From an optimization exercise on the open Yosys and OpenROAD flow, aimed at small area; shortcuts taken in it are not production practice.
Only simulation tests tie the RTL to the original design; equivalence was not proved.
Some runs may be left out. An edit can pass the tests and still lose a function that they never use.
The clock port is modelled as an ideal driver; clocking choices that lean on that would not hold on a real chip.

===== design/flow/run.sh =====
#!/bin/bash
# synth_recipe.tcl (not shown) runs the flow's synth.tcl, then flattens the netlist and writes it again
# the make line also repeats each setting of config.mk as NAME=value (left out here)
make -C /OpenROAD-flow-scripts/flow DESIGN_CONFIG=/design/flow/config.mk WORK_HOME=/design/flow/orfs CLKGATE_MAP_FILE= SYNTH_SCRIPT=/design/flow/synth_recipe.tcl finish

===== design/flow/config.mk =====
export PLATFORM = sky130hd
export DESIGN_NAME = top
export DESIGN_NICKNAME = top
export VERILOG_FILES = /design/flow/design.v
export SDC_FILE = /design/flow/constraint.sdc
export NUM_CORES = 4
export LEC_CHECK = 0
export CAP_MARGIN = 20
export CORE_MARGIN = 2
export CORE_UTILIZATION = 40
export SLEW_MARGIN = 20

===== design/flow/constraint.sdc =====
create_clock -name core_clock -period 10.0 [get_ports {clk}]
set_input_delay 2.0000 -clock core_clock [delete_from_list [all_inputs] [get_ports {clk}]]
set_output_delay 2.0000 -clock core_clock [all_outputs]
set_load 0.01 [all_outputs]

===== design/flow/design.v =====
`timescale 1ns / 1ps
module top(
  input clk,
  input clr,
  input start,
  input day,
  input Wait,
  input display_d,    
  input display_w,    
  output reg[3:0]an,
  output reg[6:0]seg7,
  output reg over_3_day ,  
  output reg over_10_day,
  output reg over_10_night,
  output reg dp
    );
	reg clk_1hz;
	reg [15:0]distance;  
	reg [15:0]fee;       
	reg [15:0]wait_time;
	reg [3:0]fee_z;      
   reg [31:0]count1;
   reg [31:0]count2;
   reg [3:0]Num;
   reg clk_1khz;    
   reg [1:0]cnt;
	reg[3:0] m_one,m_ten,m_hun,m_tho;  
	reg[15:0]comb1;
	reg[3:0]comb1_a,comb1_b,comb1_c,comb1_d;
	reg[3:0] d_one,d_ten,d_hun,d_tho;   
	reg[15:0] comb2;
	reg[3:0]comb2_a,comb2_b,comb2_c,comb2_d;
   parameter S_price1=14,S_price2=17;
   parameter DIV_1HZ='d24;    
   parameter DIV_1KHZ='d3;    
   wire tick_1hz  = (count1==DIV_1HZ)  && !clk_1hz;
   wire tick_1khz = (count2==DIV_1KHZ) && !clk_1khz;
always@(posedge clk or posedge clr)
  begin
	if(clr)
	  begin
	   clk_1hz<=0;
	   count1<=0;
	  end
	else if(count1==DIV_1HZ)
	  begin
	   clk_1hz<=~clk_1hz;
	   count1<=0;
		end
	else count1<=count1+1;
	end
always@(posedge clk or posedge clr)
  begin
   if(clr)
	 distance<=0;
	else if(tick_1hz)
	 begin
	 if(!start)
	  distance<=0;
	 else if(!Wait)
	   begin
		 if(distance[3:0]=='d9&&distance[7:4]=='d9&&distance[11:8]=='d9)
		  begin
		   distance[3:0]<=0;
			distance[7:4]<=0;
			distance[11:8]<=0;
			distance[15:12]<=distance[15:12]+1;
			end
		else if(distance[3:0]=='d9&&distance[7:4]=='d9)
        begin
         distance[3:0]<=0;
         distance[7:4]<=0;
         distance[11:8]<=distance[11:8]+1;
         end
		else if(distance[3:0]=='d9)
        begin
         distance[3:0]<=0;
         distance[7:4]<=distance[7:4]+1;
         end
		else distance[3:0]<=distance[3:0]+1;
	  end
	 end
  	 end
  always@(posedge clk or posedge clr)
    begin
	  if(clr)
	    wait_time<=0;
	  else if(tick_1hz)
	   begin
	   if(!start)
         wait_time<=0;
       else if(Wait)
         wait_time<=wait_time+1;
	   end
   end
	always@(posedge clk or posedge clr)
  begin
   if  (clr)
	  begin
	  fee<=0;
	  over_3_day<=0;
	  over_10_day<=0;
	  over_10_night<=0;
	  end
	else if(!start) fee<=0;
	else
	 begin
	  if(day)
	   begin
		 if((distance[3:0]+10*distance[7:4]+100*distance[11:8]+1000*distance[15:12])<=3)
		  begin
		  fee<=S_price1+wait_time[15:1];
		  over_3_day<=0;
		  over_10_day<=0;
		  over_10_night<=0;
		  end
		 else if((distance[3:0]+10*distance[7:4]+100*distance[11:8]+1000*distance[15:12])<=10)
        begin
		  fee<=S_price1+3*((distance[3:0]+10*distance[7:4]+100*distance[11:8]+1000*distance[15:12])-3)+wait_time[15:1];
		  over_3_day<=1;
		  over_10_day<=0;
		  over_10_night<=0;
		  end
       else if((distance[3:0]+10*distance[7:4]+100*distance[11:8]+1000*distance[15:12])>10)
        begin
		  fee<=S_price1+4*((distance[3:0]+10*distance[7:4]+100*distance[11:8]+1000*distance[15:12])-10)+21+wait_time[15:1];		  over_10_day<=1;
		  over_3_day<=0;
		  over_10_night<=0;
		  end
       end
     if(!day)
      begin
       if((distance[3:0]+10*distance[7:4]+100*distance[11:8]+1000*distance[15:12])<=10)
        begin
		  fee<=S_price2+4*(distance[3:0]+10*distance[7:4]+100*distance[11:8]+1000*distance[15:12])+wait_time[15:1];
		  over_3_day<=0;
		  over_10_day<=0;
		  over_10_night<=0;
		  end
		else if((distance[3:0]+10*distance[7:4]+100*distance[11:8]+1000*distance[15:12])>10)
		  begin
        fee<=S_price2+5*((distance[3:0]+10*distance[7:4]+100*distance[11:8]+1000*distance[15:12])-10)+40+wait_time[15:1];
		  over_10_night<=1;
		  over_3_day<=0;
		  over_10_day<=0;
		  end
       end
      end
     end
  always@(posedge clk or posedge clr)
   begin
	 if(clr)
	   fee_z<=4'b0000;
	 else if(wait_time[0]==1)
	   fee_z<=4'b0101;
	 else fee_z<=4'b0000;
   end
always@(posedge clk or posedge clr)
   begin
	if(clr)
	 begin
	  comb1<='d0;
	  comb1_a<='b0000;
	  comb1_b<='b0000;
	  comb1_c<='b0000;
	  comb1_d<='b0000;
	  m_one<='b0000;
	  m_ten<='b0000;
	  m_hun<='b0000;
	  m_tho<='b0000;
	 end
	else if(comb1<fee)
     begin
	 if (comb1_a=='d9&&comb1_b=='d9&&comb1_c=='d9)
		begin
	      comb1_a<='b0000;
	      comb1_b<='b0000;
          comb1_c<='b0000;
          comb1_d<=comb1_d+1;
          comb1<=comb1+1;
        end
     else if(comb1_a=='d9&&comb1_b=='d9)
        begin
          comb1_a<='b0000;
          comb1_b<='b0000;
          comb1_c<=comb1_c+1;
          comb1<=comb1+1;
        end
     else if(comb1_a=='d9)
        begin
	      comb1_a<='b0000;
	      comb1_b<=comb1_b+1;
	      comb1<=comb1+1;
	    end
	 else
	  begin
		comb1_a<=comb1_a+1;
		comb1<=comb1+1;
      end
	 end
	else if (comb1==fee)
		begin
	      m_one<=comb1_a;
	      m_ten<=comb1_b;
	      m_hun<=comb1_c;
	      m_tho<=comb1_d;
	    end
	else if (comb1>fee)
	    begin
			comb1_a<='b0000;
			comb1_b<='b0000;
            comb1_c<='b0000;
            comb1_d<='b0000;
            comb1<='d0;
        end
 end
  always@(posedge clk or posedge clr)
   begin
	if(clr)
	 begin
	  comb2<='d0;
	  comb2_a<='b0000;
	  comb2_b<='b0000;
	  comb2_c<='b0000;
	  comb2_d<='b0000;
	  d_one<='b0000;
	  d_ten<='b0000;
	  d_hun<='b0000;
	  d_tho<='b0000;
	 end
	else if(comb2<wait_time)
     begin
	  if (comb2_a=='d9&&comb2_b=='d9&&comb2_c=='d9)
		begin
	      comb2_a<='b0000;
	      comb2_b<='b0000;
          comb2_c<='b0000;
          comb2_d<=comb2_d+1;
          comb2<=comb2+1;
        end
     else if(comb2_a=='d9&&comb2_b=='d9)
        begin
          comb2_a<='b0000;
          comb2_b<='b0000;
          comb2_c<=comb2_c+1;
          comb2<=comb2+1;
        end
     else if(comb2_a=='d9)
        begin
	      comb2_a<='b0000;
	      comb2_b<=comb2_b+1;
	      comb2<=comb2+1;
	    end
	 else
	  begin
		comb2_a<=comb2_a+1;
		comb2<=comb2+1;
      end
	 end
	else if (comb2==wait_time)
		begin
	      d_one<=comb2_a;
	      d_ten<=comb2_b;
	      d_hun<=comb2_c;
	      d_tho<=comb2_d;
	    end
	else if (comb2>wait_time)
	    begin
			comb2_a<='b0000;
			comb2_b<='b0000;
            comb2_c<='b0000;
            comb2_d<='b0000;
            comb2<='d0;
        end
 end
 always@(posedge clk or posedge clr)
    begin
		if(clr)
			begin clk_1khz<=0;count2<='d0;end
		else if(count2==DIV_1KHZ)
			begin clk_1khz<=~clk_1khz;count2<='d0;end
		else
		 begin count2<=count2+1;end
      end
always@(posedge clk or posedge clr)
   begin
	 if(clr)
	   cnt<=0;
	 else if(tick_1khz)
	   cnt<=cnt+1;
	 end
always@(*)
 begin
  if(display_d==1&&display_w==0)
   begin
	case(cnt)
	 'b00:begin Num=distance[3:0];dp=1;an='b1110;end
	 'b01:begin Num=distance[7:4];dp=1;an='b1101;end
	 'b10:begin Num=distance[11:8];dp=1;an='b1011;end
	 default:begin Num=distance[15:12];dp=1;an='b0111;end
    endcase
  end
 else if(display_d==0&&display_w==1)
   begin
	case(cnt)
	 'b00:begin Num=d_one;dp=1;an='b1110;end
	 'b01:begin Num=d_ten;dp=1;an='b1101;end
	 'b10:begin Num=d_hun;dp=1;an='b1011;end
	 default:begin Num=d_tho;dp=1;an='b0111;end
  endcase
  end
 else
    begin
    case(cnt)
      'b00:begin Num=fee_z;dp=1;an='b1110;end
	   'b01:begin Num=m_one;dp=0;an='b1101;end
	   'b10:begin Num=m_ten;dp=1;an='b1011;end
	   default:begin Num=m_hun;dp=1;an='b0111;end
    endcase
	 end
  end
always@(*)
 begin
 case(Num)
 0:seg7=7'b0000001;
 1:seg7=7'b1001111;
 2:seg7=7'b0010010;
 3:seg7=7'b0000110;
 4:seg7=7'b1001100;
 5:seg7=7'b0100100;
 6:seg7=7'b0100000;
 7:seg7=7'b0001111;
 8:seg7=7'b0000000;
 9:seg7=7'b0000100;
 default:seg7=7'b1111111;
 endcase
 end
endmodule

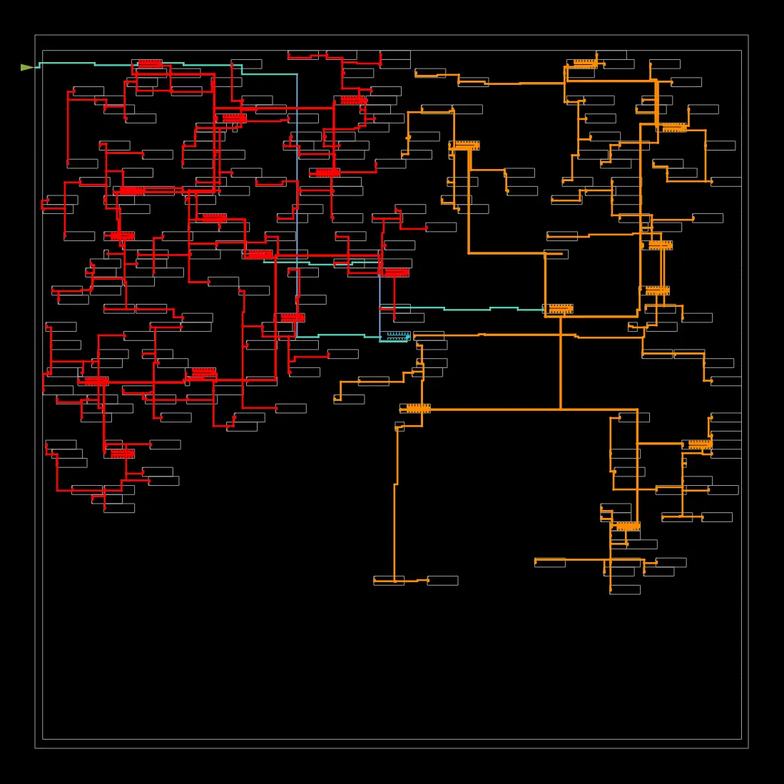
*The clock tree on the layout, run 1*
Clock Sink Count: 208
total clock buffers created by CTS: 23
Root Buffer Master: sky130_fd_sc_hd__clkbuf_16
number of H-tree levels: 1
sequential cells: 208

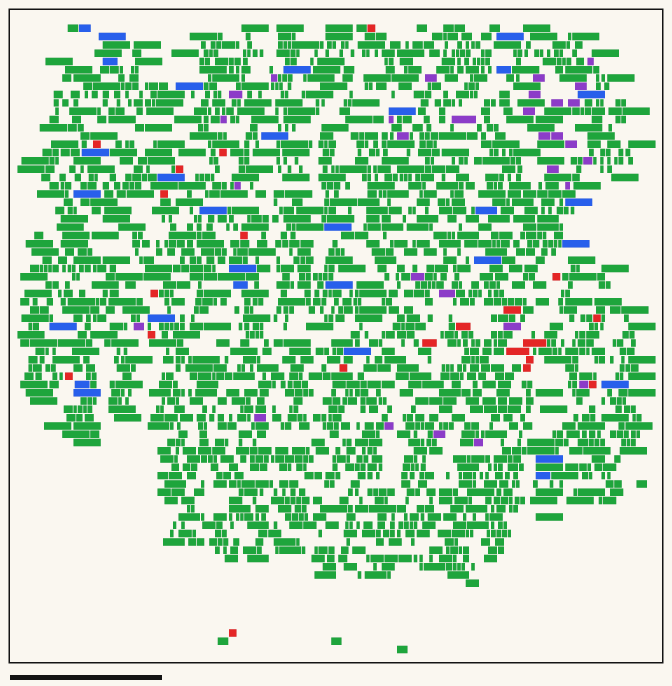
*Drive-strength map, run 1*
Scale bar: 50 um.
- purple: drive 2 (cells 30; share 1.5%)
- red: drive 3 to 4 (cells 21; share 1.0%)
- green: drive 1 or less (cells 1,921; share 96%)
- blue: drive 6 and up (cells 30; share 1.5%)
Non-Filler Cell Area, Final: 19,200 um^2
Buffers excl. clock: 35
synthesis-to-layout area growth: 8.92%
Worst Slack Setup Final: 1.98 ns

==> results_dict.tcl, run 1 <==
set metrics [dict create \
    place_hpwl_um 32600 \
    fin_setup_tns_ns 0 \
    pin_count_of_the_biggest_net_entering_global_routing 97 \
    post_layout_nonfiller_instances 2587 \
    grt_first_pass_wirelength_um 71600 \
    cap_viol_max_count 0 \
    fraction_of_layout_instances_using_a_drive_strength_above_1_pct 4.05 \
    final_layout_non_clock_buffer_area_share_pct 1.64 \
    antenna-diode-count 0 \
    max_freq_ghz 0.125 \
    post-cts-setup-buffer-count 0 \
    synth_cells 1980 \
    placedCellCount 2548 \
    clock_buffers 34 \
    drt_iter0_markers 954 \
    drt-vias-per-instance 5.45 \
    final.fill_count 4280 \
    overflow 0 \
    fraction_of_standard_cell_area_in_multi_input_logic_pct 60.2 \
    io_buffers 21 \
    die_h_um 214 \
    clock_insertion_delay_at_the_later_pin_of_the_skew_report_ns 0.55 \
    multi_input_gates 1540 \
    r2r-end "fee[14]" \
    status "timing/DRC/antenna clean" \
    grt_antenna_before_repair 0 \
    crit_type "flip-flop to flip-flop" \
    floorplan.initialDensity_pct 40.7 \
    path_clk_slew_ns 0.07 \
    crit_path_max_incr_delay_ns 0.66 \
    worstPathRequired_ns 10.41 \
    timing.hold.worst.start "d_ten[2]" \
    first_global_vias 13900 \
    critical_path_buf_inv_count 2 \
    crit_path_capture "fee[14]" \
    preCtsSetupSlack_ns 2.03 \
    post_synth_fa_ha_maj_area_fraction_pct 22.7 \
    n_all_inverters 180 \
    rows 76 \
    fraction_of_the_mapped_netlist_area_in_compound_gates_pct 14.4 \
    ys_top_cells_by_area "sky130_fd_sc_hd__dfrtp_1 (29%), sky130_fd_sc_hd__ha_1 (17%), sky130_fd_sc_hd__xnor2_1 (6.1%)" \
    critical_path_depth 26 \
]
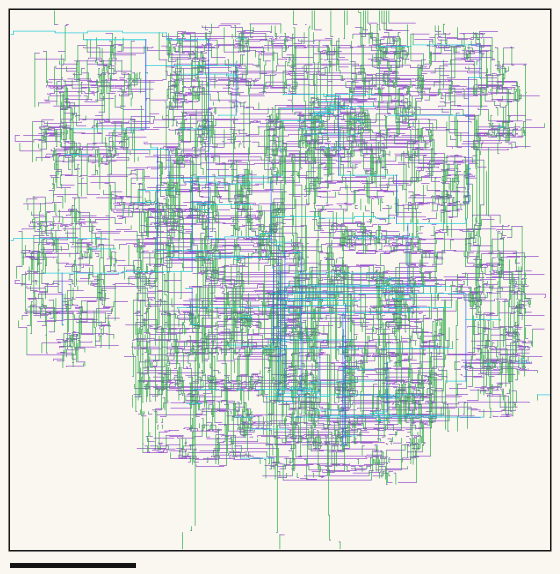
*Wiring by layer, run 1*
Scale bar: 50 um.
- cyan: met3 (wire length 2,040 um)
- green: met2 (wire length 19,500 um)
- blue: met4 (wire length 837 um)
- purple: met1 (wire length 20.4 mm)
mean routed wirelength per cell: 16.5 um
global-route usage over all layers: 18.7%
total number of vias: 14,100

==> run 1: placed cells by master (no fill, tap or decap), drive strengths merged, types with 30 or more instances in the layout <==
master / count
xor2: 48
nor2: 129
nor3: 47
o21ai: 137
inv: 181
fa: 47
a21oi: 87
and3: 30
nand3: 74
nand2: 204
xnor2: 124
dfrtp: 208
a21o: 34
clkbuf: 34
ha: 245
==> run 1: registers in the layout, summed over array words and instances (netlist names), 16 cells and up <==
name and count:
count1 32, wait_time 16, comb2 16, comb1 16, distance 16, count2 32
fee 16
==> run 1: per-layer routing <==
layer  wire length, um  share of wire (%)  up-vias  global-route usage, %
li1                  -                  -     6929                      -
met1             20400                 48     6847                   26.3
met2             19500                 45      258                   30.6
met3              2040                4.8       60                   2.55
met4               837                2.0        0                   4.21
met5                 0                  0        -                      0
--- run 2 (changed files replaced; the others as in run 1) ---
==> design/flow/design.v <==
`timescale 1ns / 1ps
module top(
  input clk,
  input clr,
  input start,
  input day,
  input Wait,
  input display_d,
  input display_w,
  output reg [3:0] an,
  output reg [6:0] seg7,
  output reg over_3_day,
  output reg over_10_day,
  output reg over_10_night,
  output reg dp
);
  reg [4:0] count1;
  reg       ph1;
  wire c1_24 = count1[4] & count1[3];           
  wire tick  = c1_24 & ~ph1;                     
  wire pt1   = ph1 & (count1 == 5'd0);           
  wire pt2   = ph1 & (count1 == 5'd1);           
  always @(posedge clk or posedge clr)
    if (clr) begin count1 <= 0; ph1 <= 0; end
    else if (c1_24) begin count1 <= 0; ph1 <= ~ph1; end
    else count1 <= count1 + 1'b1;
  reg [4:0] z;
  always @(posedge clk or posedge clr)
    if (clr) z <= 5'd4;
    else z <= z + 1'b1;
  wire [1:0] cnt = z[4:3];
  reg op_s, op_w;
  always @(posedge clk or posedge clr)
    if (clr) begin op_s <= 0; op_w <= 0; end
    else if (tick) begin op_s <= start; op_w <= Wait; end
  wire op_clr  = ~op_s;
  wire op_dinc = op_s & ~op_w;
  wire op_winc = op_s & op_w;
  reg [3:0] d0, d1, d2, d3;
  always @(posedge clk or posedge clr)
    if (clr) begin d0 <= 0; d1 <= 0; d2 <= 0; d3 <= 0; end
    else if (tick) begin
      if (!start) begin d0 <= 0; d1 <= 0; d2 <= 0; d3 <= 0; end
      else if (!Wait) begin
        if (d0 == 4'd9) begin
          d0 <= 0;
          if (d1 == 4'd9) begin
            d1 <= 0;
            if (d2 == 4'd9) begin d2 <= 0; d3 <= d3 + 1'b1; end
            else d2 <= d2 + 1'b1;
          end
          else d1 <= d1 + 1'b1;
        end
        else d0 <= d0 + 1'b1;
      end
    end
  wire dhi0  = (d3 == 0) & (d2 == 0);
  wire d_le3  = dhi0 & (d1 == 0) & (d0 <= 4'd3);
  wire d_le10 = dhi0 & ((d1 == 0) | ((d1 == 4'd1) & (d0 == 0)));
  wire d_zero = dhi0 & (d1 == 0) & (d0 == 0);
  reg [6:0] wt;
  reg [3:0] w2, w1, w0;
  wire w_max = (wt == 7'd65) & (w2 == 4'd5) & (w1 == 4'd3) & (w0 == 4'd5);
  always @(posedge clk or posedge clr)
    if (clr) begin wt <= 0; w2 <= 0; w1 <= 0; w0 <= 0; end
    else if (pt2) begin
      if (op_clr | (op_winc & w_max)) begin wt <= 0; w2 <= 0; w1 <= 0; w0 <= 0; end
      else if (op_winc) begin
        if (w0 == 4'd9) begin
          w0 <= 0;
          if (w1 == 4'd9) begin
            w1 <= 0;
            if (w2 == 4'd9) begin w2 <= 0; wt <= wt + 1'b1; end
            else w2 <= w2 + 1'b1;
          end
          else w1 <= w1 + 1'b1;
        end
        else w0 <= w0 + 1'b1;
      end
    end
  wire fz = pt2 ? (op_s & (w0[0] ^ op_w)) : w0[0];
  reg [15:0] fd, fn;
  reg [15:0] dd, dn;
  always @(*) begin
    dd = 16'd0; dn = 16'd0;
    if (pt1 & op_dinc) begin
      if (d_zero) begin dd = 16'd1559; dn = 16'd51087; end
      else begin
        dd = d_le3 ? 16'd0 : d_le10 ? 16'd3 : 16'd4;
        dn = d_le10 ? 16'd4 : 16'd5;
      end
    end
    else if (pt1 & op_winc) begin
      dd = w_max ? 16'h8001 : {15'd0, w0[0]};
      dn = dd;
    end
  end
  always @(posedge clk or posedge clr)
    if (clr) begin fd <= 16'd14; fn <= 16'd17; end
    else if (pt1 & op_clr) begin fd <= 16'd14; fn <= 16'd17; end
    else begin fd <= fd + dd; fn <= fn + dn; end
  reg st_d, day_d;
  always @(posedge clk or posedge clr)
    if (clr) begin st_d <= 0; day_d <= 0; end
    else begin st_d <= start; day_d <= day; end
  wire [15:0] fee = st_d ? (day_d ? fd : fn) : 16'd0;
  always @(posedge clk or posedge clr)
    if (clr) begin over_3_day <= 0; over_10_day <= 0; over_10_night <= 0; end
    else if (start) begin
      over_3_day    <= day & ~d_le3 & d_le10;
      over_10_day   <= day & ~d_le10;
      over_10_night <= ~day & ~d_le10;
    end
  reg [15:0] c1;
  reg [3:0] ca, cb, cc;
  reg [3:0] m_one, m_ten, m_hun;
  always @(posedge clk or posedge clr)
    if (clr) begin
      c1 <= 0; ca <= 0; cb <= 0; cc <= 0;
      m_one <= 0; m_ten <= 0; m_hun <= 0;
    end
    else if (c1 < fee) begin
      c1 <= c1 + 1'b1;
      if (ca == 4'd9) begin
        ca <= 0;
        if (cb == 4'd9) begin
          cb <= 0;
          if (cc == 4'd9) cc <= 0;
          else cc <= cc + 1'b1;
        end
        else cb <= cb + 1'b1;
      end
      else ca <= ca + 1'b1;
    end
    else if (c1 == fee) begin
      m_one <= ca; m_ten <= cb; m_hun <= cc;
    end
    else begin
      c1 <= 0; ca <= 0; cb <= 0; cc <= 0;
    end
  reg [3:0] Num;
  always @(*) begin
    case (cnt)
      2'd0: an = 4'b1110;
      2'd1: an = 4'b1101;
      2'd2: an = 4'b1011;
      default: an = 4'b0111;
    endcase
    dp = 1'b1;
    if (display_d & ~display_w)
      case (cnt)
        2'd0: Num = d0;
        2'd1: Num = d1;
        2'd2: Num = d2;
        default: Num = d3;
      endcase
    else if (~display_d & display_w)
      case (cnt)
        2'd0: Num = w0;
        2'd1: Num = w1;
        2'd2: Num = w2;
        default: Num = wt[3:0];
      endcase
    else begin
      case (cnt)
        2'd0: Num = {1'b0, fz, 1'b0, fz};
        2'd1: Num = m_one;
        2'd2: Num = m_ten;
        default: Num = m_hun;
      endcase
      dp = (cnt != 2'd1);
    end
  end
  always @(*)
    case (Num)
      4'd0: seg7 = 7'b0000001;
      4'd1: seg7 = 7'b1001111;
      4'd2: seg7 = 7'b0010010;
      4'd3: seg7 = 7'b0000110;
      4'd4: seg7 = 7'b1001100;
      4'd5: seg7 = 7'b0100100;
      4'd6: seg7 = 7'b0100000;
      4'd7: seg7 = 7'b0001111;
      4'd8: seg7 = 7'b0000000;
      4'd9: seg7 = 7'b0000100;
      default: seg7 = 7'b1111111;
    endcase
endmodule
==> design/flow/config.mk <==
export PLATFORM = sky130hd
export DESIGN_NAME = top
export DESIGN_NICKNAME = top
export VERILOG_FILES = /design/flow/design.v
export SDC_FILE = /design/flow/constraint.sdc
export NUM_CORES = 4
export LEC_CHECK = 0
export CAP_MARGIN = 20
export CORE_MARGIN = 2
export CORE_UTILIZATION = 40
export CTS_BUF_LIST = sky130_fd_sc_hd__clkbuf_4
export CTS_CLUSTER_DIAMETER = 100
export CTS_CLUSTER_SIZE = 40
export SLEW_MARGIN = 20
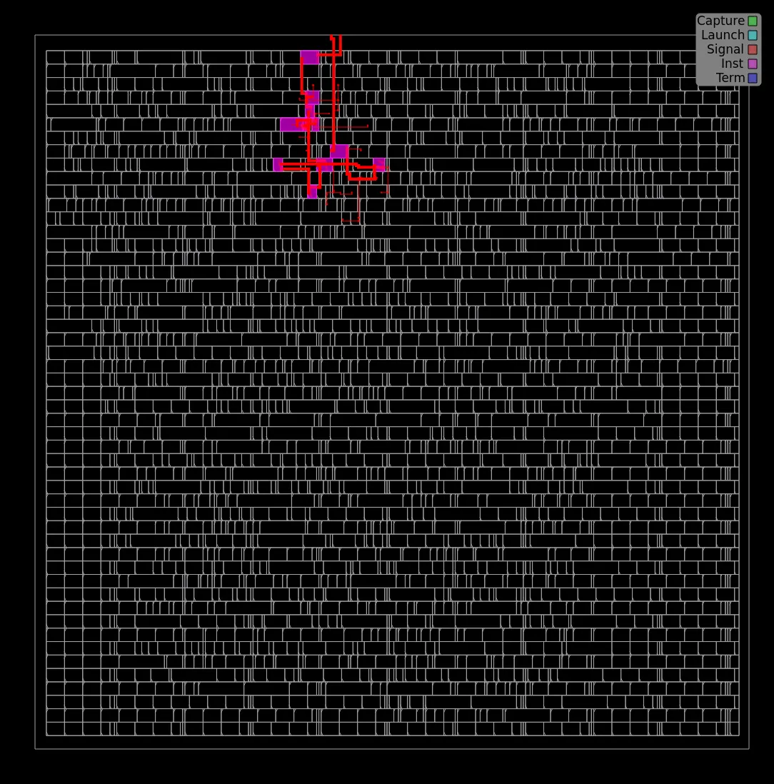
*The worst timing path, run 2*
final period demand of the worst path: 6.73 ns
Layout Cells excl Fill: 1,163

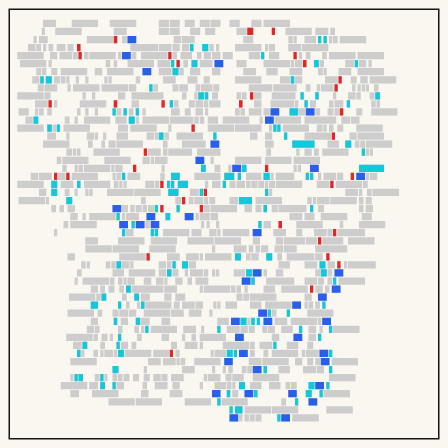
*Gate families picked out, run 2*
- red: inverters (cells 39; most used inv_1)
- cyan: NOR gates (cells 130; most used nor2_1)
- blue: XOR/XNOR gates (cells 43; most used xnor2_1)
most common cell after layout, fill and taps aside: sky130_fd_sc_hd__nand2_1
fraction of standard cell area in multi-input logic: 51.9%

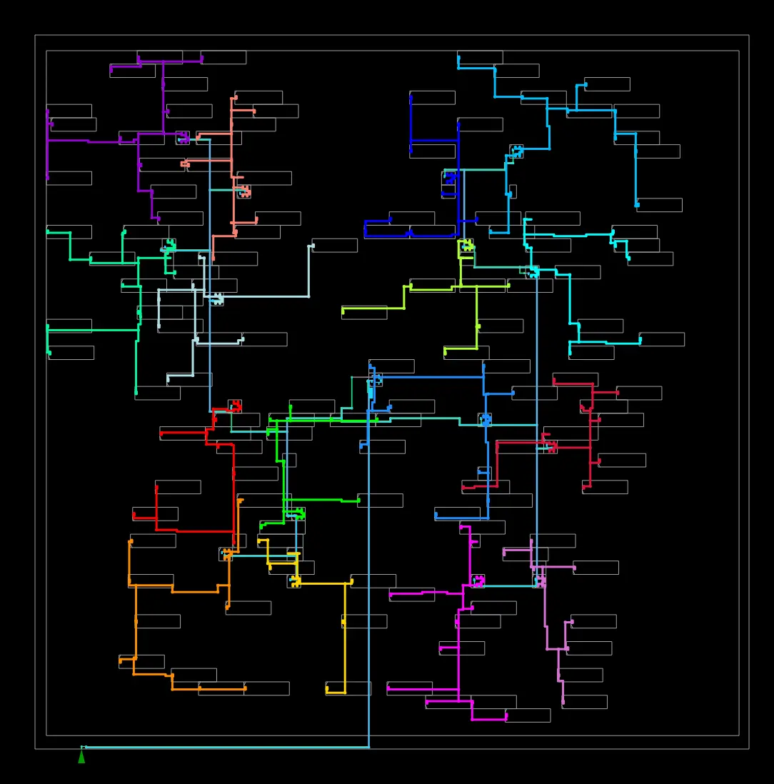
*The clock tree on the layout, run 2*
number of H-tree levels: 4
total clock buffers created by CTS: 17

==> run 2 against run 1 <==
Against the previous run:
- fmax rose by 19%
- critical path depth shrank 15
- wire length shrank 60%
- count of clock-buffer cells in the layout is 17 lower
- sequential cell count fell by 83
- clock skew shrank 0.0040 ns
- first-iteration DRC count shrank 59%
==> results_dict.tcl, run 2 <==
set metrics [dict create \
    post_synth_fa_ha_maj_area_fraction_pct 10.0 \
    buffers_excl_clock 25 \
    grt_busiest_layer "met2" \
    grt_antenna_before_repair 2 \
    numSequentialCells 125 \
    dr.max_layer_used "met4" \
    clock_buffers 17 \
    multi_input_gates 675 \
    clock_sinks 125 \
    mostFrequentLayoutCells "sky130_fd_sc_hd__nand2_1 (129), sky130_fd_sc_hd__dfrtp_1 (119), sky130_fd_sc_hd__nor2_1 (79)" \
    final_layout_non_clock_buffer_area_share_pct 2.76 \
    drt_iter0_markers 393 \
    antenna-diode-count 2 \
    synth_cells 864 \
    layout_setup_ws_ns 3.27 \
    root_buffer "sky130_fd_sc_hd__clkbuf_4" \
    area.share.sequential_pct 36.0 \
    clock_insertion_delay_at_the_later_pin_of_the_skew_report_ns 0.57 \
    cap_viol_max_count 0 \
    grtUsageTotal_pct 17.4 \
    final.fill_count 1873 \
    n_all_inverters 39 \
    finalInstanceArea_um2 8700 \
    die_h_um 145 \
    placedCellCount 1129 \
    grt_first_pass_wirelength_um 28800 \
    status "timing/DRC/antenna clean" \
    place_hpwl_um 12100 \
    pin_count_of_the_biggest_net_entering_global_routing 73 \
    area_growth_pct 10.0 \
    io_buffers 21 \
    m1WireLength_um 8540 \
    gr-usage-met1_pct 25.6 \
    post-cts-setup-buffer-count 0 \
    top_regs "c1 x16, fd x16, fn x16" \
    use_met2_pct 25.7 \
    fraction_of_layout_instances_using_a_drive_strength_above_1_pct 9.93 \
    floorplan.initialDensity_pct 40.6 \
    first_global_vias 5741 \
    wl_met2_um 7570 \
    total_number_of_vias 6174 \
    path_clk_slew_ns 0.12 \
    drt-vias-per-instance 5.31 \
    overflow 0 \
    crit_type "input pin to output pin" \
    rows 51 \
]
==> run 2: worst max-delay path, cell delays in order <==
cell	delay, ns
sky130_fd_sc_hd__clkdlybuf4s50_1	0.56
sky130_fd_sc_hd__nand2b_1	0.23
sky130_fd_sc_hd__o21ai_0	0.13
sky130_fd_sc_hd__a21oi_1	0.14
sky130_fd_sc_hd__a2bb2oi_1	0.47
sky130_fd_sc_hd__inv_1	0.16
sky130_fd_sc_hd__ha_1	0.23
sky130_fd_sc_hd__nor2_1	0.09
sky130_fd_sc_hd__o21ai_0	0.10
sky130_fd_sc_hd__o21a_1	0.14
sky130_fd_sc_hd__clkdlybuf4s50_1	0.47
==> run 2: final timing paths <==
kind	end	slack [ns]	from	depth (start not counted)
worst max-delay path	seg7[6]	3.27	display_d	11
worst min-delay path	z[0]	0.45	z[0]	1
worst max register to register	fn[15]	5.87	d3[0]	13
worst min register to register	z[0]	0.45	z[0]	1
max in group asynchronous	c1[6]	6.75	clr	3
min in group asynchronous	over_10_day	1.87	clr	2
--- run 3 (diff from run 2) ---
--- a/design/flow/config.mk
+++ b/design/flow/config.mk
@@ -9,6 +9,3 @@
 export CORE_MARGIN = 2
 export CORE_UTILIZATION = 40
-export CTS_BUF_LIST = sky130_fd_sc_hd__clkbuf_4
-export CTS_CLUSTER_DIAMETER = 100
-export CTS_CLUSTER_SIZE = 40
 export SLEW_MARGIN = 20
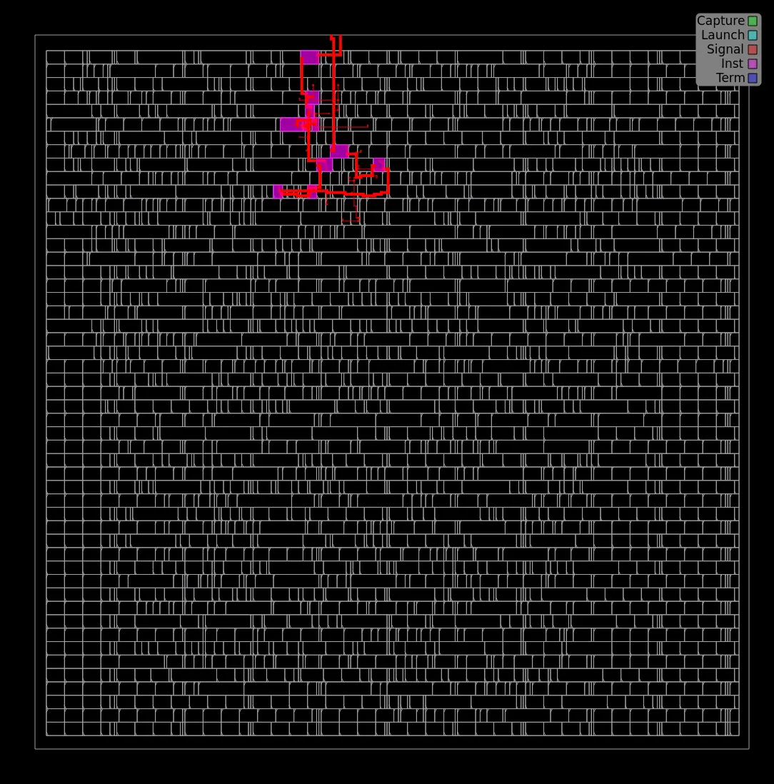
*The worst timing path, run 3*
Layout Cells excl Fill: 1,162
final period demand of the worst path: 6.71 ns
Worst Slack Setup Final: 3.29 ns

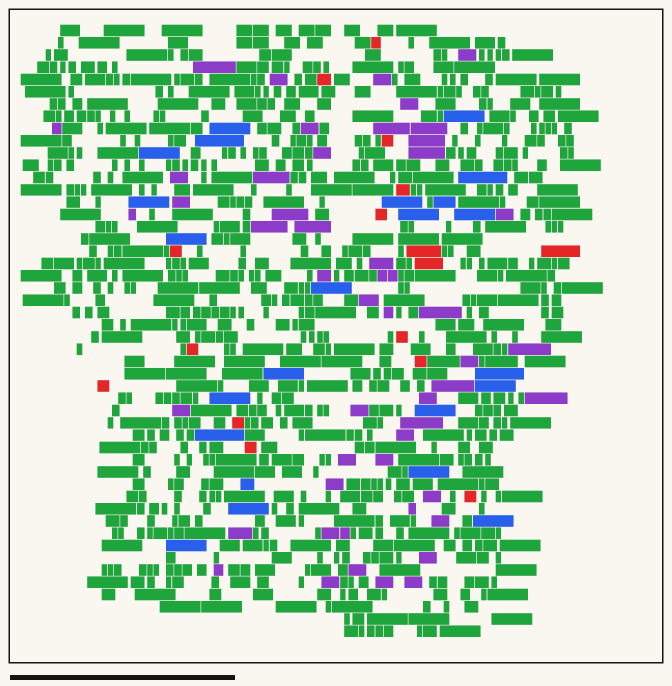
*Drive-strength map, run 3*
Scale bar: 50 um.
- blue: drive 6 and up (cells 23; share 2.6%)
- green: drive 1 or less (cells 806; share 90%)
- red: drive 3 to 4 (cells 16; share 1.8%)
- purple: drive 2 (cells 51; share 5.7%)

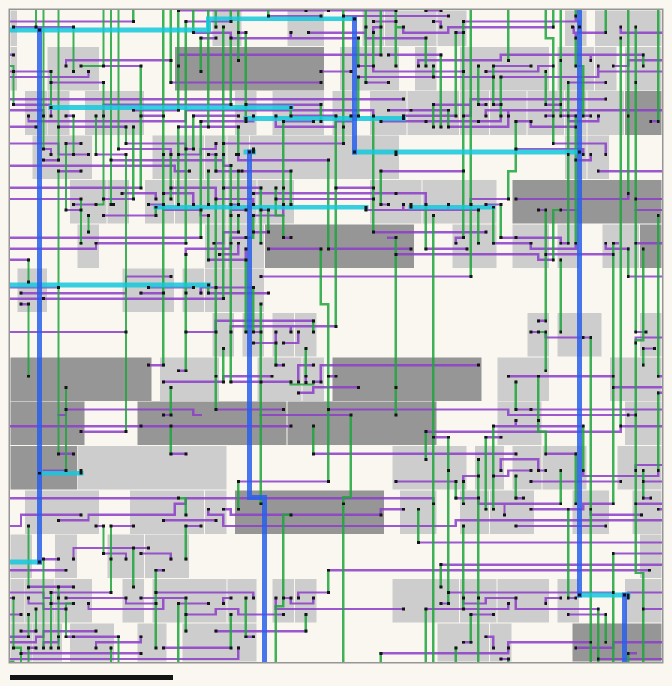
*Layout detail, run 3*
Scale bar: 10 um. Region (52, 52) to (92, 92) um. Cells in grey, sequential cells in the stronger grey; small squares are vias.
- green: met2
- purple: met1
- cyan: met3
- blue: met4
- netlist names of flops here include: `w2` (4), `fn` (3)
- cells with their middle in the window: 110
- sequential cells in the window: 9
- most frequent: nand2_1 (17), nor2_1 (11), dfrtp_1 (8)

==> run 3 against run 2 <==
Against the previous run:
- worst setup slack improved by 0.019 ns
- critical path depth stayed put
- largest cell class unchanged
- non-clock buffer count unchanged
- synthesized cell count unchanged
- final cell count about the same
- global-route usage is essentially flat
==> results_dict.tcl, run 3 <==
set metrics [dict create \
    status "timing/DRC/antenna clean" \
    buffers_excl_clock 25 \
    numSequentialCells 125 \
    critical_path_buf_inv_count 3 \
    finalInstanceArea_um2 9010 \
    top_regs "c1 x16, fd x16, fn x16" \
    antenna-diode-count 1 \
    family_with_the_most_delay_on_the_worst_path "buffers and inverters" \
    r2r-start "d3[0]" \
    area_growth_pct 13.9 \
    fin_setup_tns_ns 0 \
    whs_path_depth 1 \
    cts_inserted_buffers 17 \
    post-cts-setup-buffer-count 0 \
    placedCellCount 1129 \
    worstPathCellList "clkdlybuf4s50_1, nand2b_1, o21ai_0, a21oi_1, a2bb2oi_1, inv_1, ha_1, nor2_1, o21ai_0, o21a_1, clkdlybuf4s50_1" \
    clock_sinks 125 \
    detailroute.wirelength.met3_um 511 \
    clock_buffers 18 \
    final.fill_count 1831 \
    ys_top_cells_by_area "sky130_fd_sc_hd__dfrtp_1 (38%), sky130_fd_sc_hd__ha_1 (9.5%), sky130_fd_sc_hd__nand2_1 (6.1%)" \
    worst_r2r_path_depth 13 \
    hold_end "z[0]" \
    mostFrequentLayoutCells "sky130_fd_sc_hd__nand2_1 (129), sky130_fd_sc_hd__dfrtp_1 (119), sky130_fd_sc_hd__nor2_1 (79)" \
    preCtsSetupSlack_ns 3.28 \
    htree_num_levels 4 \
    path_clk_slew_ns 0.06 \
    max_freq_ghz 0.149 \
    drt-vias-per-instance 5.27 \
    gr-usage-met1_pct 25.5 \
    first_global_vias 5730 \
    fraction_of_the_mapped_netlist_area_in_compound_gates_pct 14.2 \
    area.share.sequential_pct 34.8 \
    reg2reg_setup_slack_ns 5.91 \
    rows 51 \
    m1WireLength_um 8640 \
    r2r-end "fn[15]" \
    io_buffers 21 \
    crit_type "input pin to output pin" \
    wl_met2_um 7520 \
    fraction_of_standard_cell_area_in_multi_input_logic_pct 50.2 \
]
==> run 3: cell counts after synthesis <==
No cell type changed its count.
==> run 3: kinds of logic (layout without fill, tap and decap cells) <==
family,after synthesis,after routing
fa+ha+maj,62,62
simple gates,361,361
flops,125,125
compound gates,175,175
buf+inv,64,96
mux,34,34
other cells,0,1
xor+xnor,43,43
==> run 3: worst max path at each step <==
stage | start | endpoint | slack (ns) | cells past startpoint
detailed placement | display_d | seg7[5] | 3.28 | 9
CTS | display_d | seg7[5] | 3.30 | 9
floorplan | display_d | seg7[5] | 4.56 | 7
finish | display_d | seg7[6] | 3.29 | 11
global placement | display_d | seg7[5] | 3.38 | 9
global route | display_d | seg7[6] | 3.03 | 11
--- run 4 (diff from run 3) ---
==> design/flow/flow/run.sh (new file) <==
#!/bin/bash
# Standard layout (standard.sh, standard synthesis), with these changes:
# port buffers use the smallest buffer cell, clock tree synthesis inserts no
# dummy loads, and after global routing non-critical gates are downsized
# (ORFS's power recovery). Each tool's full output goes to the ORFS logs;
# make's own output goes to flow_make.log in this folder.
set -euo pipefail
CTS="-sink_clustering_enable -repair_clock_nets -dont_use_dummy_load"
CTS="$CTS -buf_list sky130_fd_sc_hd__clkbuf_4 -sink_clustering_size 40 -sink_clustering_max_diameter 100"
bash standard.sh "CTS_ARGS=$CTS" "BUFFER_PORTS_ARGS=-buffer_cell sky130_fd_sc_hd__buf_1" \
  RECOVER_POWER=100 finish > flow_make.log 2>&1
==> design/flow/standard.sh (new file) <==
#!/bin/bash
# synth_recipe.tcl (not shown) runs the flow's synth.tcl, then flattens the netlist and writes it again
# the make line also repeats each setting of config.mk as NAME=value (left out here)
make -C /OpenROAD-flow-scripts/flow DESIGN_CONFIG=/design/flow/config.mk WORK_HOME=/design/flow/orfs CLKGATE_MAP_FILE= SYNTH_SCRIPT=/design/flow/synth_recipe.tcl "${@:-finish}"
--- a/design/flow/config.mk
+++ b/design/flow/config.mk
@@ -8,4 +8,4 @@
 export CAP_MARGIN = 20
 export CORE_MARGIN = 2
-export CORE_UTILIZATION = 40
+export CORE_UTILIZATION = 65
 export SLEW_MARGIN = 20
removed: design/flow/run.sh
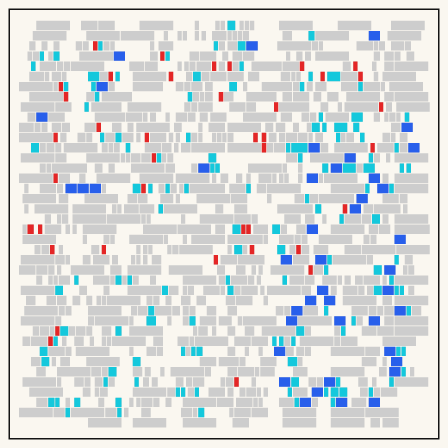
*Gate families picked out, run 4*
Layout Cells excl Fill: 1,028
fraction of standard cell area in multi-input logic: 54.8%

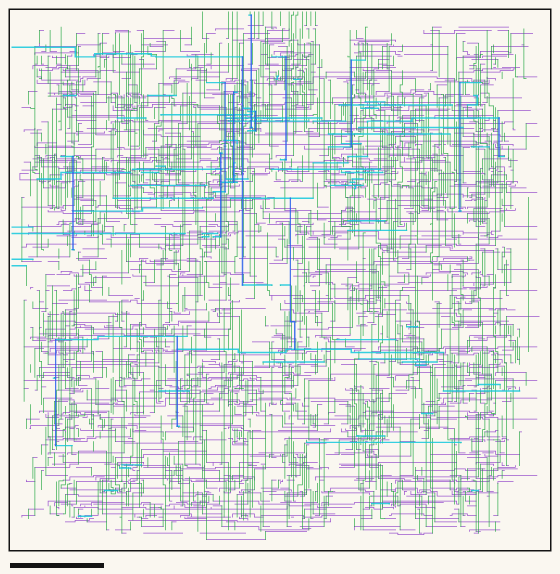
*Wiring by layer, run 4*
Scale bar: 20 um.
- green: met2 (wire length 8,200 um)
- purple: met1 (wire length 8,150 um)
- blue: met4 (wire length 306 um)
- cyan: met3 (wire length 793 um)

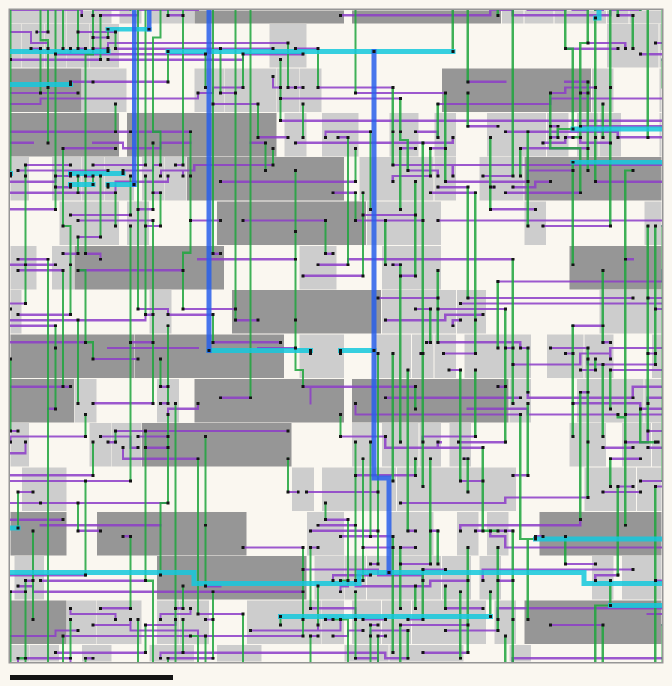
*Layout detail, run 4*
Scale bar: 10 um. Region (37, 37) to (77, 77) um. Cells in grey, sequential cells in the stronger grey; small squares are vias.
- purple: met1
- green: met2
- blue: met4
- cyan: met3
- most frequent: nand2_1 (25), dfrtp_1 (15), nor2_1 (10)
- sequential cells in the window: 18
- netlist names of flops here include: `fd` (4), `c1` (3), `fn` (2)
- cells with their middle in the window: 107

==> run 4 against run 3 <==
Against the previous run:
- critical endpoint is now w1[2]
- critical path type is now input pin to asynchronous set/reset pin
- count of clock-buffer cells in the layout is 1 lower
- register-to-register slack got worse by 2.2 ns
- final cell count shrank 12%
- now fails the layout checks on max-capacitance violations, max-slew violations
- sequential cell count unchanged
==> results_dict.tcl, run 4 <==
set metrics [dict create \
    root_buffer "sky130_fd_sc_hd__clkbuf_4" \
    worst_path_max_delay_cell "sky130_fd_sc_hd__clkbuf_1" \
    reg2reg_setup_slack_ns 3.70 \
    grt_first_pass_wirelength_um 29700 \
    top_regs "c1 x16, fd x16, fn x16" \
    htree_num_levels 4 \
    first_global_vias 6152 \
    mostFrequentLayoutCells "sky130_fd_sc_hd__nand2_1 (129), sky130_fd_sc_hd__dfrtp_1 (119), sky130_fd_sc_hd__nor2_1 (79)" \
    clock_insertion_delay_at_the_later_pin_of_the_skew_report_ns 0.56 \
    ys_top_cells_by_area "sky130_fd_sc_hd__dfrtp_1 (38%), sky130_fd_sc_hd__ha_1 (9.5%), sky130_fd_sc_hd__nand2_1 (6.1%)" \
    fraction_of_the_mapped_netlist_area_in_compound_gates_pct 14.2 \
    finalInstanceArea_um2 8170 \
    status "finished with violations" \
    place_hpwl_um 12700 \
    cts_inserted_buffers 17 \
    drt-wirelength-per-cell_um 17.0 \
    worst_r2r_path_depth 11 \
    violations "max-capacitance violations, max-slew violations" \
    cap_viol_max_count 4 \
    final-max-slew-violation-count 160 \
    synth_cells 864 \
    crit_type "input pin to asynchronous set/reset pin" \
    setup.worst_path.start "clr" \
    rows 40 \
    antenna-diode-count 0 \
    r2r-start "count1[3]" \
    whs_path_depth 1 \
    floorplan.initialDensity_pct 66.1 \
    hold_end "z[0]" \
    grtUsageTotal_pct 28.7 \
    overflow 0 \
    r2r-end "fn[15]" \
    fraction_of_layout_instances_using_a_drive_strength_above_1_pct 7.72 \
]
## run 4: kinds of logic after synthesis
group,Yosys count
simple gates,361
mux,34
flops,125
compound gates,175
buf+inv,64
xor+xnor,43
fa+ha+maj,62
## run 4: critical path, delay by kind of cell
| family | cells | cell delay (ns) |
|---|---|---|
| buffers and inverters | 3 | 4.19 |
## run 4: cell type report
class / instances / area [um^2]
inverters: 39 / 148
multi-input cells: 675 / 4470
flip-flops and latches: 125 / 3140
well taps: 147 / 184
clock buffers: 17 / 128
repair buffers: 25 / 101
fillers: 979 / 3790
## run 4: layer usage
layer / global-route usage (%) / vias to the layer above / routed length [um]
li1: - / 3060 / -
met1: 40.6 / 3086 / 8150
met4: 9.43 / 0 / 305
met5: 0 / - / 0
met3: 5.93 / 32 / 792
met2: 44.6 / 161 / 8200
--- run 5 (diff from run 4) ---
==> design/flow/flow/run.sh (replaced) <==
#!/bin/bash
# Standard layout (standard.sh, standard synthesis), with two changes:
# port buffers use the smallest buffer cell, and clock tree synthesis inserts
# no dummy loads. Each tool's full output goes to the ORFS logs; make's own
# output goes to flow_make.log in this folder.
set -euo pipefail
CTS="-sink_clustering_enable -repair_clock_nets -dont_use_dummy_load"
CTS="$CTS -buf_list sky130_fd_sc_hd__clkbuf_4 -sink_clustering_size 40 -sink_clustering_max_diameter 100"
bash standard.sh "CTS_ARGS=$CTS" "BUFFER_PORTS_ARGS=-buffer_cell sky130_fd_sc_hd__buf_1" finish > flow_make.log 2>&1
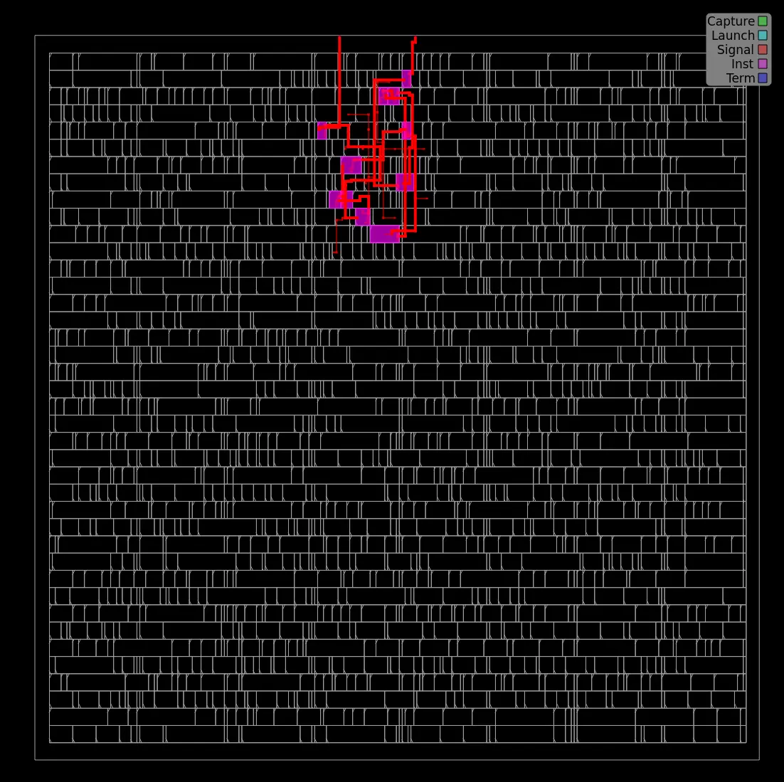
*The worst timing path, run 5*
post-route core utilization: 68.8%
Worst Slack Setup Final: 3.94 ns
final period demand of the worst path: 6.06 ns
TNS Setup: 0 ns

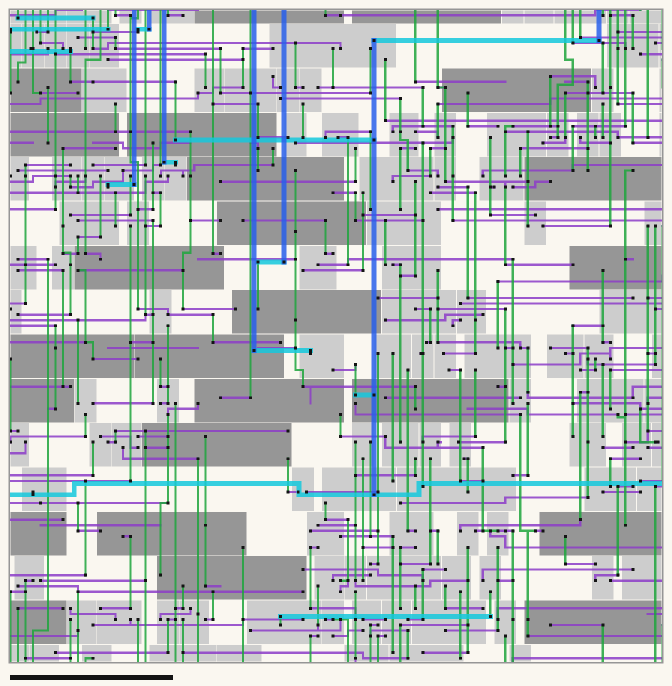
*Layout detail, run 5*
Scale bar: 10 um. Region (37, 37) to (77, 77) um. Cells in grey, sequential cells in the stronger grey; small squares are vias.

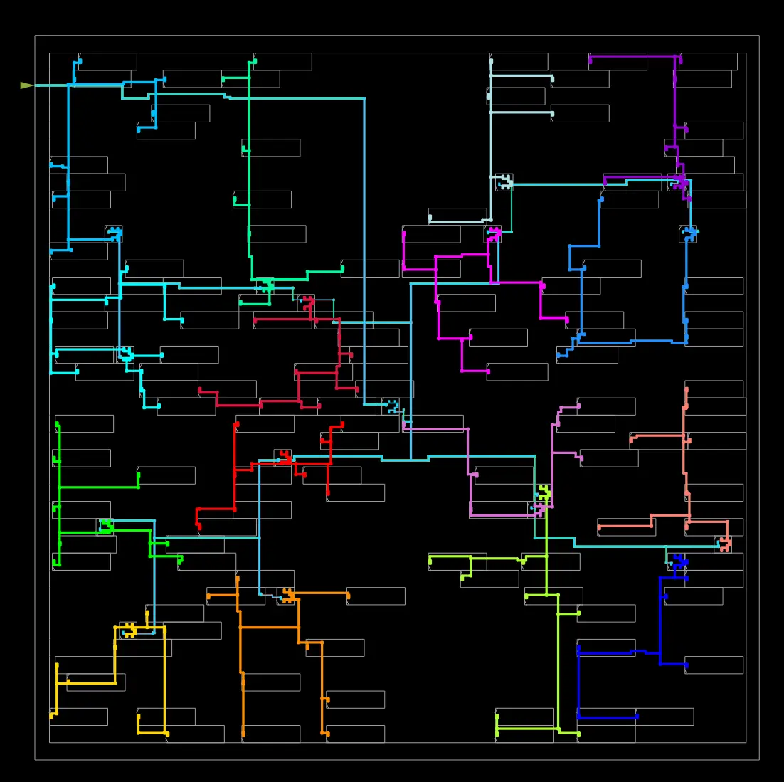
*The clock tree on the layout, run 5*
Clock Sink Count: 125
sequential cells: 125

==> run 5 against run 4 <==
Against the previous run:
- now clean on timing, DRC and antenna
- wire length decreased by 0.34%
- critical path type is now input pin to output pin
- synthesized area unchanged
- highest routed layer unchanged
- fmax up 7.7%
- count of clock-buffer cells in the layout unchanged
- sequential share of layout area shrank 0.26 points
==> results_dict.tcl, run 5 <==
set metrics [dict create \
    status "timing/DRC/antenna clean" \
    ys_top_cells_by_area "sky130_fd_sc_hd__dfrtp_1 (38%), sky130_fd_sc_hd__ha_1 (9.5%), sky130_fd_sc_hd__nand2_1 (6.1%)" \
    fraction_of_standard_cell_area_in_multi_input_logic_pct 55.0 \
    n_all_inverters 39 \
    cts_inserted_buffers 17 \
    use_met2_pct 44.6 \
    final.fill_count 970 \
    crit_path_max_incr_delay_ns 0.49 \
    worstPathRequired_ns 8.00 \
    ff_latch_area_um2 3140 \
    final-max-slew-violation-count 0 \
    grt_antenna_before_repair 0 \
    family_with_the_most_delay_on_the_worst_path "compound AO/OA/AOI/OAI gates" \
    buffers_excl_clock 25 \
    dominant-cell-class "multi-input gates" \
    io_buffers 21 \
    mostFrequentLayoutCells "sky130_fd_sc_hd__nand2_1 (128), sky130_fd_sc_hd__dfrtp_1 (119), sky130_fd_sc_hd__nor2_1 (79)" \
    drt-vias-per-instance 6.17 \
    total_number_of_vias 6341 \
    worst_r2r_path_depth 13 \
    drt_iter0_markers 523 \
    reg2reg_setup_slack_ns 5.76 \
    final_layout_non_clock_buffer_area_share_pct 1.32 \
    top_regs "c1 x16, fd x16, fn x16" \
    area_growth_pct 4.00 \
    root_buffer "sky130_fd_sc_hd__clkbuf_4" \
    grtUsageTotal_pct 28.7 \
    area_fraction_of_clock_buffers_and_clock_inverters_pct 1.55 \
    detailroute.wirelength.met3_um 774 \
    cap_viol_max_count 0 \
    fraction_of_layout_instances_using_a_drive_strength_above_1_pct 8.63 \
    path_clk_slew_ns 0.11 \
    synth_cells 864 \
    pin_count_of_the_biggest_net_entering_global_routing 78 \
    gr-usage-met1_pct 40.6 \
    grt_first_pass_wirelength_um 29700 \
    preCtsSetupSlack_ns 4.00 \
    placedCellCount 1011 \
    met3_usage_pct 5.93 \
    max_freq_ghz 0.165 \
    multi_input_gates 675 \
    antenna-diode-count 0 \
    hold_end "z[0]" \
    timing.hold.worst.start "z[0]" \
    first_global_vias 6152 \
]
run 5: how the worst max path moves through the flow:
| stage | cells after the start | end | slack (ns) | startpoint |
|---|---|---|---|---|
| after global placement | 9 | seg7[5] | 4.21 | display_d |
| after detailed placement | 11 | seg7[6] | 4.00 | display_d |
| final | 11 | seg7[6] | 3.94 | display_d |
| after CTS | 11 | seg7[6] | 4.00 | display_d |
| after global routing | 11 | seg7[6] | 3.65 | display_d |
| after floorplan | 7 | seg7[5] | 4.56 | display_d |
run 5: logic make-up after synthesis:
group,after synthesis,synth area share [%]
flip-flops,125,39.6
AND/OR/NAND/NOR,361,22.2
adder cells (fa/ha/maj),62,10.0
AO/OA/AOI/OAI,175,14.2
multiplexers,34,5.92
buffers and inverters,64,3.23
XOR/XNOR,43,4.76
--- run 6 (diff from run 5) ---
--- a/design/flow/design.v
+++ b/design/flow/design.v
@@ -15,4 +15,15 @@
   output reg dp
 );
+  function [4:0] bcd_inc(input [3:0] a, input e);
+    reg c0;
+    begin
+      c0 = e & a[0];
+      bcd_inc = {c0 & a[3],
+                 a[3] ^ (c0 & (a[3] | (a[1] & a[2]))),
+                 a[2] ^ (c0 & a[1]),
+                 a[1] ^ (c0 & ~a[3]),
+                 a[0] ^ e};
+    end
+  endfunction
   reg [4:0] count1;
   reg       ph1;
@@ -38,44 +49,32 @@
   wire op_winc = op_s & op_w;
   reg [3:0] d0, d1, d2, d3;
+  wire d_clr = tick & ~start;
+  wire d_inc = tick & start & ~Wait;
+  wire [4:0] d0n = bcd_inc(d0, d_inc);
+  wire [4:0] d1n = bcd_inc(d1, d0n[4]);
+  wire [4:0] d2n = bcd_inc(d2, d1n[4]);
   always @(posedge clk or posedge clr)
     if (clr) begin d0 <= 0; d1 <= 0; d2 <= 0; d3 <= 0; end
-    else if (tick) begin
-      if (!start) begin d0 <= 0; d1 <= 0; d2 <= 0; d3 <= 0; end
-      else if (!Wait) begin
-        if (d0 == 4'd9) begin
-          d0 <= 0;
-          if (d1 == 4'd9) begin
-            d1 <= 0;
-            if (d2 == 4'd9) begin d2 <= 0; d3 <= d3 + 1'b1; end
-            else d2 <= d2 + 1'b1;
-          end
-          else d1 <= d1 + 1'b1;
-        end
-        else d0 <= d0 + 1'b1;
-      end
+    else if (d_clr) begin d0 <= 0; d1 <= 0; d2 <= 0; d3 <= 0; end
+    else begin
+      d0 <= d0n[3:0]; d1 <= d1n[3:0]; d2 <= d2n[3:0]; d3 <= d3 + d2n[4];
     end
-  wire dhi0  = (d3 == 0) & (d2 == 0);
-  wire d_le3  = dhi0 & (d1 == 0) & (d0 <= 4'd3);
+  wire dhi0   = (d3 == 0) & (d2 == 0);
+  wire d_le3  = dhi0 & (d1 == 0) & ~d0[3] & ~d0[2];
   wire d_le10 = dhi0 & ((d1 == 0) | ((d1 == 4'd1) & (d0 == 0)));
   wire d_zero = dhi0 & (d1 == 0) & (d0 == 0);
   reg [6:0] wt;
   reg [3:0] w2, w1, w0;
-  wire w_max = (wt == 7'd65) & (w2 == 4'd5) & (w1 == 4'd3) & (w0 == 4'd5);
+  wire w_max = wt[6] & wt[0] & w2[2] & w2[0] & w1[1] & w1[0] & w0[2] & w0[0];
+  wire w_clr = pt2 & (op_clr | (op_winc & w_max));
+  wire w_inc = pt2 & op_winc;
+  wire [4:0] w0n = bcd_inc(w0, w_inc);
+  wire [4:0] w1n = bcd_inc(w1, w0n[4]);
+  wire [4:0] w2n = bcd_inc(w2, w1n[4]);
   always @(posedge clk or posedge clr)
     if (clr) begin wt <= 0; w2 <= 0; w1 <= 0; w0 <= 0; end
-    else if (pt2) begin
-      if (op_clr | (op_winc & w_max)) begin wt <= 0; w2 <= 0; w1 <= 0; w0 <= 0; end
-      else if (op_winc) begin
-        if (w0 == 4'd9) begin
-          w0 <= 0;
-          if (w1 == 4'd9) begin
-            w1 <= 0;
-            if (w2 == 4'd9) begin w2 <= 0; wt <= wt + 1'b1; end
-            else w2 <= w2 + 1'b1;
-          end
-          else w1 <= w1 + 1'b1;
-        end
-        else w0 <= w0 + 1'b1;
-      end
+    else if (w_clr) begin wt <= 0; w2 <= 0; w1 <= 0; w0 <= 0; end
+    else begin
+      w0 <= w0n[3:0]; w1 <= w1n[3:0]; w2 <= w2n[3:0]; wt <= wt + w2n[4];
     end
   wire fz = pt2 ? (op_s & (w0[0] ^ op_w)) : w0[0];
@@ -115,28 +114,19 @@
   reg [3:0] ca, cb, cc;
   reg [3:0] m_one, m_ten, m_hun;
+  wire c_lt = c1 < fee;
+  wire c_eq = c1 == fee;
+  wire [4:0] can = bcd_inc(ca, c_lt);
+  wire [4:0] cbn = bcd_inc(cb, can[4]);
+  wire [4:0] ccn = bcd_inc(cc, cbn[4]);
   always @(posedge clk or posedge clr)
-    if (clr) begin
-      c1 <= 0; ca <= 0; cb <= 0; cc <= 0;
-      m_one <= 0; m_ten <= 0; m_hun <= 0;
+    if (clr) begin c1 <= 0; ca <= 0; cb <= 0; cc <= 0; end
+    else if (~c_lt & ~c_eq) begin c1 <= 0; ca <= 0; cb <= 0; cc <= 0; end
+    else begin
+      c1 <= c1 + c_lt;
+      ca <= can[3:0]; cb <= cbn[3:0]; cc <= ccn[3:0];
     end
-    else if (c1 < fee) begin
-      c1 <= c1 + 1'b1;
-      if (ca == 4'd9) begin
-        ca <= 0;
-        if (cb == 4'd9) begin
-          cb <= 0;
-          if (cc == 4'd9) cc <= 0;
-          else cc <= cc + 1'b1;
-        end
-        else cb <= cb + 1'b1;
-      end
-      else ca <= ca + 1'b1;
-    end
-    else if (c1 == fee) begin
-      m_one <= ca; m_ten <= cb; m_hun <= cc;
-    end
-    else begin
-      c1 <= 0; ca <= 0; cb <= 0; cc <= 0;
-    end
+  always @(posedge clk or posedge clr)
+    if (clr) begin m_one <= 0; m_ten <= 0; m_hun <= 0; end
+    else if (c_eq) begin m_one <= ca; m_ten <= cb; m_hun <= cc; end
   reg [3:0] Num;
   always @(*) begin
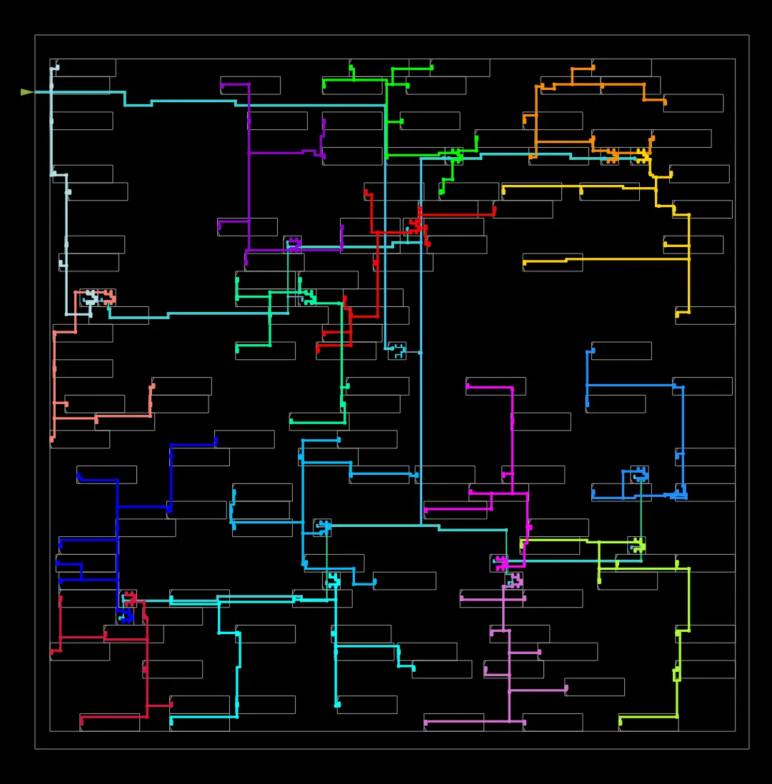
*The clock tree on the layout, run 6*
Root Buffer Master: sky130_fd_sc_hd__clkbuf_4

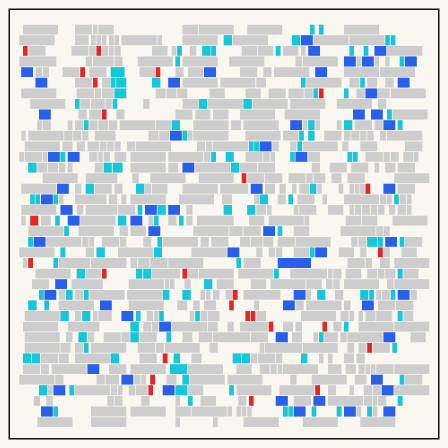
*Gate families picked out, run 6*
- cyan: NOR gates (cells 132; most used nor2_1; where all over the die)
- blue: XOR/XNOR gates (cells 63; most used xor2_1; where all over the die)
- red: inverters (cells 26; most used inv_1; where all over the die)

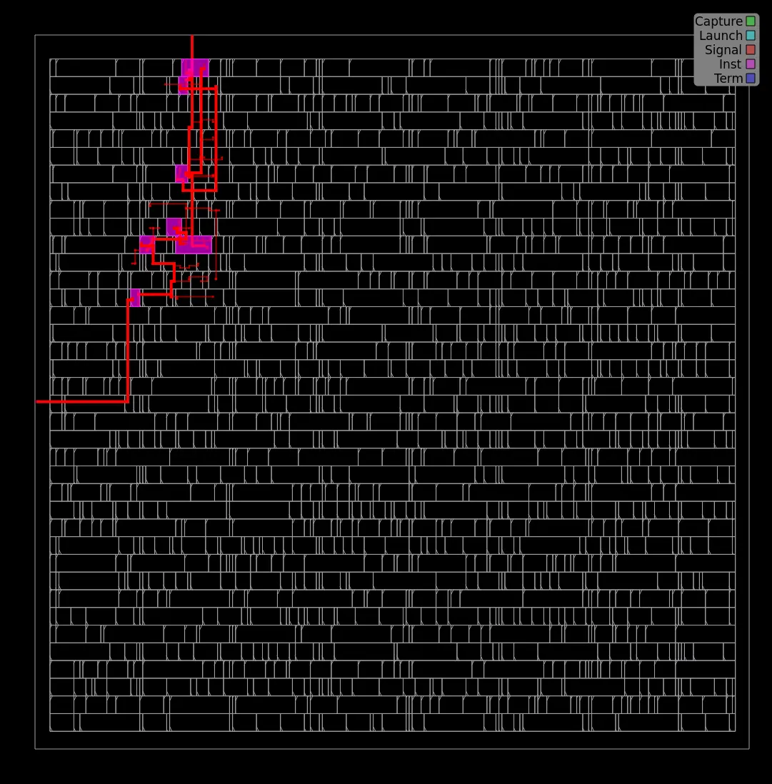
*The worst timing path, run 6*
post-route core utilization: 69.8%
Layout Cells excl Fill: 884
final period demand of the worst path: 6.25 ns
Worst Slack Setup Final: 3.75 ns

==> run 6 against run 5 <==
Against the previous run:
- final area fell by 7.5%
- non-clock buffer count shrank 1
- sequential share of layout area grew 3.1 points
- core utilization up 1.1 points
- die area shrank 7.8%
- final cell count is 14% lower
- register-to-register slack got worse by 0.22 ns
- global-route usage is 2.0 points lower
==> results_dict.tcl, run 6 <==
set metrics [dict create \
    area_growth_pct 4.59 \
    detailroute.wirelength.met3_um 505 \
    final.fill_count 853 \
    critical_path_buf_inv_count 2 \
    pin_count_of_the_biggest_net_entering_global_routing 72 \
    floorplan.initialDensity_pct 66.8 \
    setup.worst_path.start "display_d" \
    timing.hold.worst.start "z[0]" \
    wl_met2_um 7250 \
    r2r-start "ph1" \
    most_common_cell_after_layout_fill_and_taps_aside "sky130_fd_sc_hd__dfrtp_1" \
    crit_type "input pin to output pin" \
    cap_viol_max_count 0 \
    top_regs "c1 x16, fd x16, fn x16" \
    finalInstanceArea_um2 7600 \
    overflow 0 \
    rows 38 \
    die_h_um 110 \
    total_number_of_vias 5173 \
    grt_busiest_layer "met2" \
    use_met2_pct 44.2 \
    hold_end "z[0]" \
    antenna-diode-count 0 \
    cts_inserted_buffers 17 \
    worstPathRequired_ns 8.00 \
    synth_cells 724 \
    status "timing/DRC/antenna clean" \
    path_clk_slew_ns 0.08 \
]
-- run 6: cell types whose count changed after synthesis, moves of 13 or more --
cell and delta:
sky130_fd_sc_hd__nand2_1 -68, sky130_fd_sc_hd__o21ai_0 -32, sky130_fd_sc_hd__nor2b_1 +18, sky130_fd_sc_hd__mux2_2 +15
sky130_fd_sc_hd__a21o_1 -13, sky130_fd_sc_hd__inv_1 -13, sky130_fd_sc_hd__nand3_1 -13
-- run 6: logic make-up (layout without fill, tap and decap cells) --
family | count (synthesis) | count (layout) | share of synthesized area [%]
AO/OA/AOI/OAI | 100 | 100 | 8.47
XOR/XNOR | 63 | 63 | 7.80
adder cells (fa/ha/maj) | 58 | 58 | 10.2
buffers and inverters | 47 | 67 | 2.60
flip-flops | 125 | 125 | 43.1
multiplexers | 51 | 51 | 8.76
AND/OR/NAND/NOR | 280 | 280 | 19.1
-- run 6: layout make-up --
cell class | instances | area [um^2] | share of cell area (%)
Tap cell | 140 | 175 | 2.30
Multi-Input combinational cell | 552 | 3970 | 52.1
Timing Repair Buffer | 24 | 101 | 1.33
Sequential cell | 125 | 3140 | 41.2
Inverter | 26 | 100 | 1.32
Clock buffer | 17 | 128 | 1.68
--- run 7 (diff from run 6) ---
--- a/design/flow/design.v
+++ b/design/flow/design.v
@@ -80,17 +80,21 @@
   wire fz = pt2 ? (op_s & (w0[0] ^ op_w)) : w0[0];
   reg [15:0] fd, fn;
-  reg [15:0] dd, dn;
+  wire ud = pt1 & op_dinc, uw = pt1 & op_winc;
+  wire dwr = ud & d_zero;             
+  wire wwr = uw & w_max;              
+  wire [2:0] sd = dwr ? 3'd7 : ud ? (d_le3 ? 3'd0 : d_le10 ? 3'd3 : 3'd4) : {2'b0, uw & (w0[0] | w_max)};
+  wire [2:0] sn = dwr ? 3'd7 : ud ? (d_le10 ? 3'd4 : 3'd5) : {2'b0, uw & (w0[0] | w_max)};
+  wire [15:0] kd = {wwr, 4'b0, dwr, dwr, 4'b0, dwr, 1'b0, sd};
+  wire [15:0] kn = {wwr | dwr, dwr, 3'b0, dwr, dwr, dwr, dwr, 3'b0, dwr, sn};
+  reg [16:0] cd, cn;
+  reg [15:0] sdd, snn;
+  integer i;
   always @(*) begin
-    dd = 16'd0; dn = 16'd0;
-    if (pt1 & op_dinc) begin
-      if (d_zero) begin dd = 16'd1559; dn = 16'd51087; end
-      else begin
-        dd = d_le3 ? 16'd0 : d_le10 ? 16'd3 : 16'd4;
-        dn = d_le10 ? 16'd4 : 16'd5;
-      end
-    end
-    else if (pt1 & op_winc) begin
-      dd = w_max ? 16'h8001 : {15'd0, w0[0]};
-      dn = dd;
+    cd[0] = 1'b0; cn[0] = 1'b0;
+    for (i = 0; i < 16; i = i + 1) begin
+      sdd[i] = fd[i] ^ kd[i] ^ cd[i];
+      cd[i+1] = (fd[i] & kd[i]) | (cd[i] & (fd[i] ^ kd[i]));
+      snn[i] = fn[i] ^ kn[i] ^ cn[i];
+      cn[i+1] = (fn[i] & kn[i]) | (cn[i] & (fn[i] ^ kn[i]));
     end
   end
@@ -98,10 +102,10 @@
     if (clr) begin fd <= 16'd14; fn <= 16'd17; end
     else if (pt1 & op_clr) begin fd <= 16'd14; fn <= 16'd17; end
-    else begin fd <= fd + dd; fn <= fn + dn; end
+    else begin fd <= sdd; fn <= snn; end
   reg st_d, day_d;
   always @(posedge clk or posedge clr)
     if (clr) begin st_d <= 0; day_d <= 0; end
     else begin st_d <= start; day_d <= day; end
-  wire [15:0] fee = st_d ? (day_d ? fd : fn) : 16'd0;
+  wire [15:0] fsel = day_d ? fd : fn;
   always @(posedge clk or posedge clr)
     if (clr) begin over_3_day <= 0; over_10_day <= 0; over_10_night <= 0; end
@@ -114,6 +118,6 @@
   reg [3:0] ca, cb, cc;
   reg [3:0] m_one, m_ten, m_hun;
-  wire c_lt = c1 < fee;
-  wire c_eq = c1 == fee;
+  wire c_lt = st_d & (c1 < fsel);
+  wire c_eq = st_d ? (c1 == fsel) : (c1 == 16'd0);
   wire [4:0] can = bcd_inc(ca, c_lt);
   wire [4:0] cbn = bcd_inc(cb, can[4]);
--- a/design/flow/flow/run.sh
+++ b/design/flow/flow/run.sh
@@ -6,4 +6,4 @@
 set -euo pipefail
 CTS="-sink_clustering_enable -repair_clock_nets -dont_use_dummy_load"
-CTS="$CTS -buf_list sky130_fd_sc_hd__clkbuf_4 -sink_clustering_size 40 -sink_clustering_max_diameter 100"
+CTS="$CTS -buf_list sky130_fd_sc_hd__clkbuf_8 -sink_clustering_size 20 -sink_clustering_max_diameter 80"
 bash standard.sh "CTS_ARGS=$CTS" "BUFFER_PORTS_ARGS=-buffer_cell sky130_fd_sc_hd__buf_1" finish > flow_make.log 2>&1
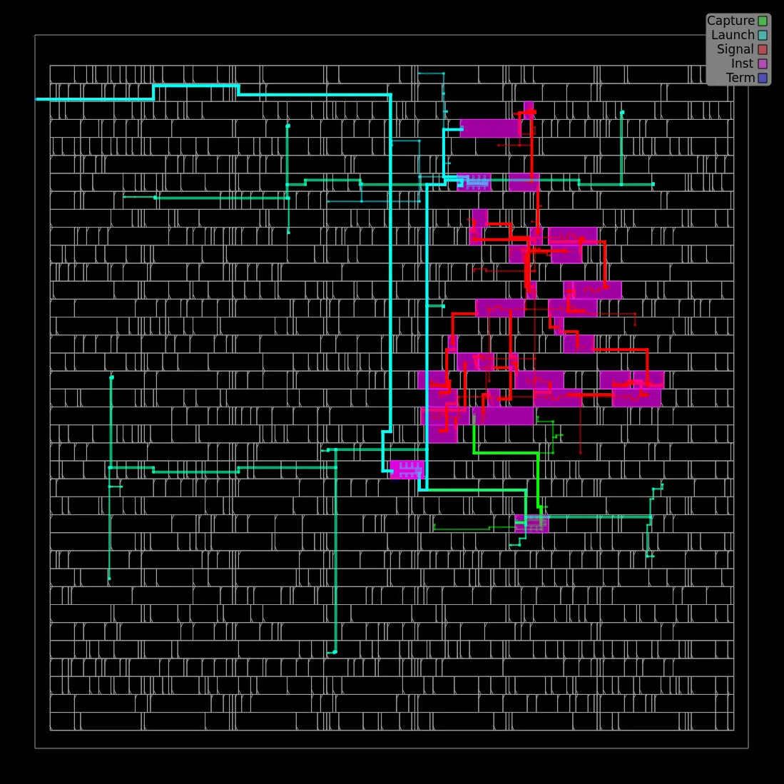
*The worst timing path, run 7*
post-route core utilization: 71.6%
Layout Cells excl Fill: 810

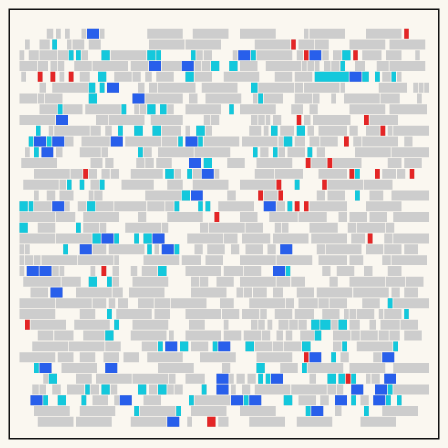
*Gate families picked out, run 7*
fraction of standard cell area in multi-input logic: 49.5%
most common cell after layout, fill and taps aside: sky130_fd_sc_hd__dfrtp_1

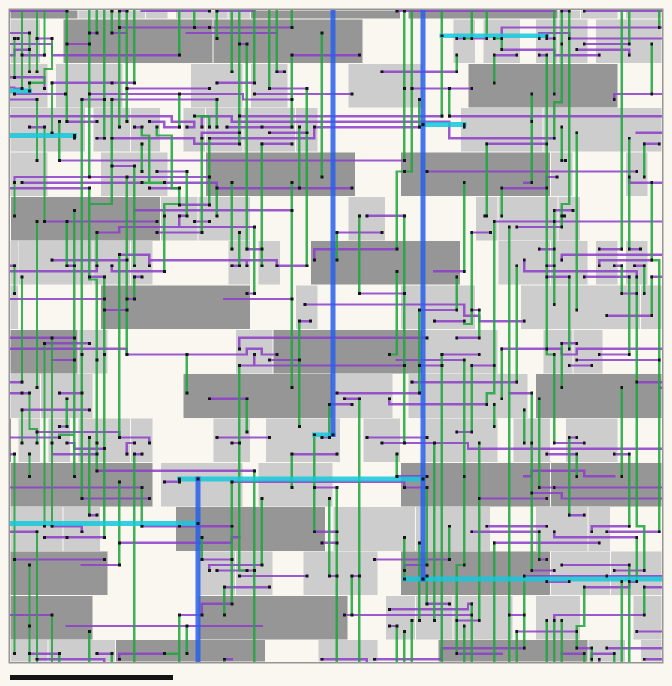
*Layout detail, run 7*
Scale bar: 10 um. Region (34, 34) to (74, 74) um. Cells in grey, sequential cells in the stronger grey; small squares are vias.
- purple: met1
- cyan: met3
- green: met2
- blue: met4
- most frequent: dfrtp_1 (21), nor2_1 (11)
- sequential cells in the window: 21
- cells with their middle in the window: 102
- netlist names of flops here include: `fd` (6), `fn` (6), `w0` (3)

==> run 7 against run 6 <==
Against the previous run:
- fmax is 5.8% lower
- still clean on timing, DRC and antenna
- synthesized cell count is 10% lower
- worst setup slack worse by 0.39 ns
- highest routed layer unchanged
- final area is 1.9% lower
- clock skew is 0.0037 ns lower
- core utilization is 1.7 points higher
- die area is 3.2% lower
- wire length is 8.7% lower
- register-to-register slack worse by 2.2 ns
==> results_dict.tcl, run 7 <==
set metrics [dict create \
    status "timing/DRC/antenna clean" \
    fin_setup_tns_ns 0 \
    io_buffers 21 \
    r2r-end "fn[15]" \
    layout_setup_ws_ns 3.36 \
    crit_path_max_incr_delay_ns 0.41 \
    place_hpwl_um 9660 \
    cap_viol_max_count 0 \
    finalInstanceArea_um2 7460 \
    mostFrequentLayoutCells "sky130_fd_sc_hd__dfrtp_1 (119), sky130_fd_sc_hd__nor2_1 (73), sky130_fd_sc_hd__ha_1 (58)" \
    hold_end "z[0]" \
    synthMuxAreaShare_pct 8.19 \
    synthSimpleGateAreaFrac_pct 18.2 \
    preCtsSetupSlack_ns 3.38 \
    crit_type "flip-flop to flip-flop" \
    antenna-diode-count 0 \
    reg2reg_setup_slack_ns 3.36 \
    fraction_of_layout_instances_using_a_drive_strength_above_1_pct 9.64 \
    grt_antenna_before_repair 0 \
    setup.worst_path.start "count1[0]" \
    post_synth_fa_ha_maj_area_fraction_pct 14.0 \
    synth_cells 648 \
    grtUsageTotal_pct 25.6 \
    die_h_um 108 \
    max_freq_ghz 0.151 \
    drt_iter0_markers 243 \
    worstPathRequired_ns 10.35 \
    critical_path_buf_inv_count 6 \
]
[run 7: cell count changes after synthesis, sizes merged, moves of 6 or more]
cell / change
clkbuf: -8
nor2b: -6
nand2: -29
mux2: -15
a21o: -7
o21ai: -11
and2: +19
mux2i: +10
xor2: -11
fa: +11
a21oi: -15
[run 7: cell families (layout without fill, tap and decap cells)]
logic type,after synthesis,count (layout)
mux,46,46
compound gates,64,64
simple gates,248,248
flops,125,125
buf+inv,46,72
xor+xnor,48,48
fa+ha+maj,71,71
[run 7: layout make-up]
cell class,count,area [um^2],area share [%]
Multi-Input combinational cell,477,3690,49.5
Sequential cell,125,3140,42.0
Clock buffer,17,234,3.14
Tap cell,136,170,2.28
Inverter,30,115,1.54
Timing Repair Buffer,25,109,1.46
[run 7: through the flow]
step / util, %
after floorplan: -
after global placement: 69.3
after detailed placement: 69.3
after CTS: 71.6
after global routing: 71.6
final: 71.6
[run 7: layer usage]
metal  vias to the layer above  wire length [um]  global-route usage (%)
met5                         -                 0                       0
met4                         0               236                    9.16
met3                        20               534                    5.79
met2                        99              6340                    39.8
met1                      2243              6270                    35.6
li1                       2248                 -                       -
--- run 8 (diff from run 7) ---
--- a/design/flow/flow/run.sh
+++ b/design/flow/flow/run.sh
@@ -6,4 +6,4 @@
 set -euo pipefail
 CTS="-sink_clustering_enable -repair_clock_nets -dont_use_dummy_load"
-CTS="$CTS -buf_list sky130_fd_sc_hd__clkbuf_8 -sink_clustering_size 20 -sink_clustering_max_diameter 80"
+CTS="$CTS -buf_list {sky130_fd_sc_hd__clkbuf_4 sky130_fd_sc_hd__clkbuf_8}"
 bash standard.sh "CTS_ARGS=$CTS" "BUFFER_PORTS_ARGS=-buffer_cell sky130_fd_sc_hd__buf_1" finish > flow_make.log 2>&1
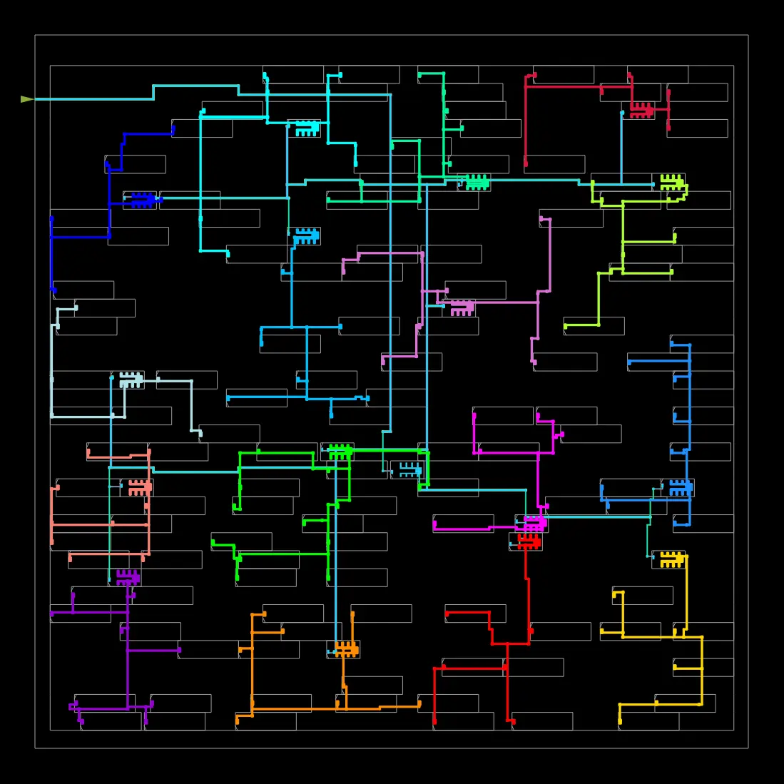
*The clock tree on the layout, run 8*
Root Buffer Master: sky130_fd_sc_hd__clkbuf_8

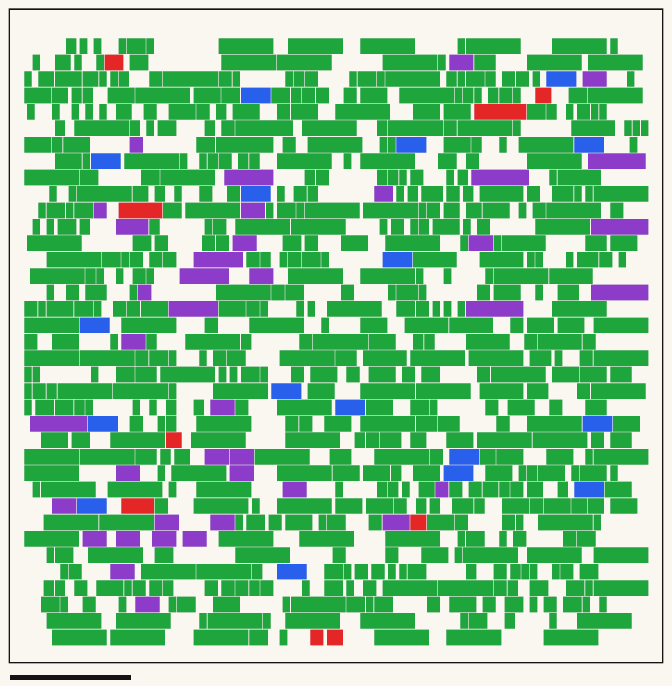
*Drive-strength map, run 8*
Scale bar: 20 um.
- red: drive 3 to 4 (cells 9; share 1.3%)
- blue: drive 6 and up (cells 17; share 2.5%)
- green: drive 1 or less (cells 609; share 90%)
- purple: drive 2 (cells 39; share 5.8%)
synthesis-to-layout area growth: 6.09%
Non-Filler Cell Area, Final: 7460 um^2
Worst Slack Setup Final: 3.36 ns
Buffers excl. clock: 25

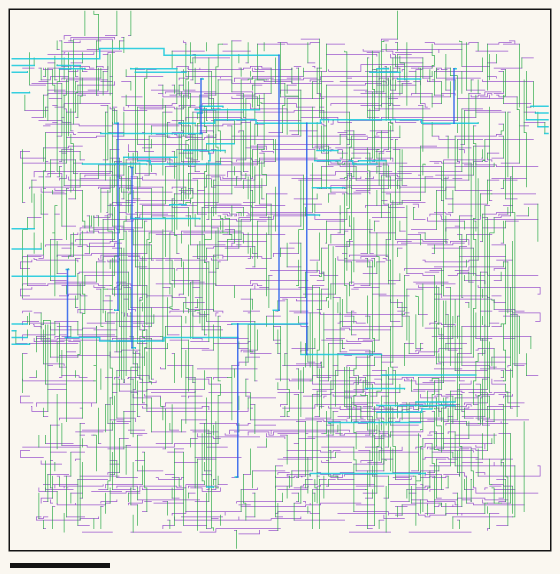
*Wiring by layer, run 8*
Scale bar: 20 um.
mean routed wirelength per cell: 16.5 um
Detailed Route WL: 13,400 um
global-route usage over all layers: 25.6%

==> run 8 against run 7 <==
Against the previous run:
- still clean
- sequential cell count unchanged
- die area unchanged
- final area did not move
- critical path type unchanged
- critical endpoint unchanged
==> results_dict.tcl, run 8 <==
set metrics [dict create \
    hold_end "z[0]" \
    fraction_of_the_mapped_netlist_area_in_compound_gates_pct 6.14 \
    use_met2_pct 39.8 \
    antenna-diode-count 0 \
    fin_setup_tns_ns 0 \
    worstPathRequired_ns 10.35 \
    place_hpwl_um 9660 \
    cts_inserted_buffers 17 \
    crit_type "flip-flop to flip-flop" \
    die_h_um 108 \
    met3_usage_pct 5.79 \
    final_util_pct 71.6 \
    status "timing/DRC/antenna clean" \
    m1WireLength_um 6270 \
    synthMuxAreaShare_pct 8.19 \
    post_layout_nonfiller_instances 810 \
    layout_min_cycle_time_ns 6.64 \
    io_buffers 21 \
    max_freq_ghz 0.151 \
    placedCellCount 793 \
    wl_met2_um 6340 \
    clock_sinks 125 \
    synth_xor_xnor_area_share_pct 5.98 \
    drt_iter0_markers 243 \
    reg2reg_setup_slack_ns 3.36 \
    grt_antenna_before_repair 0 \
    fraction_of_layout_instances_using_a_drive_strength_above_1_pct 9.64 \
    drt-vias-per-instance 5.69 \
    pin_count_of_the_biggest_net_entering_global_routing 67 \
    synthSimpleGateAreaFrac_pct 18.2 \
    overflow 0 \
    rows 37 \
    worst_path_max_delay_cell "sky130_fd_sc_hd__dfrtp_1" \
    post-cts-setup-buffer-count 0 \
    synth_top_family_by_area "simple AND/OR/NAND/NOR gates" \
    cap_viol_max_count 0 \
    dr.max_layer_used "met4" \
    top_regs "c1 x16, fd x16, fn x16" \
    preCtsSetupSlack_ns 3.38 \
    clock_insertion_delay_at_the_later_pin_of_the_skew_report_ns 0.45 \
    timing.hold.worst.start "z[0]" \
    total_number_of_vias 4610 \
]
## run 8: worst max path at each step
stage	start	endpoint	slack, ns	depth (start not counted)
floorplan	count1[0]	fn[15]	3.84	29
global placement	count1[0]	fn[15]	3.58	29
detailed placement	count1[0]	fn[15]	3.38	29
CTS	count1[0]	fn[15]	3.34	29
global route	count1[0]	fn[15]	2.90	29
finish	count1[0]	fn[15]	3.36	29
## run 8: cell type report
class	count	area, um^2
repair buffers	25	109
inverters	30	115
clock buffers	17	234
multi-input cells	477	3690
fillers	777	2960
well taps	136	170
flip-flops and latches	125	3140
## run 8: critical path, delay by kind of cell, from the launching register on
kind | cells | cell delay [ns]
compound gates | 2 | 0.28
flops | 1 | 0.41
buf+inv | 6 | 0.64
fa+ha+maj | 16 | 4.10
simple gates | 4 | 0.98
xor+xnor | 1 | 0.15
## run 8: kinds of logic after synthesis
family                     Yosys count
buffers and inverters               46
xor gates and xnor gates            48
and+or+nand+nor                    248
AOI/OAI and AO/OA                   64
muxes                               46
DFF                                125
adders and majority gates           71
--- run 9 (diff from run 8) ---
==> design/flow/flow/run.sh (replaced) <==
#!/bin/bash
# Standard layout (standard.sh, standard synthesis), with these changes:
# port buffers use the smallest buffer cell; clock tree synthesis uses
# clkbuf_4 and no dummy loads, and afterwards (flow/post_cts.tcl) upsizes the
# clock buffers that drive 10 or more clock pins. Each tool's full output goes
# to the ORFS logs; make's own output goes to flow_make.log in this folder.
set -euo pipefail
CTS="-sink_clustering_enable -repair_clock_nets -dont_use_dummy_load"
CTS="$CTS -buf_list sky130_fd_sc_hd__clkbuf_4 -sink_clustering_size 40 -sink_clustering_max_diameter 100"
bash standard.sh "CTS_ARGS=$CTS" "BUFFER_PORTS_ARGS=-buffer_cell sky130_fd_sc_hd__buf_1" \
  "POST_CTS_TCL=$PWD/flow/post_cts.tcl" finish > flow_make.log 2>&1
==> design/flow/flow/post_cts.tcl (new file) <==
set block [ord::get_db_block]
set changed 0
foreach inst [$block getInsts] {
  if {[[$inst getMaster] getName] ne "sky130_fd_sc_hd__clkbuf_4"} { continue }
  foreach it [$inst getITerms] {
    if {![$it isOutputSignal]} { continue }
    set net [$it getNet]
    if {$net eq "NULL"} { continue }
    set fo [expr {[llength [$net getITerms]] - 1}]
    if {$fo >= 10} {
      puts "post_cts: [$inst getName] drives $fo pins, upsized to clkbuf_8"
      replace_cell [$inst getName] sky130_fd_sc_hd__clkbuf_8
      incr changed
    }
  }
}
if {$changed > 0} {
  detailed_placement
  check_placement -verbose
}
--- a/design/flow/config.mk
+++ b/design/flow/config.mk
@@ -8,4 +8,4 @@
 export CAP_MARGIN = 20
 export CORE_MARGIN = 2
-export CORE_UTILIZATION = 65
+export CORE_UTILIZATION = 80
 export SLEW_MARGIN = 20
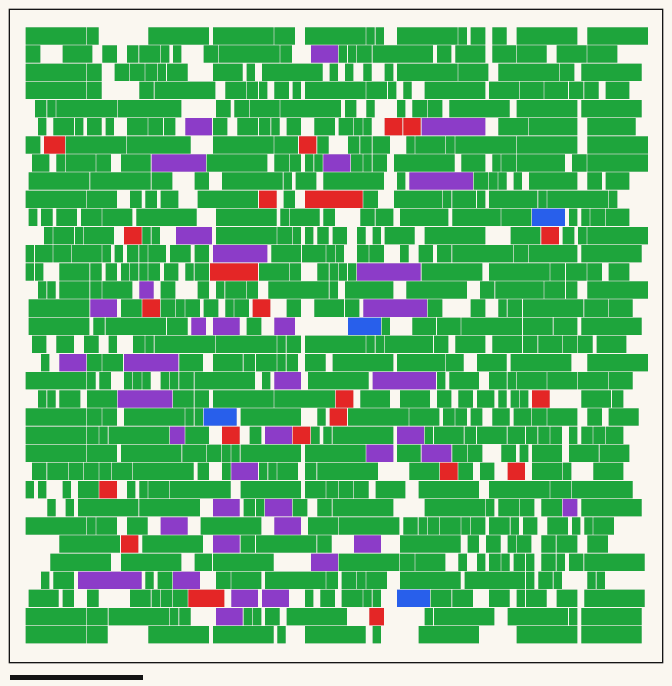
*Drive-strength map, run 9*
Scale bar: 20 um.
synthesis-to-layout area growth: 4.43%
Non-Filler Cell Area, Final: 7340 um^2
Worst Slack Setup Final: 3.29 ns

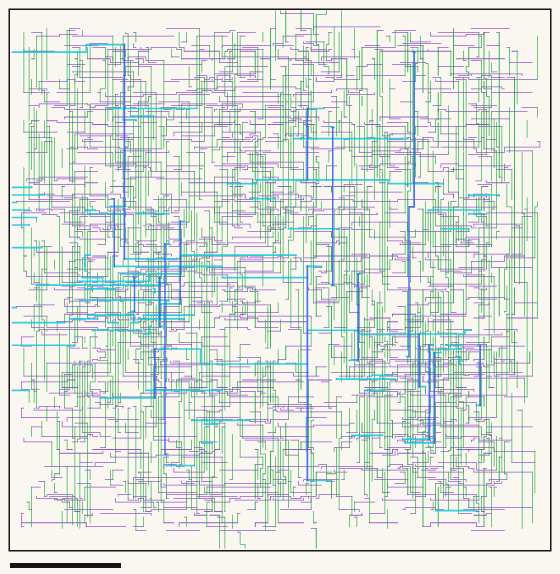
*Wiring by layer, run 9*
Scale bar: 20 um.
global-route usage over all layers: 31.2%
Detailed Route WL: 13,600 um

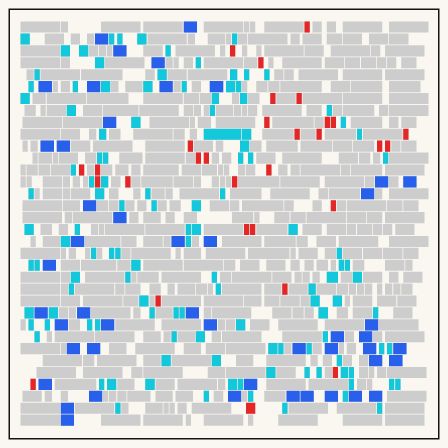
*Gate families picked out, run 9*
Layout Cells excl Fill: 782
fraction of standard cell area in multi-input logic: 50.3%

==> run 9 against run 8 <==
Against the previous run:
- still clean
- clock skew rose by 0.017 ns
- wire length rose by 2.0%
- worst hold slack got worse by 0.0051 ns
==> results_dict.tcl, run 9 <==
set metrics [dict create \
    status "timing/DRC/antenna clean" \
    clock_sinks 125 \
    fraction_of_layout_instances_using_a_drive_strength_above_1_pct 9.64 \
    synth_cells 648 \
    antenna-diode-count 0 \
    preCtsSetupSlack_ns 3.32 \
    critical_path_buf_inv_count 6 \
    whs_path_depth 1 \
    post_synth_fa_ha_maj_area_fraction_pct 14.0 \
    worst_r2r_path_depth 29 \
    first_global_vias 5026 \
    drt-vias-per-instance 6.14 \
    clock_insertion_delay_at_the_later_pin_of_the_skew_report_ns 0.42 \
    overflow 0 \
    detail_route.drc_violations 0 \
    final_util_pct 85.0 \
    total_number_of_vias 4799 \
    synthSimpleGateAreaFrac_pct 18.2 \
    worst_path_max_delay_cell "sky130_fd_sc_hd__dfrtp_1" \
    mostFrequentLayoutCells "sky130_fd_sc_hd__dfrtp_1 (119), sky130_fd_sc_hd__nor2_1 (73), sky130_fd_sc_hd__ha_1 (58)" \
    drt-wirelength-per-cell_um 17.5 \
    final-max-slew-violation-count 0 \
    grt_antenna_before_repair 0 \
    crit_type "flip-flop to flip-flop" \
    io_buffers 21 \
    fraction_of_the_mapped_netlist_area_in_compound_gates_pct 6.14 \
    multiInputGateArea_um2 3690 \
    crit_path_max_incr_delay_ns 0.42 \
    ys_top_cells_by_area "sky130_fd_sc_hd__dfrtp_1 (42%), sky130_fd_sc_hd__ha_1 (10%), sky130_fd_sc_hd__nor2_1 (3.9%)" \
    grt_first_pass_wirelength_um 23500 \
    synth_xor_xnor_area_share_pct 5.98 \
    top_regs "c1 x16, fd x16, fn x16" \
    path_clk_slew_ns 0.09 \
    cap_viol_max_count 0 \
    family_with_the_most_delay_on_the_worst_path "adder cells" \
    final.fill_count 485 \
    drt_iter0_markers 276 \
    synth_top_family_by_area "simple AND/OR/NAND/NOR gates" \
    place_hpwl_um 9840 \
    fin_setup_tns_ns 0 \
    pin_count_of_the_biggest_net_entering_global_routing 69 \
    worstPathRequired_ns 10.34 \
    synthMuxAreaShare_pct 8.19 \
    most_common_cell_after_layout_fill_and_taps_aside "sky130_fd_sc_hd__dfrtp_1" \
    max_freq_ghz 0.149 \
    rows 34 \
    layout_min_cycle_time_ns 6.71 \
]
## run 9: cell counts after synthesis
No cell type changed its count.
## run 9: worst paths after layout
check | startpoint | end | slack, ns
setup / recovery | count1[0] | fn[15] | 3.29
hold / removal | z[0] | z[0] | 0.46
setup reg to reg | count1[0] | fn[15] | 3.29
hold reg to reg | z[0] | z[0] | 0.46
max in group asynchronous | clr | d3[1] | 7.02
min in group asynchronous | clr | wt[2] | 1.68
## run 9: kinds of logic (layout without fill, tap and decap cells)
group	count (synthesis)	after routing
fa+ha+maj	71	71
xor+xnor	48	48
mux	46	46
compound gates	64	64
buf+inv	46	72
simple gates	248	248
flops	125	125
## run 9: per-layer routing
layer	vias to the layer above	GRT usage [%]	routed length [um]
li1	2264	-	-
met4	0	11.1	333
met1	2364	38.7	5640
met5	-	0	0
met2	135	54.4	7100
met3	36	6.87	579
## run 9: cell type report
class / count / area share, %
Clock buffer: 17 / 2.08
Inverter: 30 / 1.57
Multi-Input combinational cell: 477 / 50.3
Sequential cell: 125 / 42.7
Tap cell: 108 / 1.84
Timing Repair Buffer: 25 / 1.48
--- run 10 (diff from run 9) ---
--- a/design/flow/config.mk
+++ b/design/flow/config.mk
@@ -8,4 +8,4 @@
 export CAP_MARGIN = 20
 export CORE_MARGIN = 2
-export CORE_UTILIZATION = 80
+export CORE_UTILIZATION = 65
 export SLEW_MARGIN = 20
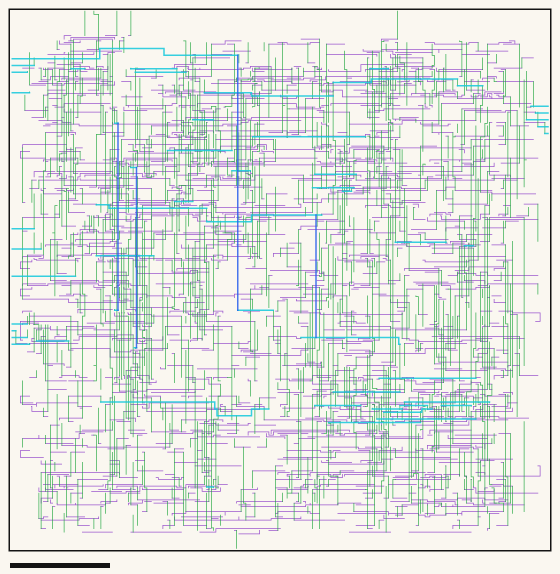
*Wiring by layer, run 10*
Scale bar: 20 um.
- blue: met4 (wire length 149 um)
- purple: met1 (wire length 6,290 um)
- cyan: met3 (wire length 525 um)
- green: met2 (wire length 6,300 um)

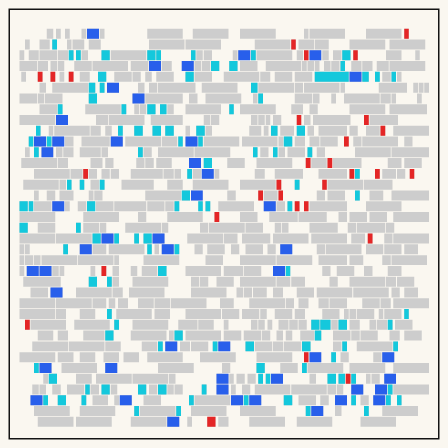
*Gate families picked out, run 10*
- cyan: NOR gates (cells 120; most used nor2_1; where all over the die)
- blue: XOR/XNOR gates (cells 48; most used xnor2_1; where all over the die)
- red: inverters (cells 30; most used inv_1; where all over the die)
Layout Cells excl Fill: 810
fraction of standard cell area in multi-input logic: 50.2%

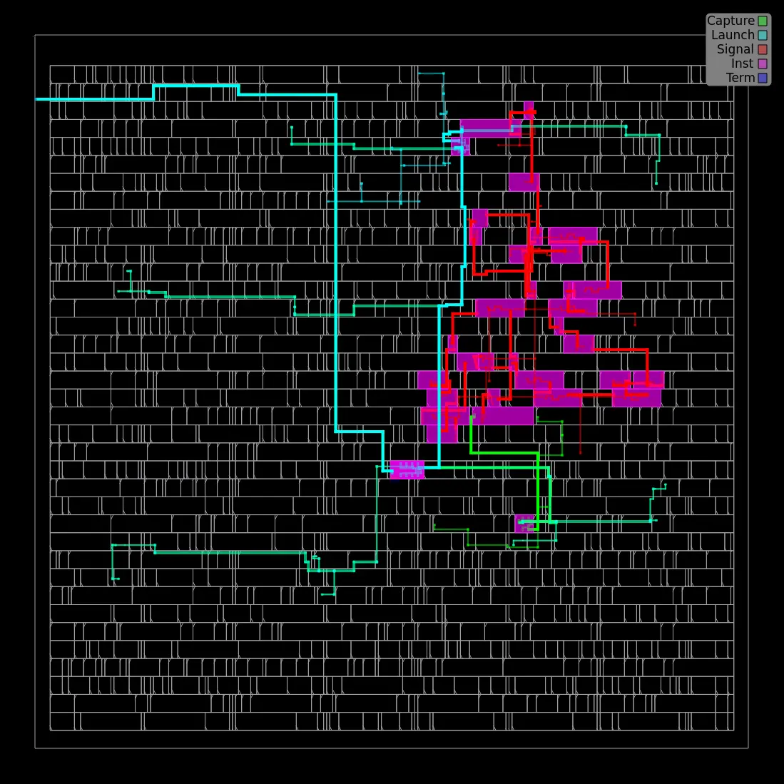
*The worst timing path, run 10*
Worst Slack Setup Final: 3.35 ns
post-route core utilization: 70.7%
final period demand of the worst path: 6.65 ns

==> run 10 against run 9 <==
Against the previous run:
- still clean
- via count shrank 3.2%
- core utilization is 14 points lower
- sequential cell count unchanged
- clock skew is 0.020 ns lower
- final area rose by 0.31%
- wire length is 2.8% lower
- non-clock buffer count unchanged
==> results_dict.tcl, run 10 <==
set metrics [dict create \
    status "timing/DRC/antenna clean" \
    clock_insertion_delay_at_the_later_pin_of_the_skew_report_ns 0.42 \
    grt_first_pass_wirelength_um 22800 \
    r2r-end "fn[15]" \
    grtUsageTotal_pct 25.4 \
    whs_path_depth 1 \
    area_growth_pct 4.75 \
    r2r-start "count1[0]" \
    fraction_of_layout_instances_using_a_drive_strength_above_1_pct 9.64 \
    worst_path_max_delay_cell "sky130_fd_sc_hd__dfrtp_1" \
    preCtsSetupSlack_ns 3.38 \
    clock_sinks 125 \
    drt-wirelength-per-cell_um 16.4 \
    overflow 0 \
    finalInstanceArea_um2 7360 \
    final-max-slew-violation-count 0 \
    drt_iter0_markers 244 \
    max_freq_ghz 0.150 \
    hold_end "z[0]" \
    crit_path_max_incr_delay_ns 0.43 \
    floorplan.initialDensity_pct 67.5 \
    detail_route.drc_violations 0 \
    ff_latch_area_um2 3140 \
    reg2reg_setup_slack_ns 3.35 \
    critical_path_buf_inv_count 6 \
    path_clk_slew_ns 0.09 \
    cap_viol_max_count 0 \
    worstPathRequired_ns 10.33 \
    worst_r2r_path_depth 29 \
    family_with_the_most_delay_on_the_worst_path "adder cells" \
    drt-vias-per-instance 5.74 \
    fin_setup_tns_ns 0 \
    pin_count_of_the_biggest_net_entering_global_routing 67 \
    synth_cells 648 \
]
run 10: layer usage:
layer | wire, um | vias to the layer above | track usage (%) | part of all wire [%]
li1 | - | 2257 | - | -
met5 | 0 | - | 0 | 0
met3 | 525 | 8 | 6.51 | 4.0
met2 | 6300 | 92 | 39.4 | 48
met4 | 148 | 0 | 7.23 | 1.1
met1 | 6290 | 2289 | 35.7 | 47
run 10: cells by family (layout without fill, tap and decap cells):
family                     Yosys count  in the layout  synth area share [%]
AOI/OAI and AO/OA                   64             64                  6.14
muxes                               46             46                  8.19
DFF                                125            125                  44.6
adders and majority gates           71             71                  14.0
buffers and inverters               46             72                  2.85
xor gates and xnor gates            48             48                  5.98
and+or+nand+nor                    248            248                  18.2
run 10: area by class of cell:
type                            count  area share [%]
Multi-Input combinational cell    477            50.2
Sequential cell                   125            42.6
Tap cell                          136            2.31
Clock buffer                       17            1.90
Inverter                           30            1.56
Timing Repair Buffer               25            1.48
run 10: through the flow:
step / std cells
after floorplan: 648
after global placement: 793
after detailed placement: 793
after global routing: 810
final: 810

==> notes/layouts.md <==
Pictures saved along the way, in no particular order.

Gate families picked out.
picture 1
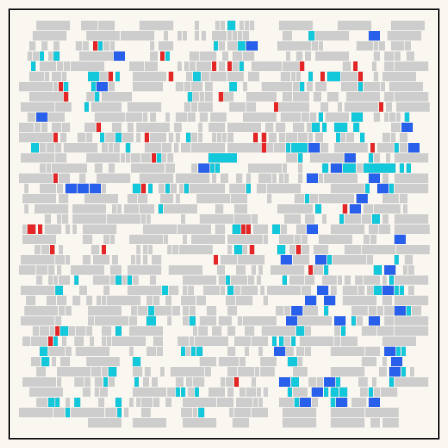
picture 2
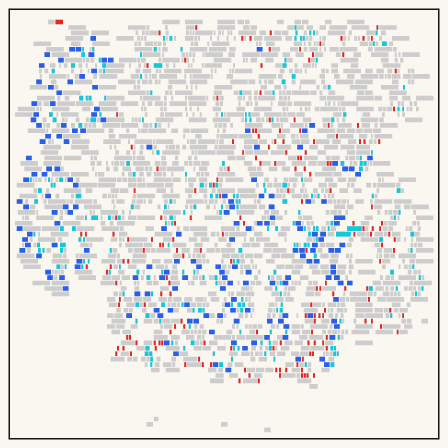
picture 3
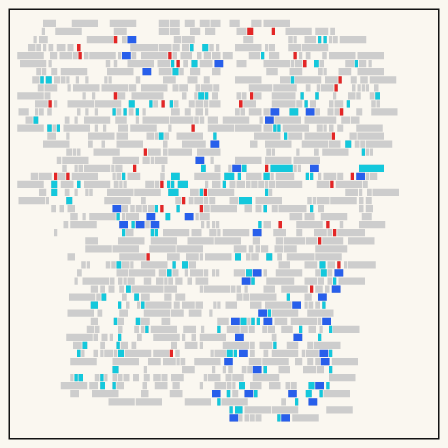
The one with the most cells is picture 2.
run 3: picture 3
run 1: picture 2
run 5: picture 1

Key to picture 2:
- cyan: NOR gates (cells 223; most used nor2_1; where all over the die)
- red: inverters (cells 180; most used inv_1)
- blue: XOR/XNOR gates (cells 172; most used xnor2_1)

## separate check: timing with driven ports
The flow's constraints put no driver on any port. The routed layouts listed below were extracted and timed again, unchanged, in two steps.
Step 1 (the two cells are an assumption about what drives the block):
set clk [get_ports {clk}]
set_driving_cell -lib_cell sky130_fd_sc_hd__clkbuf_16 $clk
set_driving_cell -lib_cell sky130_fd_sc_hd__buf_2 [delete_from_list [all_inputs] $clk]
Step 2 also shifts input and output timing later by t, the mid clock arrival at the registers, as if the neighbouring blocks saw the same clock.
a / b / c = ideal ports / drivers / drivers and shift; a / b = the first two.
run	shift t [ns]	setup WS [ns]	latest minus earliest clock arrival (ns)	pins driven straight from the clock port
run 1	0.595	1.980 / 1.980 / 1.980	0.019 / 0.020	1
run 2	0.599	3.274 / 3.234 / 3.234	0.016 / 0.015	1
run 3	0.462	3.293 / 3.254 / 3.254	0.010 / 0.010	1
run 4	0.579	3.470 / 3.484 / 2.905	0.032 / 0.031	1
run 5	0.573	3.938 / 3.905 / 3.905	0.032 / 0.032	1
run 6	0.534	3.747 / 3.710 / 3.710	0.028 / 0.028	1
run 7	0.472	3.360 / 3.360 / 3.360	0.024 / 0.024	1
run 8	0.472	3.360 / 3.360 / 3.360	0.024 / 0.024	1
run 9	0.441	3.285 / 3.285 / 3.285	0.041 / 0.041	1
run 10	0.442	3.354 / 3.354 / 3.354	0.021 / 0.022	1
The setup slack of run 4, which loses most, moves by +0.014 ns with the drivers and by -0.565 ns with both steps. Setup slack includes reset recovery checks.
